Background: an optimization exercise with open tools, aiming at small area. Do not read the settings as production practice.
In this exercise RTL edits were held to simulation tests only and were not proved equivalent to the original.
Power and IR drop assume default switching activity.

==> flow/design.v <==
`timescale 1ns / 1ps
module matmul(
 clk,
 reset,
 start_mat_mul,
 done_mat_mul,
 address_mat_a,
 address_mat_b,
 address_mat_c,
 address_stride_a,
 address_stride_b,
 address_stride_c,
 a_data,
 b_data,
 a_data_in,  
 b_data_in,
 c_data_in,  
 c_data_out,  
 a_data_out,
 b_data_out,
 a_addr,
 b_addr,
 c_addr,
 c_data_available,
 save_output_to_accum,
 add_accum_to_output,
 enable_conv_mode,
 conv_filter_height,
 conv_filter_width,
 conv_stride_horiz,
 conv_stride_verti,
 conv_padding_left,
 conv_padding_right,
 conv_padding_top,
 conv_padding_bottom,
 num_channels_inp,
 num_channels_out,
 inp_img_height,
 inp_img_width,
 out_img_height,
 out_img_width,
 batch_size,
 validity_mask_a_rows,
 validity_mask_a_cols_b_rows,
 validity_mask_b_cols,
final_mat_mul_size,
 a_loc,
 b_loc
);
 input clk;
 input reset;
 input start_mat_mul;
 output done_mat_mul;
 input [11-1:0] address_mat_a;
 input [11-1:0] address_mat_b;
 input [11-1:0] address_mat_c;
 input [8-1:0] address_stride_a;
 input [8-1:0] address_stride_b;
 input [8-1:0] address_stride_c;
 input [8*8-1:0] a_data;
 input [8*8-1:0] b_data;
 input [8*8-1:0] a_data_in;
 input [8*8-1:0] b_data_in;
 input [8*8-1:0] c_data_in;
 output [8*8-1:0] c_data_out;
 output [8*8-1:0] a_data_out;
 output [8*8-1:0] b_data_out;
 output [11-1:0] a_addr;
 output [11-1:0] b_addr;
 output [11-1:0] c_addr;
 output c_data_available;
 input save_output_to_accum;
 input add_accum_to_output;
 input enable_conv_mode;
 input [3:0] conv_filter_height;
 input [3:0] conv_filter_width;
 input [3:0] conv_stride_horiz;
 input [3:0] conv_stride_verti;
 input [3:0] conv_padding_left;
 input [3:0] conv_padding_right;
 input [3:0] conv_padding_top;
 input [3:0] conv_padding_bottom;
 input [15:0] num_channels_inp;
 input [15:0] num_channels_out;
 input [15:0] inp_img_height;
 input [15:0] inp_img_width;
 input [15:0] out_img_height;
 input [15:0] out_img_width;
 input [31:0] batch_size;
 input [8-1:0] validity_mask_a_rows;
 input [8-1:0] validity_mask_a_cols_b_rows;
 input [8-1:0] validity_mask_b_cols;
 input [7:0] final_mat_mul_size;
 input [7:0] a_loc;
 input [7:0] b_loc;
reg done_mat_mul;
reg [7:0] clk_cnt;
wire [7:0] clk_cnt_for_done;
assign clk_cnt_for_done = 
                          (save_output_to_accum && add_accum_to_output) ?
                          ((final_mat_mul_size<<2) - 3 + 3 - final_mat_mul_size) : (
                          (save_output_to_accum) ?
                          ((final_mat_mul_size<<2) - 3 + 3 - final_mat_mul_size) : (
                          (add_accum_to_output) ? 
                          ((final_mat_mul_size<<2) - 3 + 3) :  
                          ((final_mat_mul_size<<2) - 3 + 3) ));  
always @(posedge clk) begin
  if (reset || ~start_mat_mul) begin
    clk_cnt <= 0;
    done_mat_mul <= 0;
  end
  else if (clk_cnt == clk_cnt_for_done) begin
    done_mat_mul <= 1;
    clk_cnt <= clk_cnt + 1;
  end
  else if (done_mat_mul == 0) begin
    clk_cnt <= clk_cnt + 1;
  end    
  else begin
    done_mat_mul <= 0;
    clk_cnt <= clk_cnt + 1;
  end
end
reg [3:0] r;  
reg [3:0] s;  
reg [15:0] c;  
reg [15:0] cur_c_saved;
reg [3:0] cur_r_saved;
reg [3:0] cur_s_saved;
reg dummy;
always @(posedge clk) begin
  if (reset || (add_accum_to_output && ~save_output_to_accum && done_mat_mul)) begin
    c <= 0;
    r <= 0;
    s <= 0;
  end
  else if (~start_mat_mul) begin
    dummy <= conv_stride_horiz | conv_stride_verti | (|out_img_height) | (|out_img_width) | (|batch_size);
  end
  else if ((clk_cnt >= (a_loc<<3)) && (clk_cnt < (a_loc<<3)+final_mat_mul_size)) begin
    if (enable_conv_mode) begin
      if (s < (conv_filter_width-1)) begin
          s <= s + 1;
      end else begin
          s <= 0;
      end 
      if (s == (conv_filter_width-1)) begin
          if (r == (conv_filter_height-1)) begin
              r <= 0;
          end else begin
              r <= r + 1;
          end
      end 
      if ((r == (conv_filter_height-1)) && (s == (conv_filter_width-1))) begin
          if (c == (num_channels_inp-1)) begin
              c <= 0;
          end else begin
              c <= c + 1;
          end
      end
    end
  end
end  
reg [11-1:0] a_addr;
reg a_mem_access;  
always @(posedge clk) begin
  if (reset || ~start_mat_mul || (clk_cnt >= (a_loc<<3)+final_mat_mul_size)) begin
    if (enable_conv_mode) begin
      a_addr <= address_mat_a;
    end 
    else begin
      a_addr <= address_mat_a-address_stride_a;
    end
    a_mem_access <= 0;
  end
  else if ((clk_cnt >= (a_loc<<3)) && (clk_cnt < (a_loc<<3)+final_mat_mul_size)) begin
    if (enable_conv_mode) begin
      a_addr <= address_mat_a + s + r * (inp_img_width+conv_padding_left+conv_padding_right) + c * (inp_img_width+conv_padding_left+conv_padding_right) * (inp_img_height+conv_padding_top+conv_padding_bottom);
    end
    else begin
      a_addr <= a_addr + address_stride_a;
    end
    a_mem_access <= 1;
  end
end
reg [7:0] a_mem_access_counter;
always @(posedge clk) begin
  if (reset || ~start_mat_mul) begin
    a_mem_access_counter <= 0;
  end
  else if (a_mem_access == 1) begin
    a_mem_access_counter <= a_mem_access_counter + 1;  
  end
  else begin
    a_mem_access_counter <= 0;
  end
end
wire a_data_valid;  
assign a_data_valid = 
     ((validity_mask_a_cols_b_rows[0]==1'b0 && a_mem_access_counter==0) ||
      (validity_mask_a_cols_b_rows[1]==1'b0 && a_mem_access_counter==1) ||
      (validity_mask_a_cols_b_rows[2]==1'b0 && a_mem_access_counter==2) ||
      (validity_mask_a_cols_b_rows[3]==1'b0 && a_mem_access_counter==3) ||
      (validity_mask_a_cols_b_rows[4]==1'b0 && a_mem_access_counter==4) ||
      (validity_mask_a_cols_b_rows[5]==1'b0 && a_mem_access_counter==5) ||
      (validity_mask_a_cols_b_rows[6]==1'b0 && a_mem_access_counter==6) ||
      (validity_mask_a_cols_b_rows[7]==1'b0 && a_mem_access_counter==7)) ?
    1'b0 : (a_mem_access_counter >= 1);
wire [8-1:0] a0_data;
wire [8-1:0] a1_data;
wire [8-1:0] a2_data;
wire [8-1:0] a3_data;
wire [8-1:0] a4_data;
wire [8-1:0] a5_data;
wire [8-1:0] a6_data;
wire [8-1:0] a7_data;
assign a0_data = a_data[1*8-1:0*8] & {8{a_data_valid}} & {8{validity_mask_a_rows[0]}};
assign a1_data = a_data[2*8-1:1*8] & {8{a_data_valid}} & {8{validity_mask_a_rows[1]}};
assign a2_data = a_data[3*8-1:2*8] & {8{a_data_valid}} & {8{validity_mask_a_rows[2]}};
assign a3_data = a_data[4*8-1:3*8] & {8{a_data_valid}} & {8{validity_mask_a_rows[3]}};
assign a4_data = a_data[5*8-1:4*8] & {8{a_data_valid}} & {8{validity_mask_a_rows[4]}};
assign a5_data = a_data[6*8-1:5*8] & {8{a_data_valid}} & {8{validity_mask_a_rows[5]}};
assign a6_data = a_data[7*8-1:6*8] & {8{a_data_valid}} & {8{validity_mask_a_rows[6]}};
assign a7_data = a_data[8*8-1:7*8] & {8{a_data_valid}} & {8{validity_mask_a_rows[7]}};
wire [8-1:0] a0_data_in;
wire [8-1:0] a1_data_in;
wire [8-1:0] a2_data_in;
wire [8-1:0] a3_data_in;
wire [8-1:0] a4_data_in;
wire [8-1:0] a5_data_in;
wire [8-1:0] a6_data_in;
wire [8-1:0] a7_data_in;
assign a0_data_in = a_data_in[1*8-1:0*8];
assign a1_data_in = a_data_in[2*8-1:1*8];
assign a2_data_in = a_data_in[3*8-1:2*8];
assign a3_data_in = a_data_in[4*8-1:3*8];
assign a4_data_in = a_data_in[5*8-1:4*8];
assign a5_data_in = a_data_in[6*8-1:5*8];
assign a6_data_in = a_data_in[7*8-1:6*8];
assign a7_data_in = a_data_in[8*8-1:7*8];
reg [8-1:0] a1_data_delayed_1;
reg [8-1:0] a2_data_delayed_1;
reg [8-1:0] a2_data_delayed_2;
reg [8-1:0] a3_data_delayed_1;
reg [8-1:0] a3_data_delayed_2;
reg [8-1:0] a3_data_delayed_3;
reg [8-1:0] a4_data_delayed_1;
reg [8-1:0] a4_data_delayed_2;
reg [8-1:0] a4_data_delayed_3;
reg [8-1:0] a4_data_delayed_4;
reg [8-1:0] a5_data_delayed_1;
reg [8-1:0] a5_data_delayed_2;
reg [8-1:0] a5_data_delayed_3;
reg [8-1:0] a5_data_delayed_4;
reg [8-1:0] a5_data_delayed_5;
reg [8-1:0] a6_data_delayed_1;
reg [8-1:0] a6_data_delayed_2;
reg [8-1:0] a6_data_delayed_3;
reg [8-1:0] a6_data_delayed_4;
reg [8-1:0] a6_data_delayed_5;
reg [8-1:0] a6_data_delayed_6;
reg [8-1:0] a7_data_delayed_1;
reg [8-1:0] a7_data_delayed_2;
reg [8-1:0] a7_data_delayed_3;
reg [8-1:0] a7_data_delayed_4;
reg [8-1:0] a7_data_delayed_5;
reg [8-1:0] a7_data_delayed_6;
reg [8-1:0] a7_data_delayed_7;
always @(posedge clk) begin
  if (reset || ~start_mat_mul || clk_cnt==0) begin
    a1_data_delayed_1 <= 0;
    a2_data_delayed_1 <= 0;
    a2_data_delayed_2 <= 0;
    a3_data_delayed_1 <= 0;
    a3_data_delayed_2 <= 0;
    a3_data_delayed_3 <= 0;
    a4_data_delayed_1 <= 0;
    a4_data_delayed_2 <= 0;
    a4_data_delayed_3 <= 0;
    a4_data_delayed_4 <= 0;
    a5_data_delayed_1 <= 0;
    a5_data_delayed_2 <= 0;
    a5_data_delayed_3 <= 0;
    a5_data_delayed_4 <= 0;
    a5_data_delayed_5 <= 0;
    a6_data_delayed_1 <= 0;
    a6_data_delayed_2 <= 0;
    a6_data_delayed_3 <= 0;
    a6_data_delayed_4 <= 0;
    a6_data_delayed_5 <= 0;
    a6_data_delayed_6 <= 0;
    a7_data_delayed_1 <= 0;
    a7_data_delayed_2 <= 0;
    a7_data_delayed_3 <= 0;
    a7_data_delayed_4 <= 0;
    a7_data_delayed_5 <= 0;
    a7_data_delayed_6 <= 0;
    a7_data_delayed_7 <= 0;
  end
  else begin
  a1_data_delayed_1 <= a1_data;
  a2_data_delayed_1 <= a2_data;
  a3_data_delayed_1 <= a3_data;
  a4_data_delayed_1 <= a4_data;
  a5_data_delayed_1 <= a5_data;
  a6_data_delayed_1 <= a6_data;
  a7_data_delayed_1 <= a7_data;
  a2_data_delayed_2 <= a2_data_delayed_1;
  a3_data_delayed_2 <= a3_data_delayed_1;
  a3_data_delayed_3 <= a3_data_delayed_2;
  a4_data_delayed_2 <= a4_data_delayed_1;
  a4_data_delayed_3 <= a4_data_delayed_2;
  a4_data_delayed_4 <= a4_data_delayed_3;
  a5_data_delayed_2 <= a5_data_delayed_1;
  a5_data_delayed_3 <= a5_data_delayed_2;
  a5_data_delayed_4 <= a5_data_delayed_3;
  a5_data_delayed_5 <= a5_data_delayed_4;
  a6_data_delayed_2 <= a6_data_delayed_1;
  a6_data_delayed_3 <= a6_data_delayed_2;
  a6_data_delayed_4 <= a6_data_delayed_3;
  a6_data_delayed_5 <= a6_data_delayed_4;
  a6_data_delayed_6 <= a6_data_delayed_5;
  a7_data_delayed_2 <= a7_data_delayed_1;
  a7_data_delayed_3 <= a7_data_delayed_2;
  a7_data_delayed_4 <= a7_data_delayed_3;
  a7_data_delayed_5 <= a7_data_delayed_4;
  a7_data_delayed_6 <= a7_data_delayed_5;
  a7_data_delayed_7 <= a7_data_delayed_6;
  end
end
reg [11-1:0] b_addr;
reg b_mem_access;  
always @(posedge clk) begin
  if ((reset || ~start_mat_mul) || (clk_cnt >= (b_loc<<3)+final_mat_mul_size)) begin
    if (enable_conv_mode) begin
      b_addr <= address_mat_b;
    end 
    else begin
      b_addr <= address_mat_b - address_stride_b;
    end
    b_mem_access <= 0;
  end
  else if ((clk_cnt >= (b_loc<<3)) && (clk_cnt < (b_loc<<3)+final_mat_mul_size)) begin
    if (enable_conv_mode) begin
      b_addr <= address_mat_b + (s*num_channels_out) + (r*num_channels_out*num_channels_out) + (c*num_channels_out*num_channels_out*num_channels_out);
    end
    else begin
      b_addr <= b_addr + address_stride_b;
    end
    b_mem_access <= 1;
  end
end 
reg [7:0] b_mem_access_counter;
always @(posedge clk) begin
  if (reset || ~start_mat_mul) begin
    b_mem_access_counter <= 0;
  end
  else if (b_mem_access == 1) begin
    b_mem_access_counter <= b_mem_access_counter + 1;  
  end
  else begin
    b_mem_access_counter <= 0;
  end
end
wire b_data_valid;  
assign b_data_valid = 
     ((validity_mask_a_cols_b_rows[0]==1'b0 && b_mem_access_counter==0) ||
      (validity_mask_a_cols_b_rows[1]==1'b0 && b_mem_access_counter==1) ||
      (validity_mask_a_cols_b_rows[2]==1'b0 && b_mem_access_counter==2) ||
      (validity_mask_a_cols_b_rows[3]==1'b0 && b_mem_access_counter==3) ||
      (validity_mask_a_cols_b_rows[4]==1'b0 && b_mem_access_counter==4) ||
      (validity_mask_a_cols_b_rows[5]==1'b0 && b_mem_access_counter==5) ||
      (validity_mask_a_cols_b_rows[6]==1'b0 && b_mem_access_counter==6) ||
      (validity_mask_a_cols_b_rows[7]==1'b0 && b_mem_access_counter==7)) ?
        1'b0 : (b_mem_access_counter >= 1);
wire [8-1:0] b0_data;
wire [8-1:0] b1_data;
wire [8-1:0] b2_data;
wire [8-1:0] b3_data;
wire [8-1:0] b4_data;
wire [8-1:0] b5_data;
wire [8-1:0] b6_data;
wire [8-1:0] b7_data;
assign b0_data = b_data[1*8-1:0*8] & {8{b_data_valid}} & {8{validity_mask_b_cols[0]}};
assign b1_data = b_data[2*8-1:1*8] & {8{b_data_valid}} & {8{validity_mask_b_cols[1]}};
assign b2_data = b_data[3*8-1:2*8] & {8{b_data_valid}} & {8{validity_mask_b_cols[2]}};
assign b3_data = b_data[4*8-1:3*8] & {8{b_data_valid}} & {8{validity_mask_b_cols[3]}};
assign b4_data = b_data[5*8-1:4*8] & {8{b_data_valid}} & {8{validity_mask_b_cols[4]}};
assign b5_data = b_data[6*8-1:5*8] & {8{b_data_valid}} & {8{validity_mask_b_cols[5]}};
assign b6_data = b_data[7*8-1:6*8] & {8{b_data_valid}} & {8{validity_mask_b_cols[6]}};
assign b7_data = b_data[8*8-1:7*8] & {8{b_data_valid}} & {8{validity_mask_b_cols[7]}};
wire [8-1:0] b0_data_in;
wire [8-1:0] b1_data_in;
wire [8-1:0] b2_data_in;
wire [8-1:0] b3_data_in;
wire [8-1:0] b4_data_in;
wire [8-1:0] b5_data_in;
wire [8-1:0] b6_data_in;
wire [8-1:0] b7_data_in;
assign b0_data_in = b_data_in[1*8-1:0*8];
assign b1_data_in = b_data_in[2*8-1:1*8];
assign b2_data_in = b_data_in[3*8-1:2*8];
assign b3_data_in = b_data_in[4*8-1:3*8];
assign b4_data_in = b_data_in[5*8-1:4*8];
assign b5_data_in = b_data_in[6*8-1:5*8];
assign b6_data_in = b_data_in[7*8-1:6*8];
assign b7_data_in = b_data_in[8*8-1:7*8];
reg [8-1:0] b1_data_delayed_1;
reg [8-1:0] b2_data_delayed_1;
reg [8-1:0] b2_data_delayed_2;
reg [8-1:0] b3_data_delayed_1;
reg [8-1:0] b3_data_delayed_2;
reg [8-1:0] b3_data_delayed_3;
reg [8-1:0] b4_data_delayed_1;
reg [8-1:0] b4_data_delayed_2;
reg [8-1:0] b4_data_delayed_3;
reg [8-1:0] b4_data_delayed_4;
reg [8-1:0] b5_data_delayed_1;
reg [8-1:0] b5_data_delayed_2;
reg [8-1:0] b5_data_delayed_3;
reg [8-1:0] b5_data_delayed_4;
reg [8-1:0] b5_data_delayed_5;
reg [8-1:0] b6_data_delayed_1;
reg [8-1:0] b6_data_delayed_2;
reg [8-1:0] b6_data_delayed_3;
reg [8-1:0] b6_data_delayed_4;
reg [8-1:0] b6_data_delayed_5;
reg [8-1:0] b6_data_delayed_6;
reg [8-1:0] b7_data_delayed_1;
reg [8-1:0] b7_data_delayed_2;
reg [8-1:0] b7_data_delayed_3;
reg [8-1:0] b7_data_delayed_4;
reg [8-1:0] b7_data_delayed_5;
reg [8-1:0] b7_data_delayed_6;
reg [8-1:0] b7_data_delayed_7;
always @(posedge clk) begin
  if (reset || ~start_mat_mul || clk_cnt==0) begin
    b1_data_delayed_1 <= 0;
    b2_data_delayed_1 <= 0;
    b2_data_delayed_2 <= 0;
    b3_data_delayed_1 <= 0;
    b3_data_delayed_2 <= 0;
    b3_data_delayed_3 <= 0;
    b4_data_delayed_1 <= 0;
    b4_data_delayed_2 <= 0;
    b4_data_delayed_3 <= 0;
    b4_data_delayed_4 <= 0;
    b5_data_delayed_1 <= 0;
    b5_data_delayed_2 <= 0;
    b5_data_delayed_3 <= 0;
    b5_data_delayed_4 <= 0;
    b5_data_delayed_5 <= 0;
    b6_data_delayed_1 <= 0;
    b6_data_delayed_2 <= 0;
    b6_data_delayed_3 <= 0;
    b6_data_delayed_4 <= 0;
    b6_data_delayed_5 <= 0;
    b6_data_delayed_6 <= 0;
    b7_data_delayed_1 <= 0;
    b7_data_delayed_2 <= 0;
    b7_data_delayed_3 <= 0;
    b7_data_delayed_4 <= 0;
    b7_data_delayed_5 <= 0;
    b7_data_delayed_6 <= 0;
    b7_data_delayed_7 <= 0;
  end
  else begin
  b1_data_delayed_1 <= b1_data;
  b2_data_delayed_1 <= b2_data;
  b3_data_delayed_1 <= b3_data;
  b4_data_delayed_1 <= b4_data;
  b5_data_delayed_1 <= b5_data;
  b6_data_delayed_1 <= b6_data;
  b7_data_delayed_1 <= b7_data;
  b2_data_delayed_2 <= b2_data_delayed_1;
  b3_data_delayed_2 <= b3_data_delayed_1;
  b3_data_delayed_3 <= b3_data_delayed_2;
  b4_data_delayed_2 <= b4_data_delayed_1;
  b4_data_delayed_3 <= b4_data_delayed_2;
  b4_data_delayed_4 <= b4_data_delayed_3;
  b5_data_delayed_2 <= b5_data_delayed_1;
  b5_data_delayed_3 <= b5_data_delayed_2;
  b5_data_delayed_4 <= b5_data_delayed_3;
  b5_data_delayed_5 <= b5_data_delayed_4;
  b6_data_delayed_2 <= b6_data_delayed_1;
  b6_data_delayed_3 <= b6_data_delayed_2;
  b6_data_delayed_4 <= b6_data_delayed_3;
  b6_data_delayed_5 <= b6_data_delayed_4;
  b6_data_delayed_6 <= b6_data_delayed_5;
  b7_data_delayed_2 <= b7_data_delayed_1;
  b7_data_delayed_3 <= b7_data_delayed_2;
  b7_data_delayed_4 <= b7_data_delayed_3;
  b7_data_delayed_5 <= b7_data_delayed_4;
  b7_data_delayed_6 <= b7_data_delayed_5;
  b7_data_delayed_7 <= b7_data_delayed_6;
  end
end
wire [8-1:0] a0;
wire [8-1:0] a1;
wire [8-1:0] a2;
wire [8-1:0] a3;
wire [8-1:0] a4;
wire [8-1:0] a5;
wire [8-1:0] a6;
wire [8-1:0] a7;
wire [8-1:0] b0;
wire [8-1:0] b1;
wire [8-1:0] b2;
wire [8-1:0] b3;
wire [8-1:0] b4;
wire [8-1:0] b5;
wire [8-1:0] b6;
wire [8-1:0] b7;
assign a0 = (b_loc==0) ? a0_data           : a0_data_in;
assign a1 = (b_loc==0) ? a1_data_delayed_1 : a1_data_in;
assign a2 = (b_loc==0) ? a2_data_delayed_2 : a2_data_in;
assign a3 = (b_loc==0) ? a3_data_delayed_3 : a3_data_in;
assign a4 = (b_loc==0) ? a4_data_delayed_4 : a4_data_in;
assign a5 = (b_loc==0) ? a5_data_delayed_5 : a5_data_in;
assign a6 = (b_loc==0) ? a6_data_delayed_6 : a6_data_in;
assign a7 = (b_loc==0) ? a7_data_delayed_7 : a7_data_in;
assign b0 = (a_loc==0) ? b0_data           : b0_data_in;
assign b1 = (a_loc==0) ? b1_data_delayed_1 : b1_data_in;
assign b2 = (a_loc==0) ? b2_data_delayed_2 : b2_data_in;
assign b3 = (a_loc==0) ? b3_data_delayed_3 : b3_data_in;
assign b4 = (a_loc==0) ? b4_data_delayed_4 : b4_data_in;
assign b5 = (a_loc==0) ? b5_data_delayed_5 : b5_data_in;
assign b6 = (a_loc==0) ? b6_data_delayed_6 : b6_data_in;
assign b7 = (a_loc==0) ? b7_data_delayed_7 : b7_data_in;
wire [8-1:0] a0_0to0_1, a0_1to0_2, a0_2to0_3, a0_3to0_4, a0_4to0_5, a0_5to0_6, a0_6to0_7, a0_7to0_8;
wire [8-1:0] a1_0to1_1, a1_1to1_2, a1_2to1_3, a1_3to1_4, a1_4to1_5, a1_5to1_6, a1_6to1_7, a1_7to1_8;
wire [8-1:0] a2_0to2_1, a2_1to2_2, a2_2to2_3, a2_3to2_4, a2_4to2_5, a2_5to2_6, a2_6to2_7, a2_7to2_8;
wire [8-1:0] a3_0to3_1, a3_1to3_2, a3_2to3_3, a3_3to3_4, a3_4to3_5, a3_5to3_6, a3_6to3_7, a3_7to3_8;
wire [8-1:0] a4_0to4_1, a4_1to4_2, a4_2to4_3, a4_3to4_4, a4_4to4_5, a4_5to4_6, a4_6to4_7, a4_7to4_8;
wire [8-1:0] a5_0to5_1, a5_1to5_2, a5_2to5_3, a5_3to5_4, a5_4to5_5, a5_5to5_6, a5_6to5_7, a5_7to5_8;
wire [8-1:0] a6_0to6_1, a6_1to6_2, a6_2to6_3, a6_3to6_4, a6_4to6_5, a6_5to6_6, a6_6to6_7, a6_7to6_8;
wire [8-1:0] a7_0to7_1, a7_1to7_2, a7_2to7_3, a7_3to7_4, a7_4to7_5, a7_5to7_6, a7_6to7_7, a7_7to7_8;
wire [8-1:0] b0_0to1_0, b1_0to2_0, b2_0to3_0, b3_0to4_0, b4_0to5_0, b5_0to6_0, b6_0to7_0, b7_0to8_0;
wire [8-1:0] b0_1to1_1, b1_1to2_1, b2_1to3_1, b3_1to4_1, b4_1to5_1, b5_1to6_1, b6_1to7_1, b7_1to8_1;
wire [8-1:0] b0_2to1_2, b1_2to2_2, b2_2to3_2, b3_2to4_2, b4_2to5_2, b5_2to6_2, b6_2to7_2, b7_2to8_2;
wire [8-1:0] b0_3to1_3, b1_3to2_3, b2_3to3_3, b3_3to4_3, b4_3to5_3, b5_3to6_3, b6_3to7_3, b7_3to8_3;
wire [8-1:0] b0_4to1_4, b1_4to2_4, b2_4to3_4, b3_4to4_4, b4_4to5_4, b5_4to6_4, b6_4to7_4, b7_4to8_4;
wire [8-1:0] b0_5to1_5, b1_5to2_5, b2_5to3_5, b3_5to4_5, b4_5to5_5, b5_5to6_5, b6_5to7_5, b7_5to8_5;
wire [8-1:0] b0_6to1_6, b1_6to2_6, b2_6to3_6, b3_6to4_6, b4_6to5_6, b5_6to6_6, b6_6to7_6, b7_6to8_6;
wire [8-1:0] b0_7to1_7, b1_7to2_7, b2_7to3_7, b3_7to4_7, b4_7to5_7, b5_7to6_7, b6_7to7_7, b7_7to8_7;
wire [8-1:0] cin_row0;
wire [8-1:0] cin_row1;
wire [8-1:0] cin_row2;
wire [8-1:0] cin_row3;
wire [8-1:0] cin_row4;
wire [8-1:0] cin_row5;
wire [8-1:0] cin_row6;
wire [8-1:0] cin_row7;
wire row_latch_en;
wire [8-1:0] matrixC0_0;
wire [8-1:0] matrixC0_1;
wire [8-1:0] matrixC0_2;
wire [8-1:0] matrixC0_3;
wire [8-1:0] matrixC0_4;
wire [8-1:0] matrixC0_5;
wire [8-1:0] matrixC0_6;
wire [8-1:0] matrixC0_7;
wire [8-1:0] matrixC1_0;
wire [8-1:0] matrixC1_1;
wire [8-1:0] matrixC1_2;
wire [8-1:0] matrixC1_3;
wire [8-1:0] matrixC1_4;
wire [8-1:0] matrixC1_5;
wire [8-1:0] matrixC1_6;
wire [8-1:0] matrixC1_7;
wire [8-1:0] matrixC2_0;
wire [8-1:0] matrixC2_1;
wire [8-1:0] matrixC2_2;
wire [8-1:0] matrixC2_3;
wire [8-1:0] matrixC2_4;
wire [8-1:0] matrixC2_5;
wire [8-1:0] matrixC2_6;
wire [8-1:0] matrixC2_7;
wire [8-1:0] matrixC3_0;
wire [8-1:0] matrixC3_1;
wire [8-1:0] matrixC3_2;
wire [8-1:0] matrixC3_3;
wire [8-1:0] matrixC3_4;
wire [8-1:0] matrixC3_5;
wire [8-1:0] matrixC3_6;
wire [8-1:0] matrixC3_7;
wire [8-1:0] matrixC4_0;
wire [8-1:0] matrixC4_1;
wire [8-1:0] matrixC4_2;
wire [8-1:0] matrixC4_3;
wire [8-1:0] matrixC4_4;
wire [8-1:0] matrixC4_5;
wire [8-1:0] matrixC4_6;
wire [8-1:0] matrixC4_7;
wire [8-1:0] matrixC5_0;
wire [8-1:0] matrixC5_1;
wire [8-1:0] matrixC5_2;
wire [8-1:0] matrixC5_3;
wire [8-1:0] matrixC5_4;
wire [8-1:0] matrixC5_5;
wire [8-1:0] matrixC5_6;
wire [8-1:0] matrixC5_7;
wire [8-1:0] matrixC6_0;
wire [8-1:0] matrixC6_1;
wire [8-1:0] matrixC6_2;
wire [8-1:0] matrixC6_3;
wire [8-1:0] matrixC6_4;
wire [8-1:0] matrixC6_5;
wire [8-1:0] matrixC6_6;
wire [8-1:0] matrixC6_7;
wire [8-1:0] matrixC7_0;
wire [8-1:0] matrixC7_1;
wire [8-1:0] matrixC7_2;
wire [8-1:0] matrixC7_3;
wire [8-1:0] matrixC7_4;
wire [8-1:0] matrixC7_5;
wire [8-1:0] matrixC7_6;
wire [8-1:0] matrixC7_7;
assign cin_row0 = c_data_in[1*8-1:0*8];
assign cin_row1 = c_data_in[2*8-1:1*8];
assign cin_row2 = c_data_in[3*8-1:2*8];
assign cin_row3 = c_data_in[4*8-1:3*8];
assign cin_row4 = c_data_in[5*8-1:4*8];
assign cin_row5 = c_data_in[6*8-1:5*8];
assign cin_row6 = c_data_in[7*8-1:6*8];
assign cin_row7 = c_data_in[8*8-1:7*8];
wire [8-1:0] matrixC0_0_added;
wire [8-1:0] matrixC0_1_added;
wire [8-1:0] matrixC0_2_added;
wire [8-1:0] matrixC0_3_added;
wire [8-1:0] matrixC0_4_added;
wire [8-1:0] matrixC0_5_added;
wire [8-1:0] matrixC0_6_added;
wire [8-1:0] matrixC0_7_added;
wire [8-1:0] matrixC1_0_added;
wire [8-1:0] matrixC1_1_added;
wire [8-1:0] matrixC1_2_added;
wire [8-1:0] matrixC1_3_added;
wire [8-1:0] matrixC1_4_added;
wire [8-1:0] matrixC1_5_added;
wire [8-1:0] matrixC1_6_added;
wire [8-1:0] matrixC1_7_added;
wire [8-1:0] matrixC2_0_added;
wire [8-1:0] matrixC2_1_added;
wire [8-1:0] matrixC2_2_added;
wire [8-1:0] matrixC2_3_added;
wire [8-1:0] matrixC2_4_added;
wire [8-1:0] matrixC2_5_added;
wire [8-1:0] matrixC2_6_added;
wire [8-1:0] matrixC2_7_added;
wire [8-1:0] matrixC3_0_added;
wire [8-1:0] matrixC3_1_added;
wire [8-1:0] matrixC3_2_added;
wire [8-1:0] matrixC3_3_added;
wire [8-1:0] matrixC3_4_added;
wire [8-1:0] matrixC3_5_added;
wire [8-1:0] matrixC3_6_added;
wire [8-1:0] matrixC3_7_added;
wire [8-1:0] matrixC4_0_added;
wire [8-1:0] matrixC4_1_added;
wire [8-1:0] matrixC4_2_added;
wire [8-1:0] matrixC4_3_added;
wire [8-1:0] matrixC4_4_added;
wire [8-1:0] matrixC4_5_added;
wire [8-1:0] matrixC4_6_added;
wire [8-1:0] matrixC4_7_added;
wire [8-1:0] matrixC5_0_added;
wire [8-1:0] matrixC5_1_added;
wire [8-1:0] matrixC5_2_added;
wire [8-1:0] matrixC5_3_added;
wire [8-1:0] matrixC5_4_added;
wire [8-1:0] matrixC5_5_added;
wire [8-1:0] matrixC5_6_added;
wire [8-1:0] matrixC5_7_added;
wire [8-1:0] matrixC6_0_added;
wire [8-1:0] matrixC6_1_added;
wire [8-1:0] matrixC6_2_added;
wire [8-1:0] matrixC6_3_added;
wire [8-1:0] matrixC6_4_added;
wire [8-1:0] matrixC6_5_added;
wire [8-1:0] matrixC6_6_added;
wire [8-1:0] matrixC6_7_added;
wire [8-1:0] matrixC7_0_added;
wire [8-1:0] matrixC7_1_added;
wire [8-1:0] matrixC7_2_added;
wire [8-1:0] matrixC7_3_added;
wire [8-1:0] matrixC7_4_added;
wire [8-1:0] matrixC7_5_added;
wire [8-1:0] matrixC7_6_added;
wire [8-1:0] matrixC7_7_added;
reg [8-1:0] matrixC0_0_accum;
reg [8-1:0] matrixC0_1_accum;
reg [8-1:0] matrixC0_2_accum;
reg [8-1:0] matrixC0_3_accum;
reg [8-1:0] matrixC0_4_accum;
reg [8-1:0] matrixC0_5_accum;
reg [8-1:0] matrixC0_6_accum;
reg [8-1:0] matrixC0_7_accum;
reg [8-1:0] matrixC1_0_accum;
reg [8-1:0] matrixC1_1_accum;
reg [8-1:0] matrixC1_2_accum;
reg [8-1:0] matrixC1_3_accum;
reg [8-1:0] matrixC1_4_accum;
reg [8-1:0] matrixC1_5_accum;
reg [8-1:0] matrixC1_6_accum;
reg [8-1:0] matrixC1_7_accum;
reg [8-1:0] matrixC2_0_accum;
reg [8-1:0] matrixC2_1_accum;
reg [8-1:0] matrixC2_2_accum;
reg [8-1:0] matrixC2_3_accum;
reg [8-1:0] matrixC2_4_accum;
reg [8-1:0] matrixC2_5_accum;
reg [8-1:0] matrixC2_6_accum;
reg [8-1:0] matrixC2_7_accum;
reg [8-1:0] matrixC3_0_accum;
reg [8-1:0] matrixC3_1_accum;
reg [8-1:0] matrixC3_2_accum;
reg [8-1:0] matrixC3_3_accum;
reg [8-1:0] matrixC3_4_accum;
reg [8-1:0] matrixC3_5_accum;
reg [8-1:0] matrixC3_6_accum;
reg [8-1:0] matrixC3_7_accum;
reg [8-1:0] matrixC4_0_accum;
reg [8-1:0] matrixC4_1_accum;
reg [8-1:0] matrixC4_2_accum;
reg [8-1:0] matrixC4_3_accum;
reg [8-1:0] matrixC4_4_accum;
reg [8-1:0] matrixC4_5_accum;
reg [8-1:0] matrixC4_6_accum;
reg [8-1:0] matrixC4_7_accum;
reg [8-1:0] matrixC5_0_accum;
reg [8-1:0] matrixC5_1_accum;
reg [8-1:0] matrixC5_2_accum;
reg [8-1:0] matrixC5_3_accum;
reg [8-1:0] matrixC5_4_accum;
reg [8-1:0] matrixC5_5_accum;
reg [8-1:0] matrixC5_6_accum;
reg [8-1:0] matrixC5_7_accum;
reg [8-1:0] matrixC6_0_accum;
reg [8-1:0] matrixC6_1_accum;
reg [8-1:0] matrixC6_2_accum;
reg [8-1:0] matrixC6_3_accum;
reg [8-1:0] matrixC6_4_accum;
reg [8-1:0] matrixC6_5_accum;
reg [8-1:0] matrixC6_6_accum;
reg [8-1:0] matrixC6_7_accum;
reg [8-1:0] matrixC7_0_accum;
reg [8-1:0] matrixC7_1_accum;
reg [8-1:0] matrixC7_2_accum;
reg [8-1:0] matrixC7_3_accum;
reg [8-1:0] matrixC7_4_accum;
reg [8-1:0] matrixC7_5_accum;
reg [8-1:0] matrixC7_6_accum;
reg [8-1:0] matrixC7_7_accum;
  reg outputs_saved_to_accum;
  reg outputs_added_to_accum;
  wire reset_accum;
  always @(posedge clk) begin
    if (reset || ~(save_output_to_accum || add_accum_to_output) || (reset_accum)) begin
  matrixC0_0_accum <= 0;
matrixC0_1_accum <= 0;
matrixC0_2_accum <= 0;
matrixC0_3_accum <= 0;
matrixC0_4_accum <= 0;
matrixC0_5_accum <= 0;
matrixC0_6_accum <= 0;
matrixC0_7_accum <= 0;
matrixC1_0_accum <= 0;
matrixC1_1_accum <= 0;
matrixC1_2_accum <= 0;
matrixC1_3_accum <= 0;
matrixC1_4_accum <= 0;
matrixC1_5_accum <= 0;
matrixC1_6_accum <= 0;
matrixC1_7_accum <= 0;
matrixC2_0_accum <= 0;
matrixC2_1_accum <= 0;
matrixC2_2_accum <= 0;
matrixC2_3_accum <= 0;
matrixC2_4_accum <= 0;
matrixC2_5_accum <= 0;
matrixC2_6_accum <= 0;
matrixC2_7_accum <= 0;
matrixC3_0_accum <= 0;
matrixC3_1_accum <= 0;
matrixC3_2_accum <= 0;
matrixC3_3_accum <= 0;
matrixC3_4_accum <= 0;
matrixC3_5_accum <= 0;
matrixC3_6_accum <= 0;
matrixC3_7_accum <= 0;
matrixC4_0_accum <= 0;
matrixC4_1_accum <= 0;
matrixC4_2_accum <= 0;
matrixC4_3_accum <= 0;
matrixC4_4_accum <= 0;
matrixC4_5_accum <= 0;
matrixC4_6_accum <= 0;
matrixC4_7_accum <= 0;
matrixC5_0_accum <= 0;
matrixC5_1_accum <= 0;
matrixC5_2_accum <= 0;
matrixC5_3_accum <= 0;
matrixC5_4_accum <= 0;
matrixC5_5_accum <= 0;
matrixC5_6_accum <= 0;
matrixC5_7_accum <= 0;
matrixC6_0_accum <= 0;
matrixC6_1_accum <= 0;
matrixC6_2_accum <= 0;
matrixC6_3_accum <= 0;
matrixC6_4_accum <= 0;
matrixC6_5_accum <= 0;
matrixC6_6_accum <= 0;
matrixC6_7_accum <= 0;
matrixC7_0_accum <= 0;
matrixC7_1_accum <= 0;
matrixC7_2_accum <= 0;
matrixC7_3_accum <= 0;
matrixC7_4_accum <= 0;
matrixC7_5_accum <= 0;
matrixC7_6_accum <= 0;
matrixC7_7_accum <= 0;
 outputs_saved_to_accum <= 0;
      outputs_added_to_accum <= 0;
      cur_c_saved <= 0;
      cur_r_saved <= 0;
      cur_s_saved <= 0;
    end
    else if (row_latch_en && save_output_to_accum && add_accum_to_output) begin
  	matrixC0_0_accum <= matrixC0_0_added;
	matrixC0_1_accum <= matrixC0_1_added;
	matrixC0_2_accum <= matrixC0_2_added;
	matrixC0_3_accum <= matrixC0_3_added;
	matrixC0_4_accum <= matrixC0_4_added;
	matrixC0_5_accum <= matrixC0_5_added;
	matrixC0_6_accum <= matrixC0_6_added;
	matrixC0_7_accum <= matrixC0_7_added;
	matrixC1_0_accum <= matrixC1_0_added;
	matrixC1_1_accum <= matrixC1_1_added;
	matrixC1_2_accum <= matrixC1_2_added;
	matrixC1_3_accum <= matrixC1_3_added;
	matrixC1_4_accum <= matrixC1_4_added;
	matrixC1_5_accum <= matrixC1_5_added;
	matrixC1_6_accum <= matrixC1_6_added;
	matrixC1_7_accum <= matrixC1_7_added;
	matrixC2_0_accum <= matrixC2_0_added;
	matrixC2_1_accum <= matrixC2_1_added;
	matrixC2_2_accum <= matrixC2_2_added;
	matrixC2_3_accum <= matrixC2_3_added;
	matrixC2_4_accum <= matrixC2_4_added;
	matrixC2_5_accum <= matrixC2_5_added;
	matrixC2_6_accum <= matrixC2_6_added;
	matrixC2_7_accum <= matrixC2_7_added;
	matrixC3_0_accum <= matrixC3_0_added;
	matrixC3_1_accum <= matrixC3_1_added;
	matrixC3_2_accum <= matrixC3_2_added;
	matrixC3_3_accum <= matrixC3_3_added;
	matrixC3_4_accum <= matrixC3_4_added;
	matrixC3_5_accum <= matrixC3_5_added;
	matrixC3_6_accum <= matrixC3_6_added;
	matrixC3_7_accum <= matrixC3_7_added;
	matrixC4_0_accum <= matrixC4_0_added;
	matrixC4_1_accum <= matrixC4_1_added;
	matrixC4_2_accum <= matrixC4_2_added;
	matrixC4_3_accum <= matrixC4_3_added;
	matrixC4_4_accum <= matrixC4_4_added;
	matrixC4_5_accum <= matrixC4_5_added;
	matrixC4_6_accum <= matrixC4_6_added;
	matrixC4_7_accum <= matrixC4_7_added;
	matrixC5_0_accum <= matrixC5_0_added;
	matrixC5_1_accum <= matrixC5_1_added;
	matrixC5_2_accum <= matrixC5_2_added;
	matrixC5_3_accum <= matrixC5_3_added;
	matrixC5_4_accum <= matrixC5_4_added;
	matrixC5_5_accum <= matrixC5_5_added;
	matrixC5_6_accum <= matrixC5_6_added;
	matrixC5_7_accum <= matrixC5_7_added;
	matrixC6_0_accum <= matrixC6_0_added;
	matrixC6_1_accum <= matrixC6_1_added;
	matrixC6_2_accum <= matrixC6_2_added;
	matrixC6_3_accum <= matrixC6_3_added;
	matrixC6_4_accum <= matrixC6_4_added;
	matrixC6_5_accum <= matrixC6_5_added;
	matrixC6_6_accum <= matrixC6_6_added;
	matrixC6_7_accum <= matrixC6_7_added;
	matrixC7_0_accum <= matrixC7_0_added;
	matrixC7_1_accum <= matrixC7_1_added;
	matrixC7_2_accum <= matrixC7_2_added;
	matrixC7_3_accum <= matrixC7_3_added;
	matrixC7_4_accum <= matrixC7_4_added;
	matrixC7_5_accum <= matrixC7_5_added;
	matrixC7_6_accum <= matrixC7_6_added;
	matrixC7_7_accum <= matrixC7_7_added;
      outputs_saved_to_accum <= 1;
      outputs_added_to_accum <= 1;
      cur_c_saved <= c;
      cur_r_saved <= r;
      cur_s_saved <= s;
    end
    else if (row_latch_en && save_output_to_accum) begin
  	matrixC0_0_accum <= matrixC0_0;
	matrixC0_1_accum <= matrixC0_1;
	matrixC0_2_accum <= matrixC0_2;
	matrixC0_3_accum <= matrixC0_3;
	matrixC0_4_accum <= matrixC0_4;
	matrixC0_5_accum <= matrixC0_5;
	matrixC0_6_accum <= matrixC0_6;
	matrixC0_7_accum <= matrixC0_7;
	matrixC1_0_accum <= matrixC1_0;
	matrixC1_1_accum <= matrixC1_1;
	matrixC1_2_accum <= matrixC1_2;
	matrixC1_3_accum <= matrixC1_3;
	matrixC1_4_accum <= matrixC1_4;
	matrixC1_5_accum <= matrixC1_5;
	matrixC1_6_accum <= matrixC1_6;
	matrixC1_7_accum <= matrixC1_7;
	matrixC2_0_accum <= matrixC2_0;
	matrixC2_1_accum <= matrixC2_1;
	matrixC2_2_accum <= matrixC2_2;
	matrixC2_3_accum <= matrixC2_3;
	matrixC2_4_accum <= matrixC2_4;
	matrixC2_5_accum <= matrixC2_5;
	matrixC2_6_accum <= matrixC2_6;
	matrixC2_7_accum <= matrixC2_7;
	matrixC3_0_accum <= matrixC3_0;
	matrixC3_1_accum <= matrixC3_1;
	matrixC3_2_accum <= matrixC3_2;
	matrixC3_3_accum <= matrixC3_3;
	matrixC3_4_accum <= matrixC3_4;
	matrixC3_5_accum <= matrixC3_5;
	matrixC3_6_accum <= matrixC3_6;
	matrixC3_7_accum <= matrixC3_7;
	matrixC4_0_accum <= matrixC4_0;
	matrixC4_1_accum <= matrixC4_1;
	matrixC4_2_accum <= matrixC4_2;
	matrixC4_3_accum <= matrixC4_3;
	matrixC4_4_accum <= matrixC4_4;
	matrixC4_5_accum <= matrixC4_5;
	matrixC4_6_accum <= matrixC4_6;
	matrixC4_7_accum <= matrixC4_7;
	matrixC5_0_accum <= matrixC5_0;
	matrixC5_1_accum <= matrixC5_1;
	matrixC5_2_accum <= matrixC5_2;
	matrixC5_3_accum <= matrixC5_3;
	matrixC5_4_accum <= matrixC5_4;
	matrixC5_5_accum <= matrixC5_5;
	matrixC5_6_accum <= matrixC5_6;
	matrixC5_7_accum <= matrixC5_7;
	matrixC6_0_accum <= matrixC6_0;
	matrixC6_1_accum <= matrixC6_1;
	matrixC6_2_accum <= matrixC6_2;
	matrixC6_3_accum <= matrixC6_3;
	matrixC6_4_accum <= matrixC6_4;
	matrixC6_5_accum <= matrixC6_5;
	matrixC6_6_accum <= matrixC6_6;
	matrixC6_7_accum <= matrixC6_7;
	matrixC7_0_accum <= matrixC7_0;
	matrixC7_1_accum <= matrixC7_1;
	matrixC7_2_accum <= matrixC7_2;
	matrixC7_3_accum <= matrixC7_3;
	matrixC7_4_accum <= matrixC7_4;
	matrixC7_5_accum <= matrixC7_5;
	matrixC7_6_accum <= matrixC7_6;
	matrixC7_7_accum <= matrixC7_7;
      outputs_saved_to_accum <= 1;
      cur_c_saved <= c;
      cur_r_saved <= r;
      cur_s_saved <= s;
    end
    else if (row_latch_en && add_accum_to_output) begin
      outputs_added_to_accum <= 1;
    end
  end
  assign matrixC0_0_added = (add_accum_to_output) ? (matrixC0_0 + matrixC0_0_accum) : matrixC0_0;
assign matrixC0_1_added = (add_accum_to_output) ? (matrixC0_1 + matrixC0_1_accum) : matrixC0_1;
assign matrixC0_2_added = (add_accum_to_output) ? (matrixC0_2 + matrixC0_2_accum) : matrixC0_2;
assign matrixC0_3_added = (add_accum_to_output) ? (matrixC0_3 + matrixC0_3_accum) : matrixC0_3;
assign matrixC0_4_added = (add_accum_to_output) ? (matrixC0_4 + matrixC0_4_accum) : matrixC0_4;
assign matrixC0_5_added = (add_accum_to_output) ? (matrixC0_5 + matrixC0_5_accum) : matrixC0_5;
assign matrixC0_6_added = (add_accum_to_output) ? (matrixC0_6 + matrixC0_6_accum) : matrixC0_6;
assign matrixC0_7_added = (add_accum_to_output) ? (matrixC0_7 + matrixC0_7_accum) : matrixC0_7;
assign matrixC1_0_added = (add_accum_to_output) ? (matrixC1_0 + matrixC1_0_accum) : matrixC1_0;
assign matrixC1_1_added = (add_accum_to_output) ? (matrixC1_1 + matrixC1_1_accum) : matrixC1_1;
assign matrixC1_2_added = (add_accum_to_output) ? (matrixC1_2 + matrixC1_2_accum) : matrixC1_2;
assign matrixC1_3_added = (add_accum_to_output) ? (matrixC1_3 + matrixC1_3_accum) : matrixC1_3;
assign matrixC1_4_added = (add_accum_to_output) ? (matrixC1_4 + matrixC1_4_accum) : matrixC1_4;
assign matrixC1_5_added = (add_accum_to_output) ? (matrixC1_5 + matrixC1_5_accum) : matrixC1_5;
assign matrixC1_6_added = (add_accum_to_output) ? (matrixC1_6 + matrixC1_6_accum) : matrixC1_6;
assign matrixC1_7_added = (add_accum_to_output) ? (matrixC1_7 + matrixC1_7_accum) : matrixC1_7;
assign matrixC2_0_added = (add_accum_to_output) ? (matrixC2_0 + matrixC2_0_accum) : matrixC2_0;
assign matrixC2_1_added = (add_accum_to_output) ? (matrixC2_1 + matrixC2_1_accum) : matrixC2_1;
assign matrixC2_2_added = (add_accum_to_output) ? (matrixC2_2 + matrixC2_2_accum) : matrixC2_2;
assign matrixC2_3_added = (add_accum_to_output) ? (matrixC2_3 + matrixC2_3_accum) : matrixC2_3;
assign matrixC2_4_added = (add_accum_to_output) ? (matrixC2_4 + matrixC2_4_accum) : matrixC2_4;
assign matrixC2_5_added = (add_accum_to_output) ? (matrixC2_5 + matrixC2_5_accum) : matrixC2_5;
assign matrixC2_6_added = (add_accum_to_output) ? (matrixC2_6 + matrixC2_6_accum) : matrixC2_6;
assign matrixC2_7_added = (add_accum_to_output) ? (matrixC2_7 + matrixC2_7_accum) : matrixC2_7;
assign matrixC3_0_added = (add_accum_to_output) ? (matrixC3_0 + matrixC3_0_accum) : matrixC3_0;
assign matrixC3_1_added = (add_accum_to_output) ? (matrixC3_1 + matrixC3_1_accum) : matrixC3_1;
assign matrixC3_2_added = (add_accum_to_output) ? (matrixC3_2 + matrixC3_2_accum) : matrixC3_2;
assign matrixC3_3_added = (add_accum_to_output) ? (matrixC3_3 + matrixC3_3_accum) : matrixC3_3;
assign matrixC3_4_added = (add_accum_to_output) ? (matrixC3_4 + matrixC3_4_accum) : matrixC3_4;
assign matrixC3_5_added = (add_accum_to_output) ? (matrixC3_5 + matrixC3_5_accum) : matrixC3_5;
assign matrixC3_6_added = (add_accum_to_output) ? (matrixC3_6 + matrixC3_6_accum) : matrixC3_6;
assign matrixC3_7_added = (add_accum_to_output) ? (matrixC3_7 + matrixC3_7_accum) : matrixC3_7;
assign matrixC4_0_added = (add_accum_to_output) ? (matrixC4_0 + matrixC4_0_accum) : matrixC4_0;
assign matrixC4_1_added = (add_accum_to_output) ? (matrixC4_1 + matrixC4_1_accum) : matrixC4_1;
assign matrixC4_2_added = (add_accum_to_output) ? (matrixC4_2 + matrixC4_2_accum) : matrixC4_2;
assign matrixC4_3_added = (add_accum_to_output) ? (matrixC4_3 + matrixC4_3_accum) : matrixC4_3;
assign matrixC4_4_added = (add_accum_to_output) ? (matrixC4_4 + matrixC4_4_accum) : matrixC4_4;
assign matrixC4_5_added = (add_accum_to_output) ? (matrixC4_5 + matrixC4_5_accum) : matrixC4_5;
assign matrixC4_6_added = (add_accum_to_output) ? (matrixC4_6 + matrixC4_6_accum) : matrixC4_6;
assign matrixC4_7_added = (add_accum_to_output) ? (matrixC4_7 + matrixC4_7_accum) : matrixC4_7;
assign matrixC5_0_added = (add_accum_to_output) ? (matrixC5_0 + matrixC5_0_accum) : matrixC5_0;
assign matrixC5_1_added = (add_accum_to_output) ? (matrixC5_1 + matrixC5_1_accum) : matrixC5_1;
assign matrixC5_2_added = (add_accum_to_output) ? (matrixC5_2 + matrixC5_2_accum) : matrixC5_2;
assign matrixC5_3_added = (add_accum_to_output) ? (matrixC5_3 + matrixC5_3_accum) : matrixC5_3;
assign matrixC5_4_added = (add_accum_to_output) ? (matrixC5_4 + matrixC5_4_accum) : matrixC5_4;
assign matrixC5_5_added = (add_accum_to_output) ? (matrixC5_5 + matrixC5_5_accum) : matrixC5_5;
assign matrixC5_6_added = (add_accum_to_output) ? (matrixC5_6 + matrixC5_6_accum) : matrixC5_6;
assign matrixC5_7_added = (add_accum_to_output) ? (matrixC5_7 + matrixC5_7_accum) : matrixC5_7;
assign matrixC6_0_added = (add_accum_to_output) ? (matrixC6_0 + matrixC6_0_accum) : matrixC6_0;
assign matrixC6_1_added = (add_accum_to_output) ? (matrixC6_1 + matrixC6_1_accum) : matrixC6_1;
assign matrixC6_2_added = (add_accum_to_output) ? (matrixC6_2 + matrixC6_2_accum) : matrixC6_2;
assign matrixC6_3_added = (add_accum_to_output) ? (matrixC6_3 + matrixC6_3_accum) : matrixC6_3;
assign matrixC6_4_added = (add_accum_to_output) ? (matrixC6_4 + matrixC6_4_accum) : matrixC6_4;
assign matrixC6_5_added = (add_accum_to_output) ? (matrixC6_5 + matrixC6_5_accum) : matrixC6_5;
assign matrixC6_6_added = (add_accum_to_output) ? (matrixC6_6 + matrixC6_6_accum) : matrixC6_6;
assign matrixC6_7_added = (add_accum_to_output) ? (matrixC6_7 + matrixC6_7_accum) : matrixC6_7;
assign matrixC7_0_added = (add_accum_to_output) ? (matrixC7_0 + matrixC7_0_accum) : matrixC7_0;
assign matrixC7_1_added = (add_accum_to_output) ? (matrixC7_1 + matrixC7_1_accum) : matrixC7_1;
assign matrixC7_2_added = (add_accum_to_output) ? (matrixC7_2 + matrixC7_2_accum) : matrixC7_2;
assign matrixC7_3_added = (add_accum_to_output) ? (matrixC7_3 + matrixC7_3_accum) : matrixC7_3;
assign matrixC7_4_added = (add_accum_to_output) ? (matrixC7_4 + matrixC7_4_accum) : matrixC7_4;
assign matrixC7_5_added = (add_accum_to_output) ? (matrixC7_5 + matrixC7_5_accum) : matrixC7_5;
assign matrixC7_6_added = (add_accum_to_output) ? (matrixC7_6 + matrixC7_6_accum) : matrixC7_6;
assign matrixC7_7_added = (add_accum_to_output) ? (matrixC7_7 + matrixC7_7_accum) : matrixC7_7;
assign row_latch_en =  (save_output_to_accum) ?
                       ((clk_cnt == ((8<<2) - 8 -1 +3))) :
                       ((clk_cnt == ((8<<2) - 8 -2 +3)));
reg c_data_available;
reg [11-1:0] c_addr;
reg start_capturing_c_data;
integer counter;
reg [8*8-1:0] c_data_out;
assign reset_accum = done_mat_mul & start_capturing_c_data;
wire condition_to_start_shifting_output;
assign condition_to_start_shifting_output = 
                          (save_output_to_accum && add_accum_to_output) ?
                          1'b0 : (
                          (save_output_to_accum) ?
                          1'b0 : (
                          (add_accum_to_output) ? 
                          row_latch_en:  
                          row_latch_en ));  
always @(posedge clk) begin
  if (reset | ~start_mat_mul) begin
    start_capturing_c_data <= 1'b0;
    c_data_available <= 1'b0;
    c_addr <= address_mat_c-address_stride_c;
    c_data_out <= 0;
    counter <= 0;
  end else if (condition_to_start_shifting_output) begin
    start_capturing_c_data <= 1'b1;
    c_data_available <= 1'b1;
    c_addr <= c_addr + address_stride_c ;
    c_data_out <= {matrixC7_0_added, matrixC6_0_added, matrixC5_0_added, matrixC4_0_added, matrixC3_0_added, matrixC2_0_added, matrixC1_0_added, matrixC0_0_added};
    counter <= counter + 1;
  end else if (done_mat_mul) begin
    start_capturing_c_data <= 1'b0;
    c_data_available <= 1'b0;
    c_addr <= address_mat_c - address_stride_c;
    c_data_out <= 0;
  end 
  else if (start_capturing_c_data) begin
    c_data_available <= 1'b1;
    c_addr <= c_addr + address_stride_c; 
    counter <= counter + 1;
    case (counter)   
    1: c_data_out <= {matrixC7_1_added, matrixC6_1_added, matrixC5_1_added, matrixC4_1_added, matrixC3_1_added, matrixC2_1_added, matrixC1_1_added, matrixC0_1_added};
    2: c_data_out <= {matrixC7_2_added, matrixC6_2_added, matrixC5_2_added, matrixC4_2_added, matrixC3_2_added, matrixC2_2_added, matrixC1_2_added, matrixC0_2_added};
    3: c_data_out <= {matrixC7_3_added, matrixC6_3_added, matrixC5_3_added, matrixC4_3_added, matrixC3_3_added, matrixC2_3_added, matrixC1_3_added, matrixC0_3_added};
    4: c_data_out <= {matrixC7_4_added, matrixC6_4_added, matrixC5_4_added, matrixC4_4_added, matrixC3_4_added, matrixC2_4_added, matrixC1_4_added, matrixC0_4_added};
    5: c_data_out <= {matrixC7_5_added, matrixC6_5_added, matrixC5_5_added, matrixC4_5_added, matrixC3_5_added, matrixC2_5_added, matrixC1_5_added, matrixC0_5_added};
    6: c_data_out <= {matrixC7_6_added, matrixC6_6_added, matrixC5_6_added, matrixC4_6_added, matrixC3_6_added, matrixC2_6_added, matrixC1_6_added, matrixC0_6_added};
    7: c_data_out <= {matrixC7_7_added, matrixC6_7_added, matrixC5_7_added, matrixC4_7_added, matrixC3_7_added, matrixC2_7_added, matrixC1_7_added, matrixC0_7_added};
        default: c_data_out <= 0;
    endcase
  end
end
wire effective_rst;
assign effective_rst = reset | ~start_mat_mul;
processing_element pe0_0(.reset(effective_rst), .clk(clk),  .in_a(a0),      .in_b(b0),  .out_a(a0_0to0_1), .out_b(b0_0to1_0), .out_c(matrixC0_0));
processing_element pe0_1(.reset(effective_rst), .clk(clk),  .in_a(a0_0to0_1), .in_b(b1),  .out_a(a0_1to0_2), .out_b(b0_1to1_1), .out_c(matrixC0_1));
processing_element pe0_2(.reset(effective_rst), .clk(clk),  .in_a(a0_1to0_2), .in_b(b2),  .out_a(a0_2to0_3), .out_b(b0_2to1_2), .out_c(matrixC0_2));
processing_element pe0_3(.reset(effective_rst), .clk(clk),  .in_a(a0_2to0_3), .in_b(b3),  .out_a(a0_3to0_4), .out_b(b0_3to1_3), .out_c(matrixC0_3));
processing_element pe0_4(.reset(effective_rst), .clk(clk),  .in_a(a0_3to0_4), .in_b(b4),  .out_a(a0_4to0_5), .out_b(b0_4to1_4), .out_c(matrixC0_4));
processing_element pe0_5(.reset(effective_rst), .clk(clk),  .in_a(a0_4to0_5), .in_b(b5),  .out_a(a0_5to0_6), .out_b(b0_5to1_5), .out_c(matrixC0_5));
processing_element pe0_6(.reset(effective_rst), .clk(clk),  .in_a(a0_5to0_6), .in_b(b6),  .out_a(a0_6to0_7), .out_b(b0_6to1_6), .out_c(matrixC0_6));
processing_element pe0_7(.reset(effective_rst), .clk(clk),  .in_a(a0_6to0_7), .in_b(b7),  .out_a(a0_7to0_8), .out_b(b0_7to1_7), .out_c(matrixC0_7));
processing_element pe1_0(.reset(effective_rst), .clk(clk),  .in_a(a1), .in_b(b0_0to1_0),  .out_a(a1_0to1_1), .out_b(b1_0to2_0), .out_c(matrixC1_0));
processing_element pe2_0(.reset(effective_rst), .clk(clk),  .in_a(a2), .in_b(b1_0to2_0),  .out_a(a2_0to2_1), .out_b(b2_0to3_0), .out_c(matrixC2_0));
processing_element pe3_0(.reset(effective_rst), .clk(clk),  .in_a(a3), .in_b(b2_0to3_0),  .out_a(a3_0to3_1), .out_b(b3_0to4_0), .out_c(matrixC3_0));
processing_element pe4_0(.reset(effective_rst), .clk(clk),  .in_a(a4), .in_b(b3_0to4_0),  .out_a(a4_0to4_1), .out_b(b4_0to5_0), .out_c(matrixC4_0));
processing_element pe5_0(.reset(effective_rst), .clk(clk),  .in_a(a5), .in_b(b4_0to5_0),  .out_a(a5_0to5_1), .out_b(b5_0to6_0), .out_c(matrixC5_0));
processing_element pe6_0(.reset(effective_rst), .clk(clk),  .in_a(a6), .in_b(b5_0to6_0),  .out_a(a6_0to6_1), .out_b(b6_0to7_0), .out_c(matrixC6_0));
processing_element pe7_0(.reset(effective_rst), .clk(clk),  .in_a(a7), .in_b(b6_0to7_0),  .out_a(a7_0to7_1), .out_b(b7_0to8_0), .out_c(matrixC7_0));
processing_element pe1_1(.reset(effective_rst), .clk(clk),  .in_a(a1_0to1_1), .in_b(b0_1to1_1),  .out_a(a1_1to1_2), .out_b(b1_1to2_1), .out_c(matrixC1_1));
processing_element pe1_2(.reset(effective_rst), .clk(clk),  .in_a(a1_1to1_2), .in_b(b0_2to1_2),  .out_a(a1_2to1_3), .out_b(b1_2to2_2), .out_c(matrixC1_2));
processing_element pe1_3(.reset(effective_rst), .clk(clk),  .in_a(a1_2to1_3), .in_b(b0_3to1_3),  .out_a(a1_3to1_4), .out_b(b1_3to2_3), .out_c(matrixC1_3));
processing_element pe1_4(.reset(effective_rst), .clk(clk),  .in_a(a1_3to1_4), .in_b(b0_4to1_4),  .out_a(a1_4to1_5), .out_b(b1_4to2_4), .out_c(matrixC1_4));
processing_element pe1_5(.reset(effective_rst), .clk(clk),  .in_a(a1_4to1_5), .in_b(b0_5to1_5),  .out_a(a1_5to1_6), .out_b(b1_5to2_5), .out_c(matrixC1_5));
processing_element pe1_6(.reset(effective_rst), .clk(clk),  .in_a(a1_5to1_6), .in_b(b0_6to1_6),  .out_a(a1_6to1_7), .out_b(b1_6to2_6), .out_c(matrixC1_6));
processing_element pe1_7(.reset(effective_rst), .clk(clk),  .in_a(a1_6to1_7), .in_b(b0_7to1_7),  .out_a(a1_7to1_8), .out_b(b1_7to2_7), .out_c(matrixC1_7));
processing_element pe2_1(.reset(effective_rst), .clk(clk),  .in_a(a2_0to2_1), .in_b(b1_1to2_1),  .out_a(a2_1to2_2), .out_b(b2_1to3_1), .out_c(matrixC2_1));
processing_element pe2_2(.reset(effective_rst), .clk(clk),  .in_a(a2_1to2_2), .in_b(b1_2to2_2),  .out_a(a2_2to2_3), .out_b(b2_2to3_2), .out_c(matrixC2_2));
processing_element pe2_3(.reset(effective_rst), .clk(clk),  .in_a(a2_2to2_3), .in_b(b1_3to2_3),  .out_a(a2_3to2_4), .out_b(b2_3to3_3), .out_c(matrixC2_3));
processing_element pe2_4(.reset(effective_rst), .clk(clk),  .in_a(a2_3to2_4), .in_b(b1_4to2_4),  .out_a(a2_4to2_5), .out_b(b2_4to3_4), .out_c(matrixC2_4));
processing_element pe2_5(.reset(effective_rst), .clk(clk),  .in_a(a2_4to2_5), .in_b(b1_5to2_5),  .out_a(a2_5to2_6), .out_b(b2_5to3_5), .out_c(matrixC2_5));
processing_element pe2_6(.reset(effective_rst), .clk(clk),  .in_a(a2_5to2_6), .in_b(b1_6to2_6),  .out_a(a2_6to2_7), .out_b(b2_6to3_6), .out_c(matrixC2_6));
processing_element pe2_7(.reset(effective_rst), .clk(clk),  .in_a(a2_6to2_7), .in_b(b1_7to2_7),  .out_a(a2_7to2_8), .out_b(b2_7to3_7), .out_c(matrixC2_7));
processing_element pe3_1(.reset(effective_rst), .clk(clk),  .in_a(a3_0to3_1), .in_b(b2_1to3_1),  .out_a(a3_1to3_2), .out_b(b3_1to4_1), .out_c(matrixC3_1));
processing_element pe3_2(.reset(effective_rst), .clk(clk),  .in_a(a3_1to3_2), .in_b(b2_2to3_2),  .out_a(a3_2to3_3), .out_b(b3_2to4_2), .out_c(matrixC3_2));
processing_element pe3_3(.reset(effective_rst), .clk(clk),  .in_a(a3_2to3_3), .in_b(b2_3to3_3),  .out_a(a3_3to3_4), .out_b(b3_3to4_3), .out_c(matrixC3_3));
processing_element pe3_4(.reset(effective_rst), .clk(clk),  .in_a(a3_3to3_4), .in_b(b2_4to3_4),  .out_a(a3_4to3_5), .out_b(b3_4to4_4), .out_c(matrixC3_4));
processing_element pe3_5(.reset(effective_rst), .clk(clk),  .in_a(a3_4to3_5), .in_b(b2_5to3_5),  .out_a(a3_5to3_6), .out_b(b3_5to4_5), .out_c(matrixC3_5));
processing_element pe3_6(.reset(effective_rst), .clk(clk),  .in_a(a3_5to3_6), .in_b(b2_6to3_6),  .out_a(a3_6to3_7), .out_b(b3_6to4_6), .out_c(matrixC3_6));
processing_element pe3_7(.reset(effective_rst), .clk(clk),  .in_a(a3_6to3_7), .in_b(b2_7to3_7),  .out_a(a3_7to3_8), .out_b(b3_7to4_7), .out_c(matrixC3_7));
processing_element pe4_1(.reset(effective_rst), .clk(clk),  .in_a(a4_0to4_1), .in_b(b3_1to4_1),  .out_a(a4_1to4_2), .out_b(b4_1to5_1), .out_c(matrixC4_1));
processing_element pe4_2(.reset(effective_rst), .clk(clk),  .in_a(a4_1to4_2), .in_b(b3_2to4_2),  .out_a(a4_2to4_3), .out_b(b4_2to5_2), .out_c(matrixC4_2));
processing_element pe4_3(.reset(effective_rst), .clk(clk),  .in_a(a4_2to4_3), .in_b(b3_3to4_3),  .out_a(a4_3to4_4), .out_b(b4_3to5_3), .out_c(matrixC4_3));
processing_element pe4_4(.reset(effective_rst), .clk(clk),  .in_a(a4_3to4_4), .in_b(b3_4to4_4),  .out_a(a4_4to4_5), .out_b(b4_4to5_4), .out_c(matrixC4_4));
processing_element pe4_5(.reset(effective_rst), .clk(clk),  .in_a(a4_4to4_5), .in_b(b3_5to4_5),  .out_a(a4_5to4_6), .out_b(b4_5to5_5), .out_c(matrixC4_5));
processing_element pe4_6(.reset(effective_rst), .clk(clk),  .in_a(a4_5to4_6), .in_b(b3_6to4_6),  .out_a(a4_6to4_7), .out_b(b4_6to5_6), .out_c(matrixC4_6));
processing_element pe4_7(.reset(effective_rst), .clk(clk),  .in_a(a4_6to4_7), .in_b(b3_7to4_7),  .out_a(a4_7to4_8), .out_b(b4_7to5_7), .out_c(matrixC4_7));
processing_element pe5_1(.reset(effective_rst), .clk(clk),  .in_a(a5_0to5_1), .in_b(b4_1to5_1),  .out_a(a5_1to5_2), .out_b(b5_1to6_1), .out_c(matrixC5_1));
processing_element pe5_2(.reset(effective_rst), .clk(clk),  .in_a(a5_1to5_2), .in_b(b4_2to5_2),  .out_a(a5_2to5_3), .out_b(b5_2to6_2), .out_c(matrixC5_2));
processing_element pe5_3(.reset(effective_rst), .clk(clk),  .in_a(a5_2to5_3), .in_b(b4_3to5_3),  .out_a(a5_3to5_4), .out_b(b5_3to6_3), .out_c(matrixC5_3));
processing_element pe5_4(.reset(effective_rst), .clk(clk),  .in_a(a5_3to5_4), .in_b(b4_4to5_4),  .out_a(a5_4to5_5), .out_b(b5_4to6_4), .out_c(matrixC5_4));
processing_element pe5_5(.reset(effective_rst), .clk(clk),  .in_a(a5_4to5_5), .in_b(b4_5to5_5),  .out_a(a5_5to5_6), .out_b(b5_5to6_5), .out_c(matrixC5_5));
processing_element pe5_6(.reset(effective_rst), .clk(clk),  .in_a(a5_5to5_6), .in_b(b4_6to5_6),  .out_a(a5_6to5_7), .out_b(b5_6to6_6), .out_c(matrixC5_6));
processing_element pe5_7(.reset(effective_rst), .clk(clk),  .in_a(a5_6to5_7), .in_b(b4_7to5_7),  .out_a(a5_7to5_8), .out_b(b5_7to6_7), .out_c(matrixC5_7));
processing_element pe6_1(.reset(effective_rst), .clk(clk),  .in_a(a6_0to6_1), .in_b(b5_1to6_1),  .out_a(a6_1to6_2), .out_b(b6_1to7_1), .out_c(matrixC6_1));
processing_element pe6_2(.reset(effective_rst), .clk(clk),  .in_a(a6_1to6_2), .in_b(b5_2to6_2),  .out_a(a6_2to6_3), .out_b(b6_2to7_2), .out_c(matrixC6_2));
processing_element pe6_3(.reset(effective_rst), .clk(clk),  .in_a(a6_2to6_3), .in_b(b5_3to6_3),  .out_a(a6_3to6_4), .out_b(b6_3to7_3), .out_c(matrixC6_3));
processing_element pe6_4(.reset(effective_rst), .clk(clk),  .in_a(a6_3to6_4), .in_b(b5_4to6_4),  .out_a(a6_4to6_5), .out_b(b6_4to7_4), .out_c(matrixC6_4));
processing_element pe6_5(.reset(effective_rst), .clk(clk),  .in_a(a6_4to6_5), .in_b(b5_5to6_5),  .out_a(a6_5to6_6), .out_b(b6_5to7_5), .out_c(matrixC6_5));
processing_element pe6_6(.reset(effective_rst), .clk(clk),  .in_a(a6_5to6_6), .in_b(b5_6to6_6),  .out_a(a6_6to6_7), .out_b(b6_6to7_6), .out_c(matrixC6_6));
processing_element pe6_7(.reset(effective_rst), .clk(clk),  .in_a(a6_6to6_7), .in_b(b5_7to6_7),  .out_a(a6_7to6_8), .out_b(b6_7to7_7), .out_c(matrixC6_7));
processing_element pe7_1(.reset(effective_rst), .clk(clk),  .in_a(a7_0to7_1), .in_b(b6_1to7_1),  .out_a(a7_1to7_2), .out_b(b7_1to8_1), .out_c(matrixC7_1));
processing_element pe7_2(.reset(effective_rst), .clk(clk),  .in_a(a7_1to7_2), .in_b(b6_2to7_2),  .out_a(a7_2to7_3), .out_b(b7_2to8_2), .out_c(matrixC7_2));
processing_element pe7_3(.reset(effective_rst), .clk(clk),  .in_a(a7_2to7_3), .in_b(b6_3to7_3),  .out_a(a7_3to7_4), .out_b(b7_3to8_3), .out_c(matrixC7_3));
processing_element pe7_4(.reset(effective_rst), .clk(clk),  .in_a(a7_3to7_4), .in_b(b6_4to7_4),  .out_a(a7_4to7_5), .out_b(b7_4to8_4), .out_c(matrixC7_4));
processing_element pe7_5(.reset(effective_rst), .clk(clk),  .in_a(a7_4to7_5), .in_b(b6_5to7_5),  .out_a(a7_5to7_6), .out_b(b7_5to8_5), .out_c(matrixC7_5));
processing_element pe7_6(.reset(effective_rst), .clk(clk),  .in_a(a7_5to7_6), .in_b(b6_6to7_6),  .out_a(a7_6to7_7), .out_b(b7_6to8_6), .out_c(matrixC7_6));
processing_element pe7_7(.reset(effective_rst), .clk(clk),  .in_a(a7_6to7_7), .in_b(b6_7to7_7),  .out_a(a7_7to7_8), .out_b(b7_7to8_7), .out_c(matrixC7_7));
assign a_data_out = {a7_7to7_8,a6_7to6_8,a5_7to5_8,a4_7to4_8,a3_7to3_8,a2_7to2_8,a1_7to1_8,a0_7to0_8};
assign b_data_out = {b7_7to8_7,b7_6to8_6,b7_5to8_5,b7_4to8_4,b7_3to8_3,b7_2to8_2,b7_1to8_1,b7_0to8_0};
endmodule
module processing_element(
 reset, 
 clk, 
 in_a,
 in_b, 
 out_a, 
 out_b, 
 out_c
 );
 input reset;
 input clk;
 input  [8-1:0] in_a;
 input  [8-1:0] in_b;
 output [8-1:0] out_a;
 output [8-1:0] out_b;
 output [8-1:0] out_c;   
 reg [8-1:0] out_a;
 reg [8-1:0] out_b;
 wire [8-1:0] out_c;
 wire [8-1:0] out_mac;
 assign out_c = out_mac;
 seq_mac u_mac(.a(in_a), .b(in_b), .out(out_mac), .reset(reset), .clk(clk));
 always @(posedge clk)begin
    if(reset) begin
      out_a<=0;
      out_b<=0;
    end
    else begin  
      out_a<=in_a;
      out_b<=in_b;
    end
 end
endmodule
module seq_mac(a, b, out, reset, clk);
input [8-1:0] a;
input [8-1:0] b;
input reset;
input clk;
output [8-1:0] out;
reg [8-1:0] out;
wire [8-1:0] mul_out;
wire [8-1:0] add_out;
reg [8-1:0] a_flopped;
reg [8-1:0] b_flopped;
wire [2*8-1:0] mul_out_temp;
reg [2*8-1:0] mul_out_temp_reg;
always @(posedge clk) begin
  if (reset) begin
    a_flopped <= 0;
    b_flopped <= 0;
  end else begin
    a_flopped <= a;
    b_flopped <= b;
  end
end
qmult mult_u1(.i_multiplicand(a_flopped), .i_multiplier(b_flopped), .o_result(mul_out_temp));
always @(posedge clk) begin
  if (reset) begin
    mul_out_temp_reg <= 0;
  end else begin
    mul_out_temp_reg <= mul_out_temp;
  end
end
assign mul_out = 
    (mul_out_temp_reg[2*8-1] == 0) ?   
        (
           (|(mul_out_temp_reg[2*8-2 : 8-1])) ?   
             {mul_out_temp_reg[2*8-1] , {(8-1){1'b1}}} :  
             {mul_out_temp_reg[2*8-1] , mul_out_temp_reg[8-2:0]} 
        )
        :  
        (
           (|(mul_out_temp_reg[2*8-2 : 8-1])) ?   
             {mul_out_temp_reg[2*8-1] , mul_out_temp_reg[8-2:0]} :
             {mul_out_temp_reg[2*8-1] , {(8-1){1'b0}}}  
        );
qadd add_u1(.a(out), .b(mul_out), .c(add_out));
always @(posedge clk) begin
  if (reset) begin
    out <= 0;
  end else begin
    out <= add_out;
  end
end
endmodule
module qmult(i_multiplicand,i_multiplier,o_result);
input [8-1:0] i_multiplicand;
input [8-1:0] i_multiplier;
output [2*8-1:0] o_result;
assign o_result = i_multiplicand * i_multiplier;
endmodule
module qadd(a,b,c);
input [8-1:0] a;
input [8-1:0] b;
output [8-1:0] c;
assign c = a + b;
endmodule
==> flow/run.sh <==
#!/bin/bash
# synth_recipe.tcl (not shown) runs the flow's synth.tcl, then flattens the netlist and writes it again
# the make line also repeats each setting of config.mk as NAME=value (left out here)
make -C /OpenROAD-flow-scripts/flow DESIGN_CONFIG=/design/flow/config.mk WORK_HOME=/design/flow/orfs CLKGATE_MAP_FILE= SYNTH_SCRIPT=/design/flow/synth_recipe.tcl finish
==> flow/config.mk <==
export PLATFORM = sky130hd
export DESIGN_NAME = matmul
export DESIGN_NICKNAME = matmul
export VERILOG_FILES = /design/flow/design.v
export SDC_FILE = /design/flow/constraint.sdc
export NUM_CORES = 4
export LEC_CHECK = 0
export CAP_MARGIN = 20
export CORE_MARGIN = 2
export CORE_UTILIZATION = 40
export PLACE_DENSITY = 0.6
export SLEW_MARGIN = 20
==> flow/constraint.sdc <==
create_clock -name core_clock -period 18.0 [get_ports {clk}]
set_input_delay 3.6000 -clock core_clock [delete_from_list [all_inputs] [get_ports {clk}]]
set_output_delay 3.6000 -clock core_clock [all_outputs]
set_load 0.01 [all_outputs]
Fig. 1: met1 routing
Scale: 1 px per um. Supply wires on this layer in grey. Cells faint in the background.
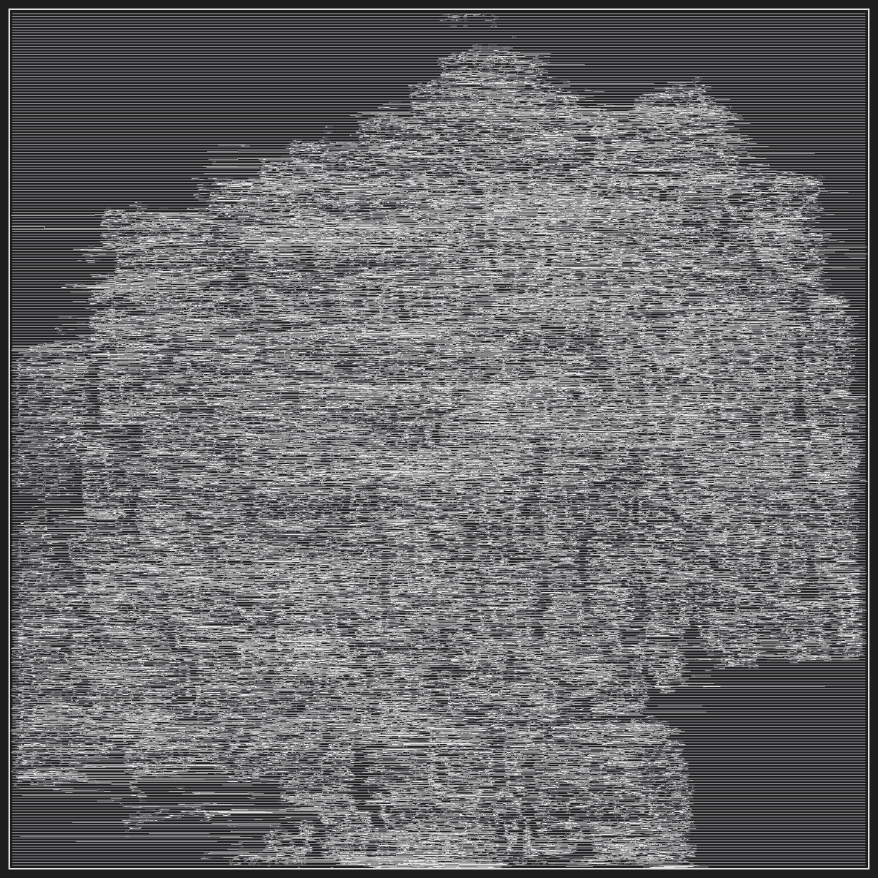
longest straight run: 220 um
nets with wire on the layer: 36515
share of all routed wire: 46%
vias: 214000
final WL: 809 mm

==> metrics.md <==
| Metric | Value |
|---|---|
| Hold Buf Count CTS | `0` |
| Most frequent cells in the layout | `4051 x inv_1, 3970 x and2_1, 3669 x dfxtp_1` |
| Yosys top cell area share | `25.2%` |
| Initial drt markers | `12400` |
| Max-cap violations | `0` |
| Ys flop type | `dfxtp_1` |
| Critical path required time | `18.77 ns` |
| H-tree levels | `5` |
| CTS root buf | `clkbuf_16` |
| Cell Area, Synth | `between 200000 and 300000 um2` |
| CTS tree | `built` |
| Clkbuf count | `~570` |
| Synth area leaders | `dfxtp_1 25%, fa_1 19%, ha_1 15%, and2_1 8.5%, inv_1 5.2%` |
| CP max FO | `9` |
| Final nets | `39300` |
| Global route overflow | `0` |
| # rows | `about 310` |
| Commonest non-fill, non-tap cell in the layout | `inv_1` |
| ANT nets after route | `0` |
| Storage cell area | `74400 um2` |
| Static leakage | `154 nW` |
| Routed vias/inst | `roughly 5.0` |
| Mapped Nets | `39200` |
| Hold crit path type | `register to register` |
| Initial Util | `40.1%` |
| RSZ-0062 raised after global routing | `false` |
| Initial antenna violation count | `88` |
| Final Skew | `0.0898 ns` |
| Clock network share of area | `4.84%` |
| Clk buf depth | `4` |
| Avg Inst Size Synth | `9.02 um2` |
| Fraction of area in multi-input gates | `approximately three fifths` |
| Status | `timing/DRC/antenna clean` |
| Die area | `736000 um2` |
| FILL cells | `between 70000 and 80000` |
| Top post-synthesis cells by count | `4051 x inv_1, 3974 x and2_1, 3669 x dfxtp_1, 3528 x ha_1, 3021 x nand2_1` |
| Post_cts resized | `0` |
| Number of tapcells | `9607` |
| DR WL/cell | `around 19 um` |
| Most flops, register | `c_data_out` |
| Die height | `858 um` |
| Crit start category | `input port` |
| Max FFs per register | `64` |
| Final setup fails | `0` |
| Bufs w/o clock | `between 800 and 900` |
| Dpl ws | `1.01 ns` |
| Core Area | `726000 um2` |
| Ys async rst share | `0%` |
| Yosys warns | `3` |
| Final period util | `88.4%` |
| Top cell category | `multi-input gates` |
| Final core utilization | `between 40% and 50%` |
| DP Wirelength | `631 mm` |
| Die width | `858 um` |
| Hold Violations, Final | `0` |
| Area of the multi-input gates | `198000 um2` |
| Max-slew violations | `0` |
| Cell with the most instances after synthesis | `inv_1` |
| Number of global-route vias before repair | `220000` |
| Clock Pin Slew Worst Setup and Hold Paths | `0.06 ns` |
| 1st-pass router iterations | `9` |
| Fraction of the yosys area taken by sequential cells | `25.5%` |
| #FFs+latches synth | `3702` |
| Crit-path max cell delay | `0.63 ns` |
| Cell Pwr Density | `approximately 58 nW/um2` |
| Leading area contributor after synthesis | `dfxtp_1` |
| Worst Setup End Kind | `register` |
| Seq Cell Count | `between 3000 and 4000` |
| Skew-Pair Late Insertion Delay | `between 1 and 1.5 ns` |
| Number of buffers created by CTS | `434` |
| Slew @ Worst Pin | `1.27 ns` |
| Worst path slowest cell | `clkdlybuf4s50_1` |
| Placed cells | `about 42000` |
| GRT Util Overall | `21.8%` |
| Non-clk invs | `4053` |
| Largest regs | `c_data_out (64), counter (32)` |
| #MultiIn Comb | `23400` |
| WP buf/inv | `8` |
| Fraction of area in registers | `a little under a quarter` |
| Non-clock buffer share | `2.45%` |
| Io pins | `818` |
| Post-placement cell area | `307000 um2` |
| CP Class | `input port to register` |
| P&R area growth vs syn | `10.8%` |
| Final Instance Area | `323000 um2` |
| Delay-heaviest family, CP | `adder cells` |
| First-pass GRT wire length | `approximately 1300 mm` |
| Final WS setup | `roughly 2.1 ns` |
| Post-route DRC | `0` |
| PortBufs | `between 600 and 700` |
| Fmax | `62.9 MHz` |
| ANT cells | `27` |
| Most frequent cell on the critical path | `fa_1` |
| CTS Sinks | `3702` |
| TNS Setup | `0 ns` |
| Slew HR | `15.4%` |
| Worst vdd ir | `0.0000785 V` |
| Final Power | `18.7 mW` |
| Arr. time, crit path | `around 17 ns` |
| Synth unique cells | `83` |
Fig. 2: critical path on the layout
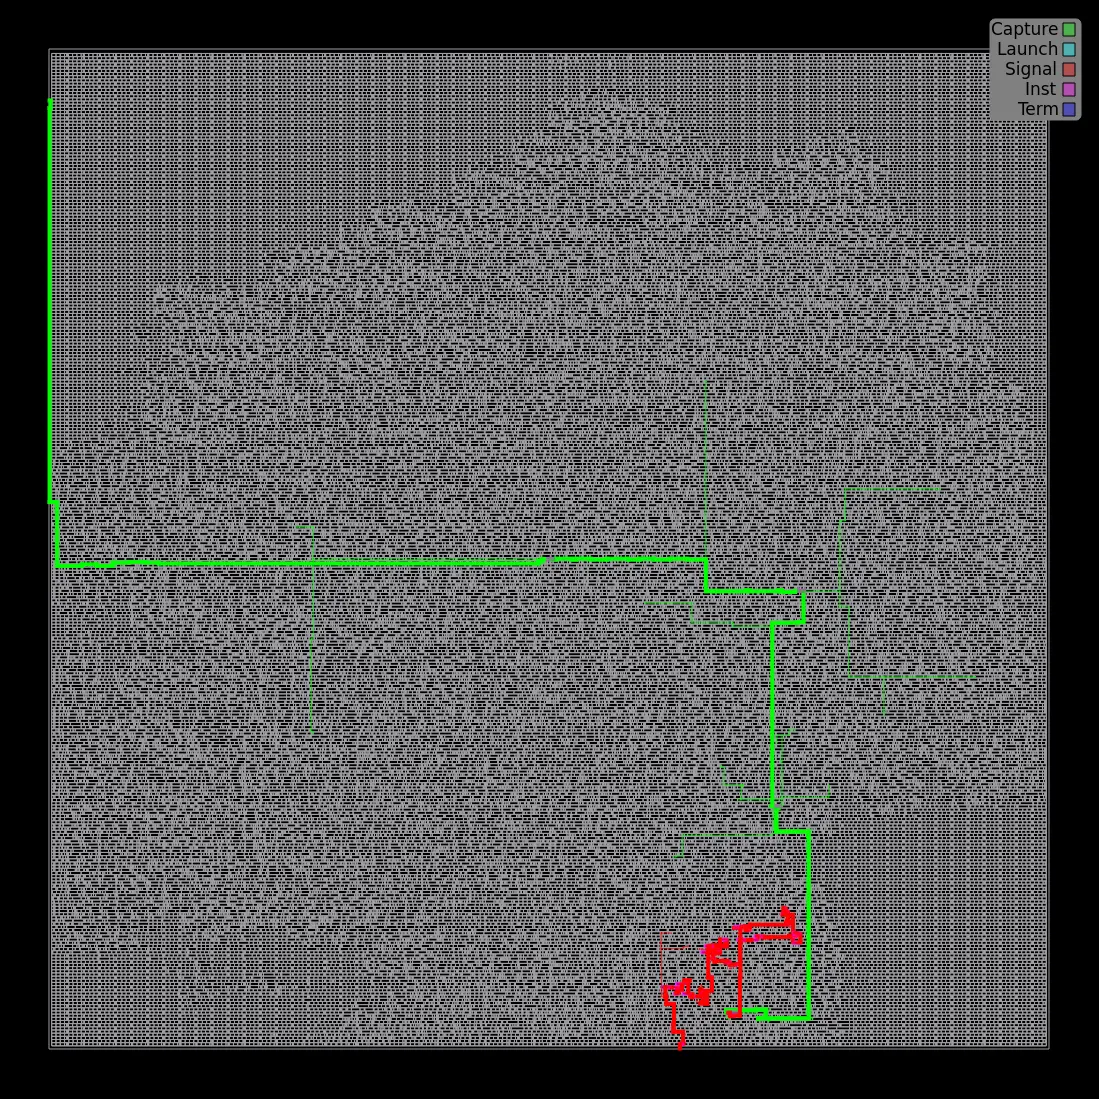
Non-Filler Instances: 42400
Final Critical Period: 15.90 ns

[final timing paths]
check                  startpoint                   end  slack [ns]  depth (start not counted)
max           num_channels_out[2]            b_addr[10]        2.10                         46
min          a5_data_delayed_2[1]  a5_data_delayed_3[1]        0.41                          1
max reg2reg                  c[4]            b_addr[10]        4.41                         45
min reg2reg  a5_data_delayed_2[1]  a5_data_delayed_3[1]        0.41                          1
[where the power goes]
part / internal (mW) / total [mW] / leakage (nW) / switching [mW]
logic: 0.271 / 0.725 / 117 / 0.454
clock network: 5.79 / 9.63 / 7.62 / 3.84
registers: 8.25 / 8.33 / 29.9 / 0.0819
total: 14.3 / 18.7 / 154 / 4.37
[cell families after synthesis]
| group | Yosys count | synth area share, % |
|---|---|---|
| flops | 3702 | 25.5 |
| compound gates | 4177 | 8.71 |
| xor+xnor | 1756 | 5.31 |
| simple gates | 10800 | 18.2 |
| buf+inv | 5217 | 6.74 |
| fa+ha+maj | 6501 | 34.7 |
| mux | 210 | 0.743 |
[per-layer routing]
layer  global-route usage, %  share of wire (%)
met2                    35.6                 45
met3                    3.19                5.5
met1                    30.2                 46
met4                    6.00                3.1
met5                       0              0.084

## what the ideal ports hide
The results above use ideal ports. As a check the final layout listed here was re-extracted and re-timed, cells and wires unchanged. Step 1 sets driving cells, clkbuf_16 on the clock port and buf_2 on the other inputs (assumed; they add their load-dependent delay and slew). Step 2 moves the port delays by t, midway between the first and last clock arrival at a register: inputs arrive t later, outputs are due t later. That takes back most of the time a late clock gives input paths. a / b / c = ideal / step 1 / step 2; a / b = the first two.
t (ns): 1.146
setup slack, ns: 2.095 / 2.207 / 1.061
worst setup path after step 2: input to register
worst data-port slew with drivers (ns): 0.16
After both steps this run still meets setup and hold. For this run, drivers alone change the setup slack by +0.112 ns; drivers and shift together by -1.034 ns.
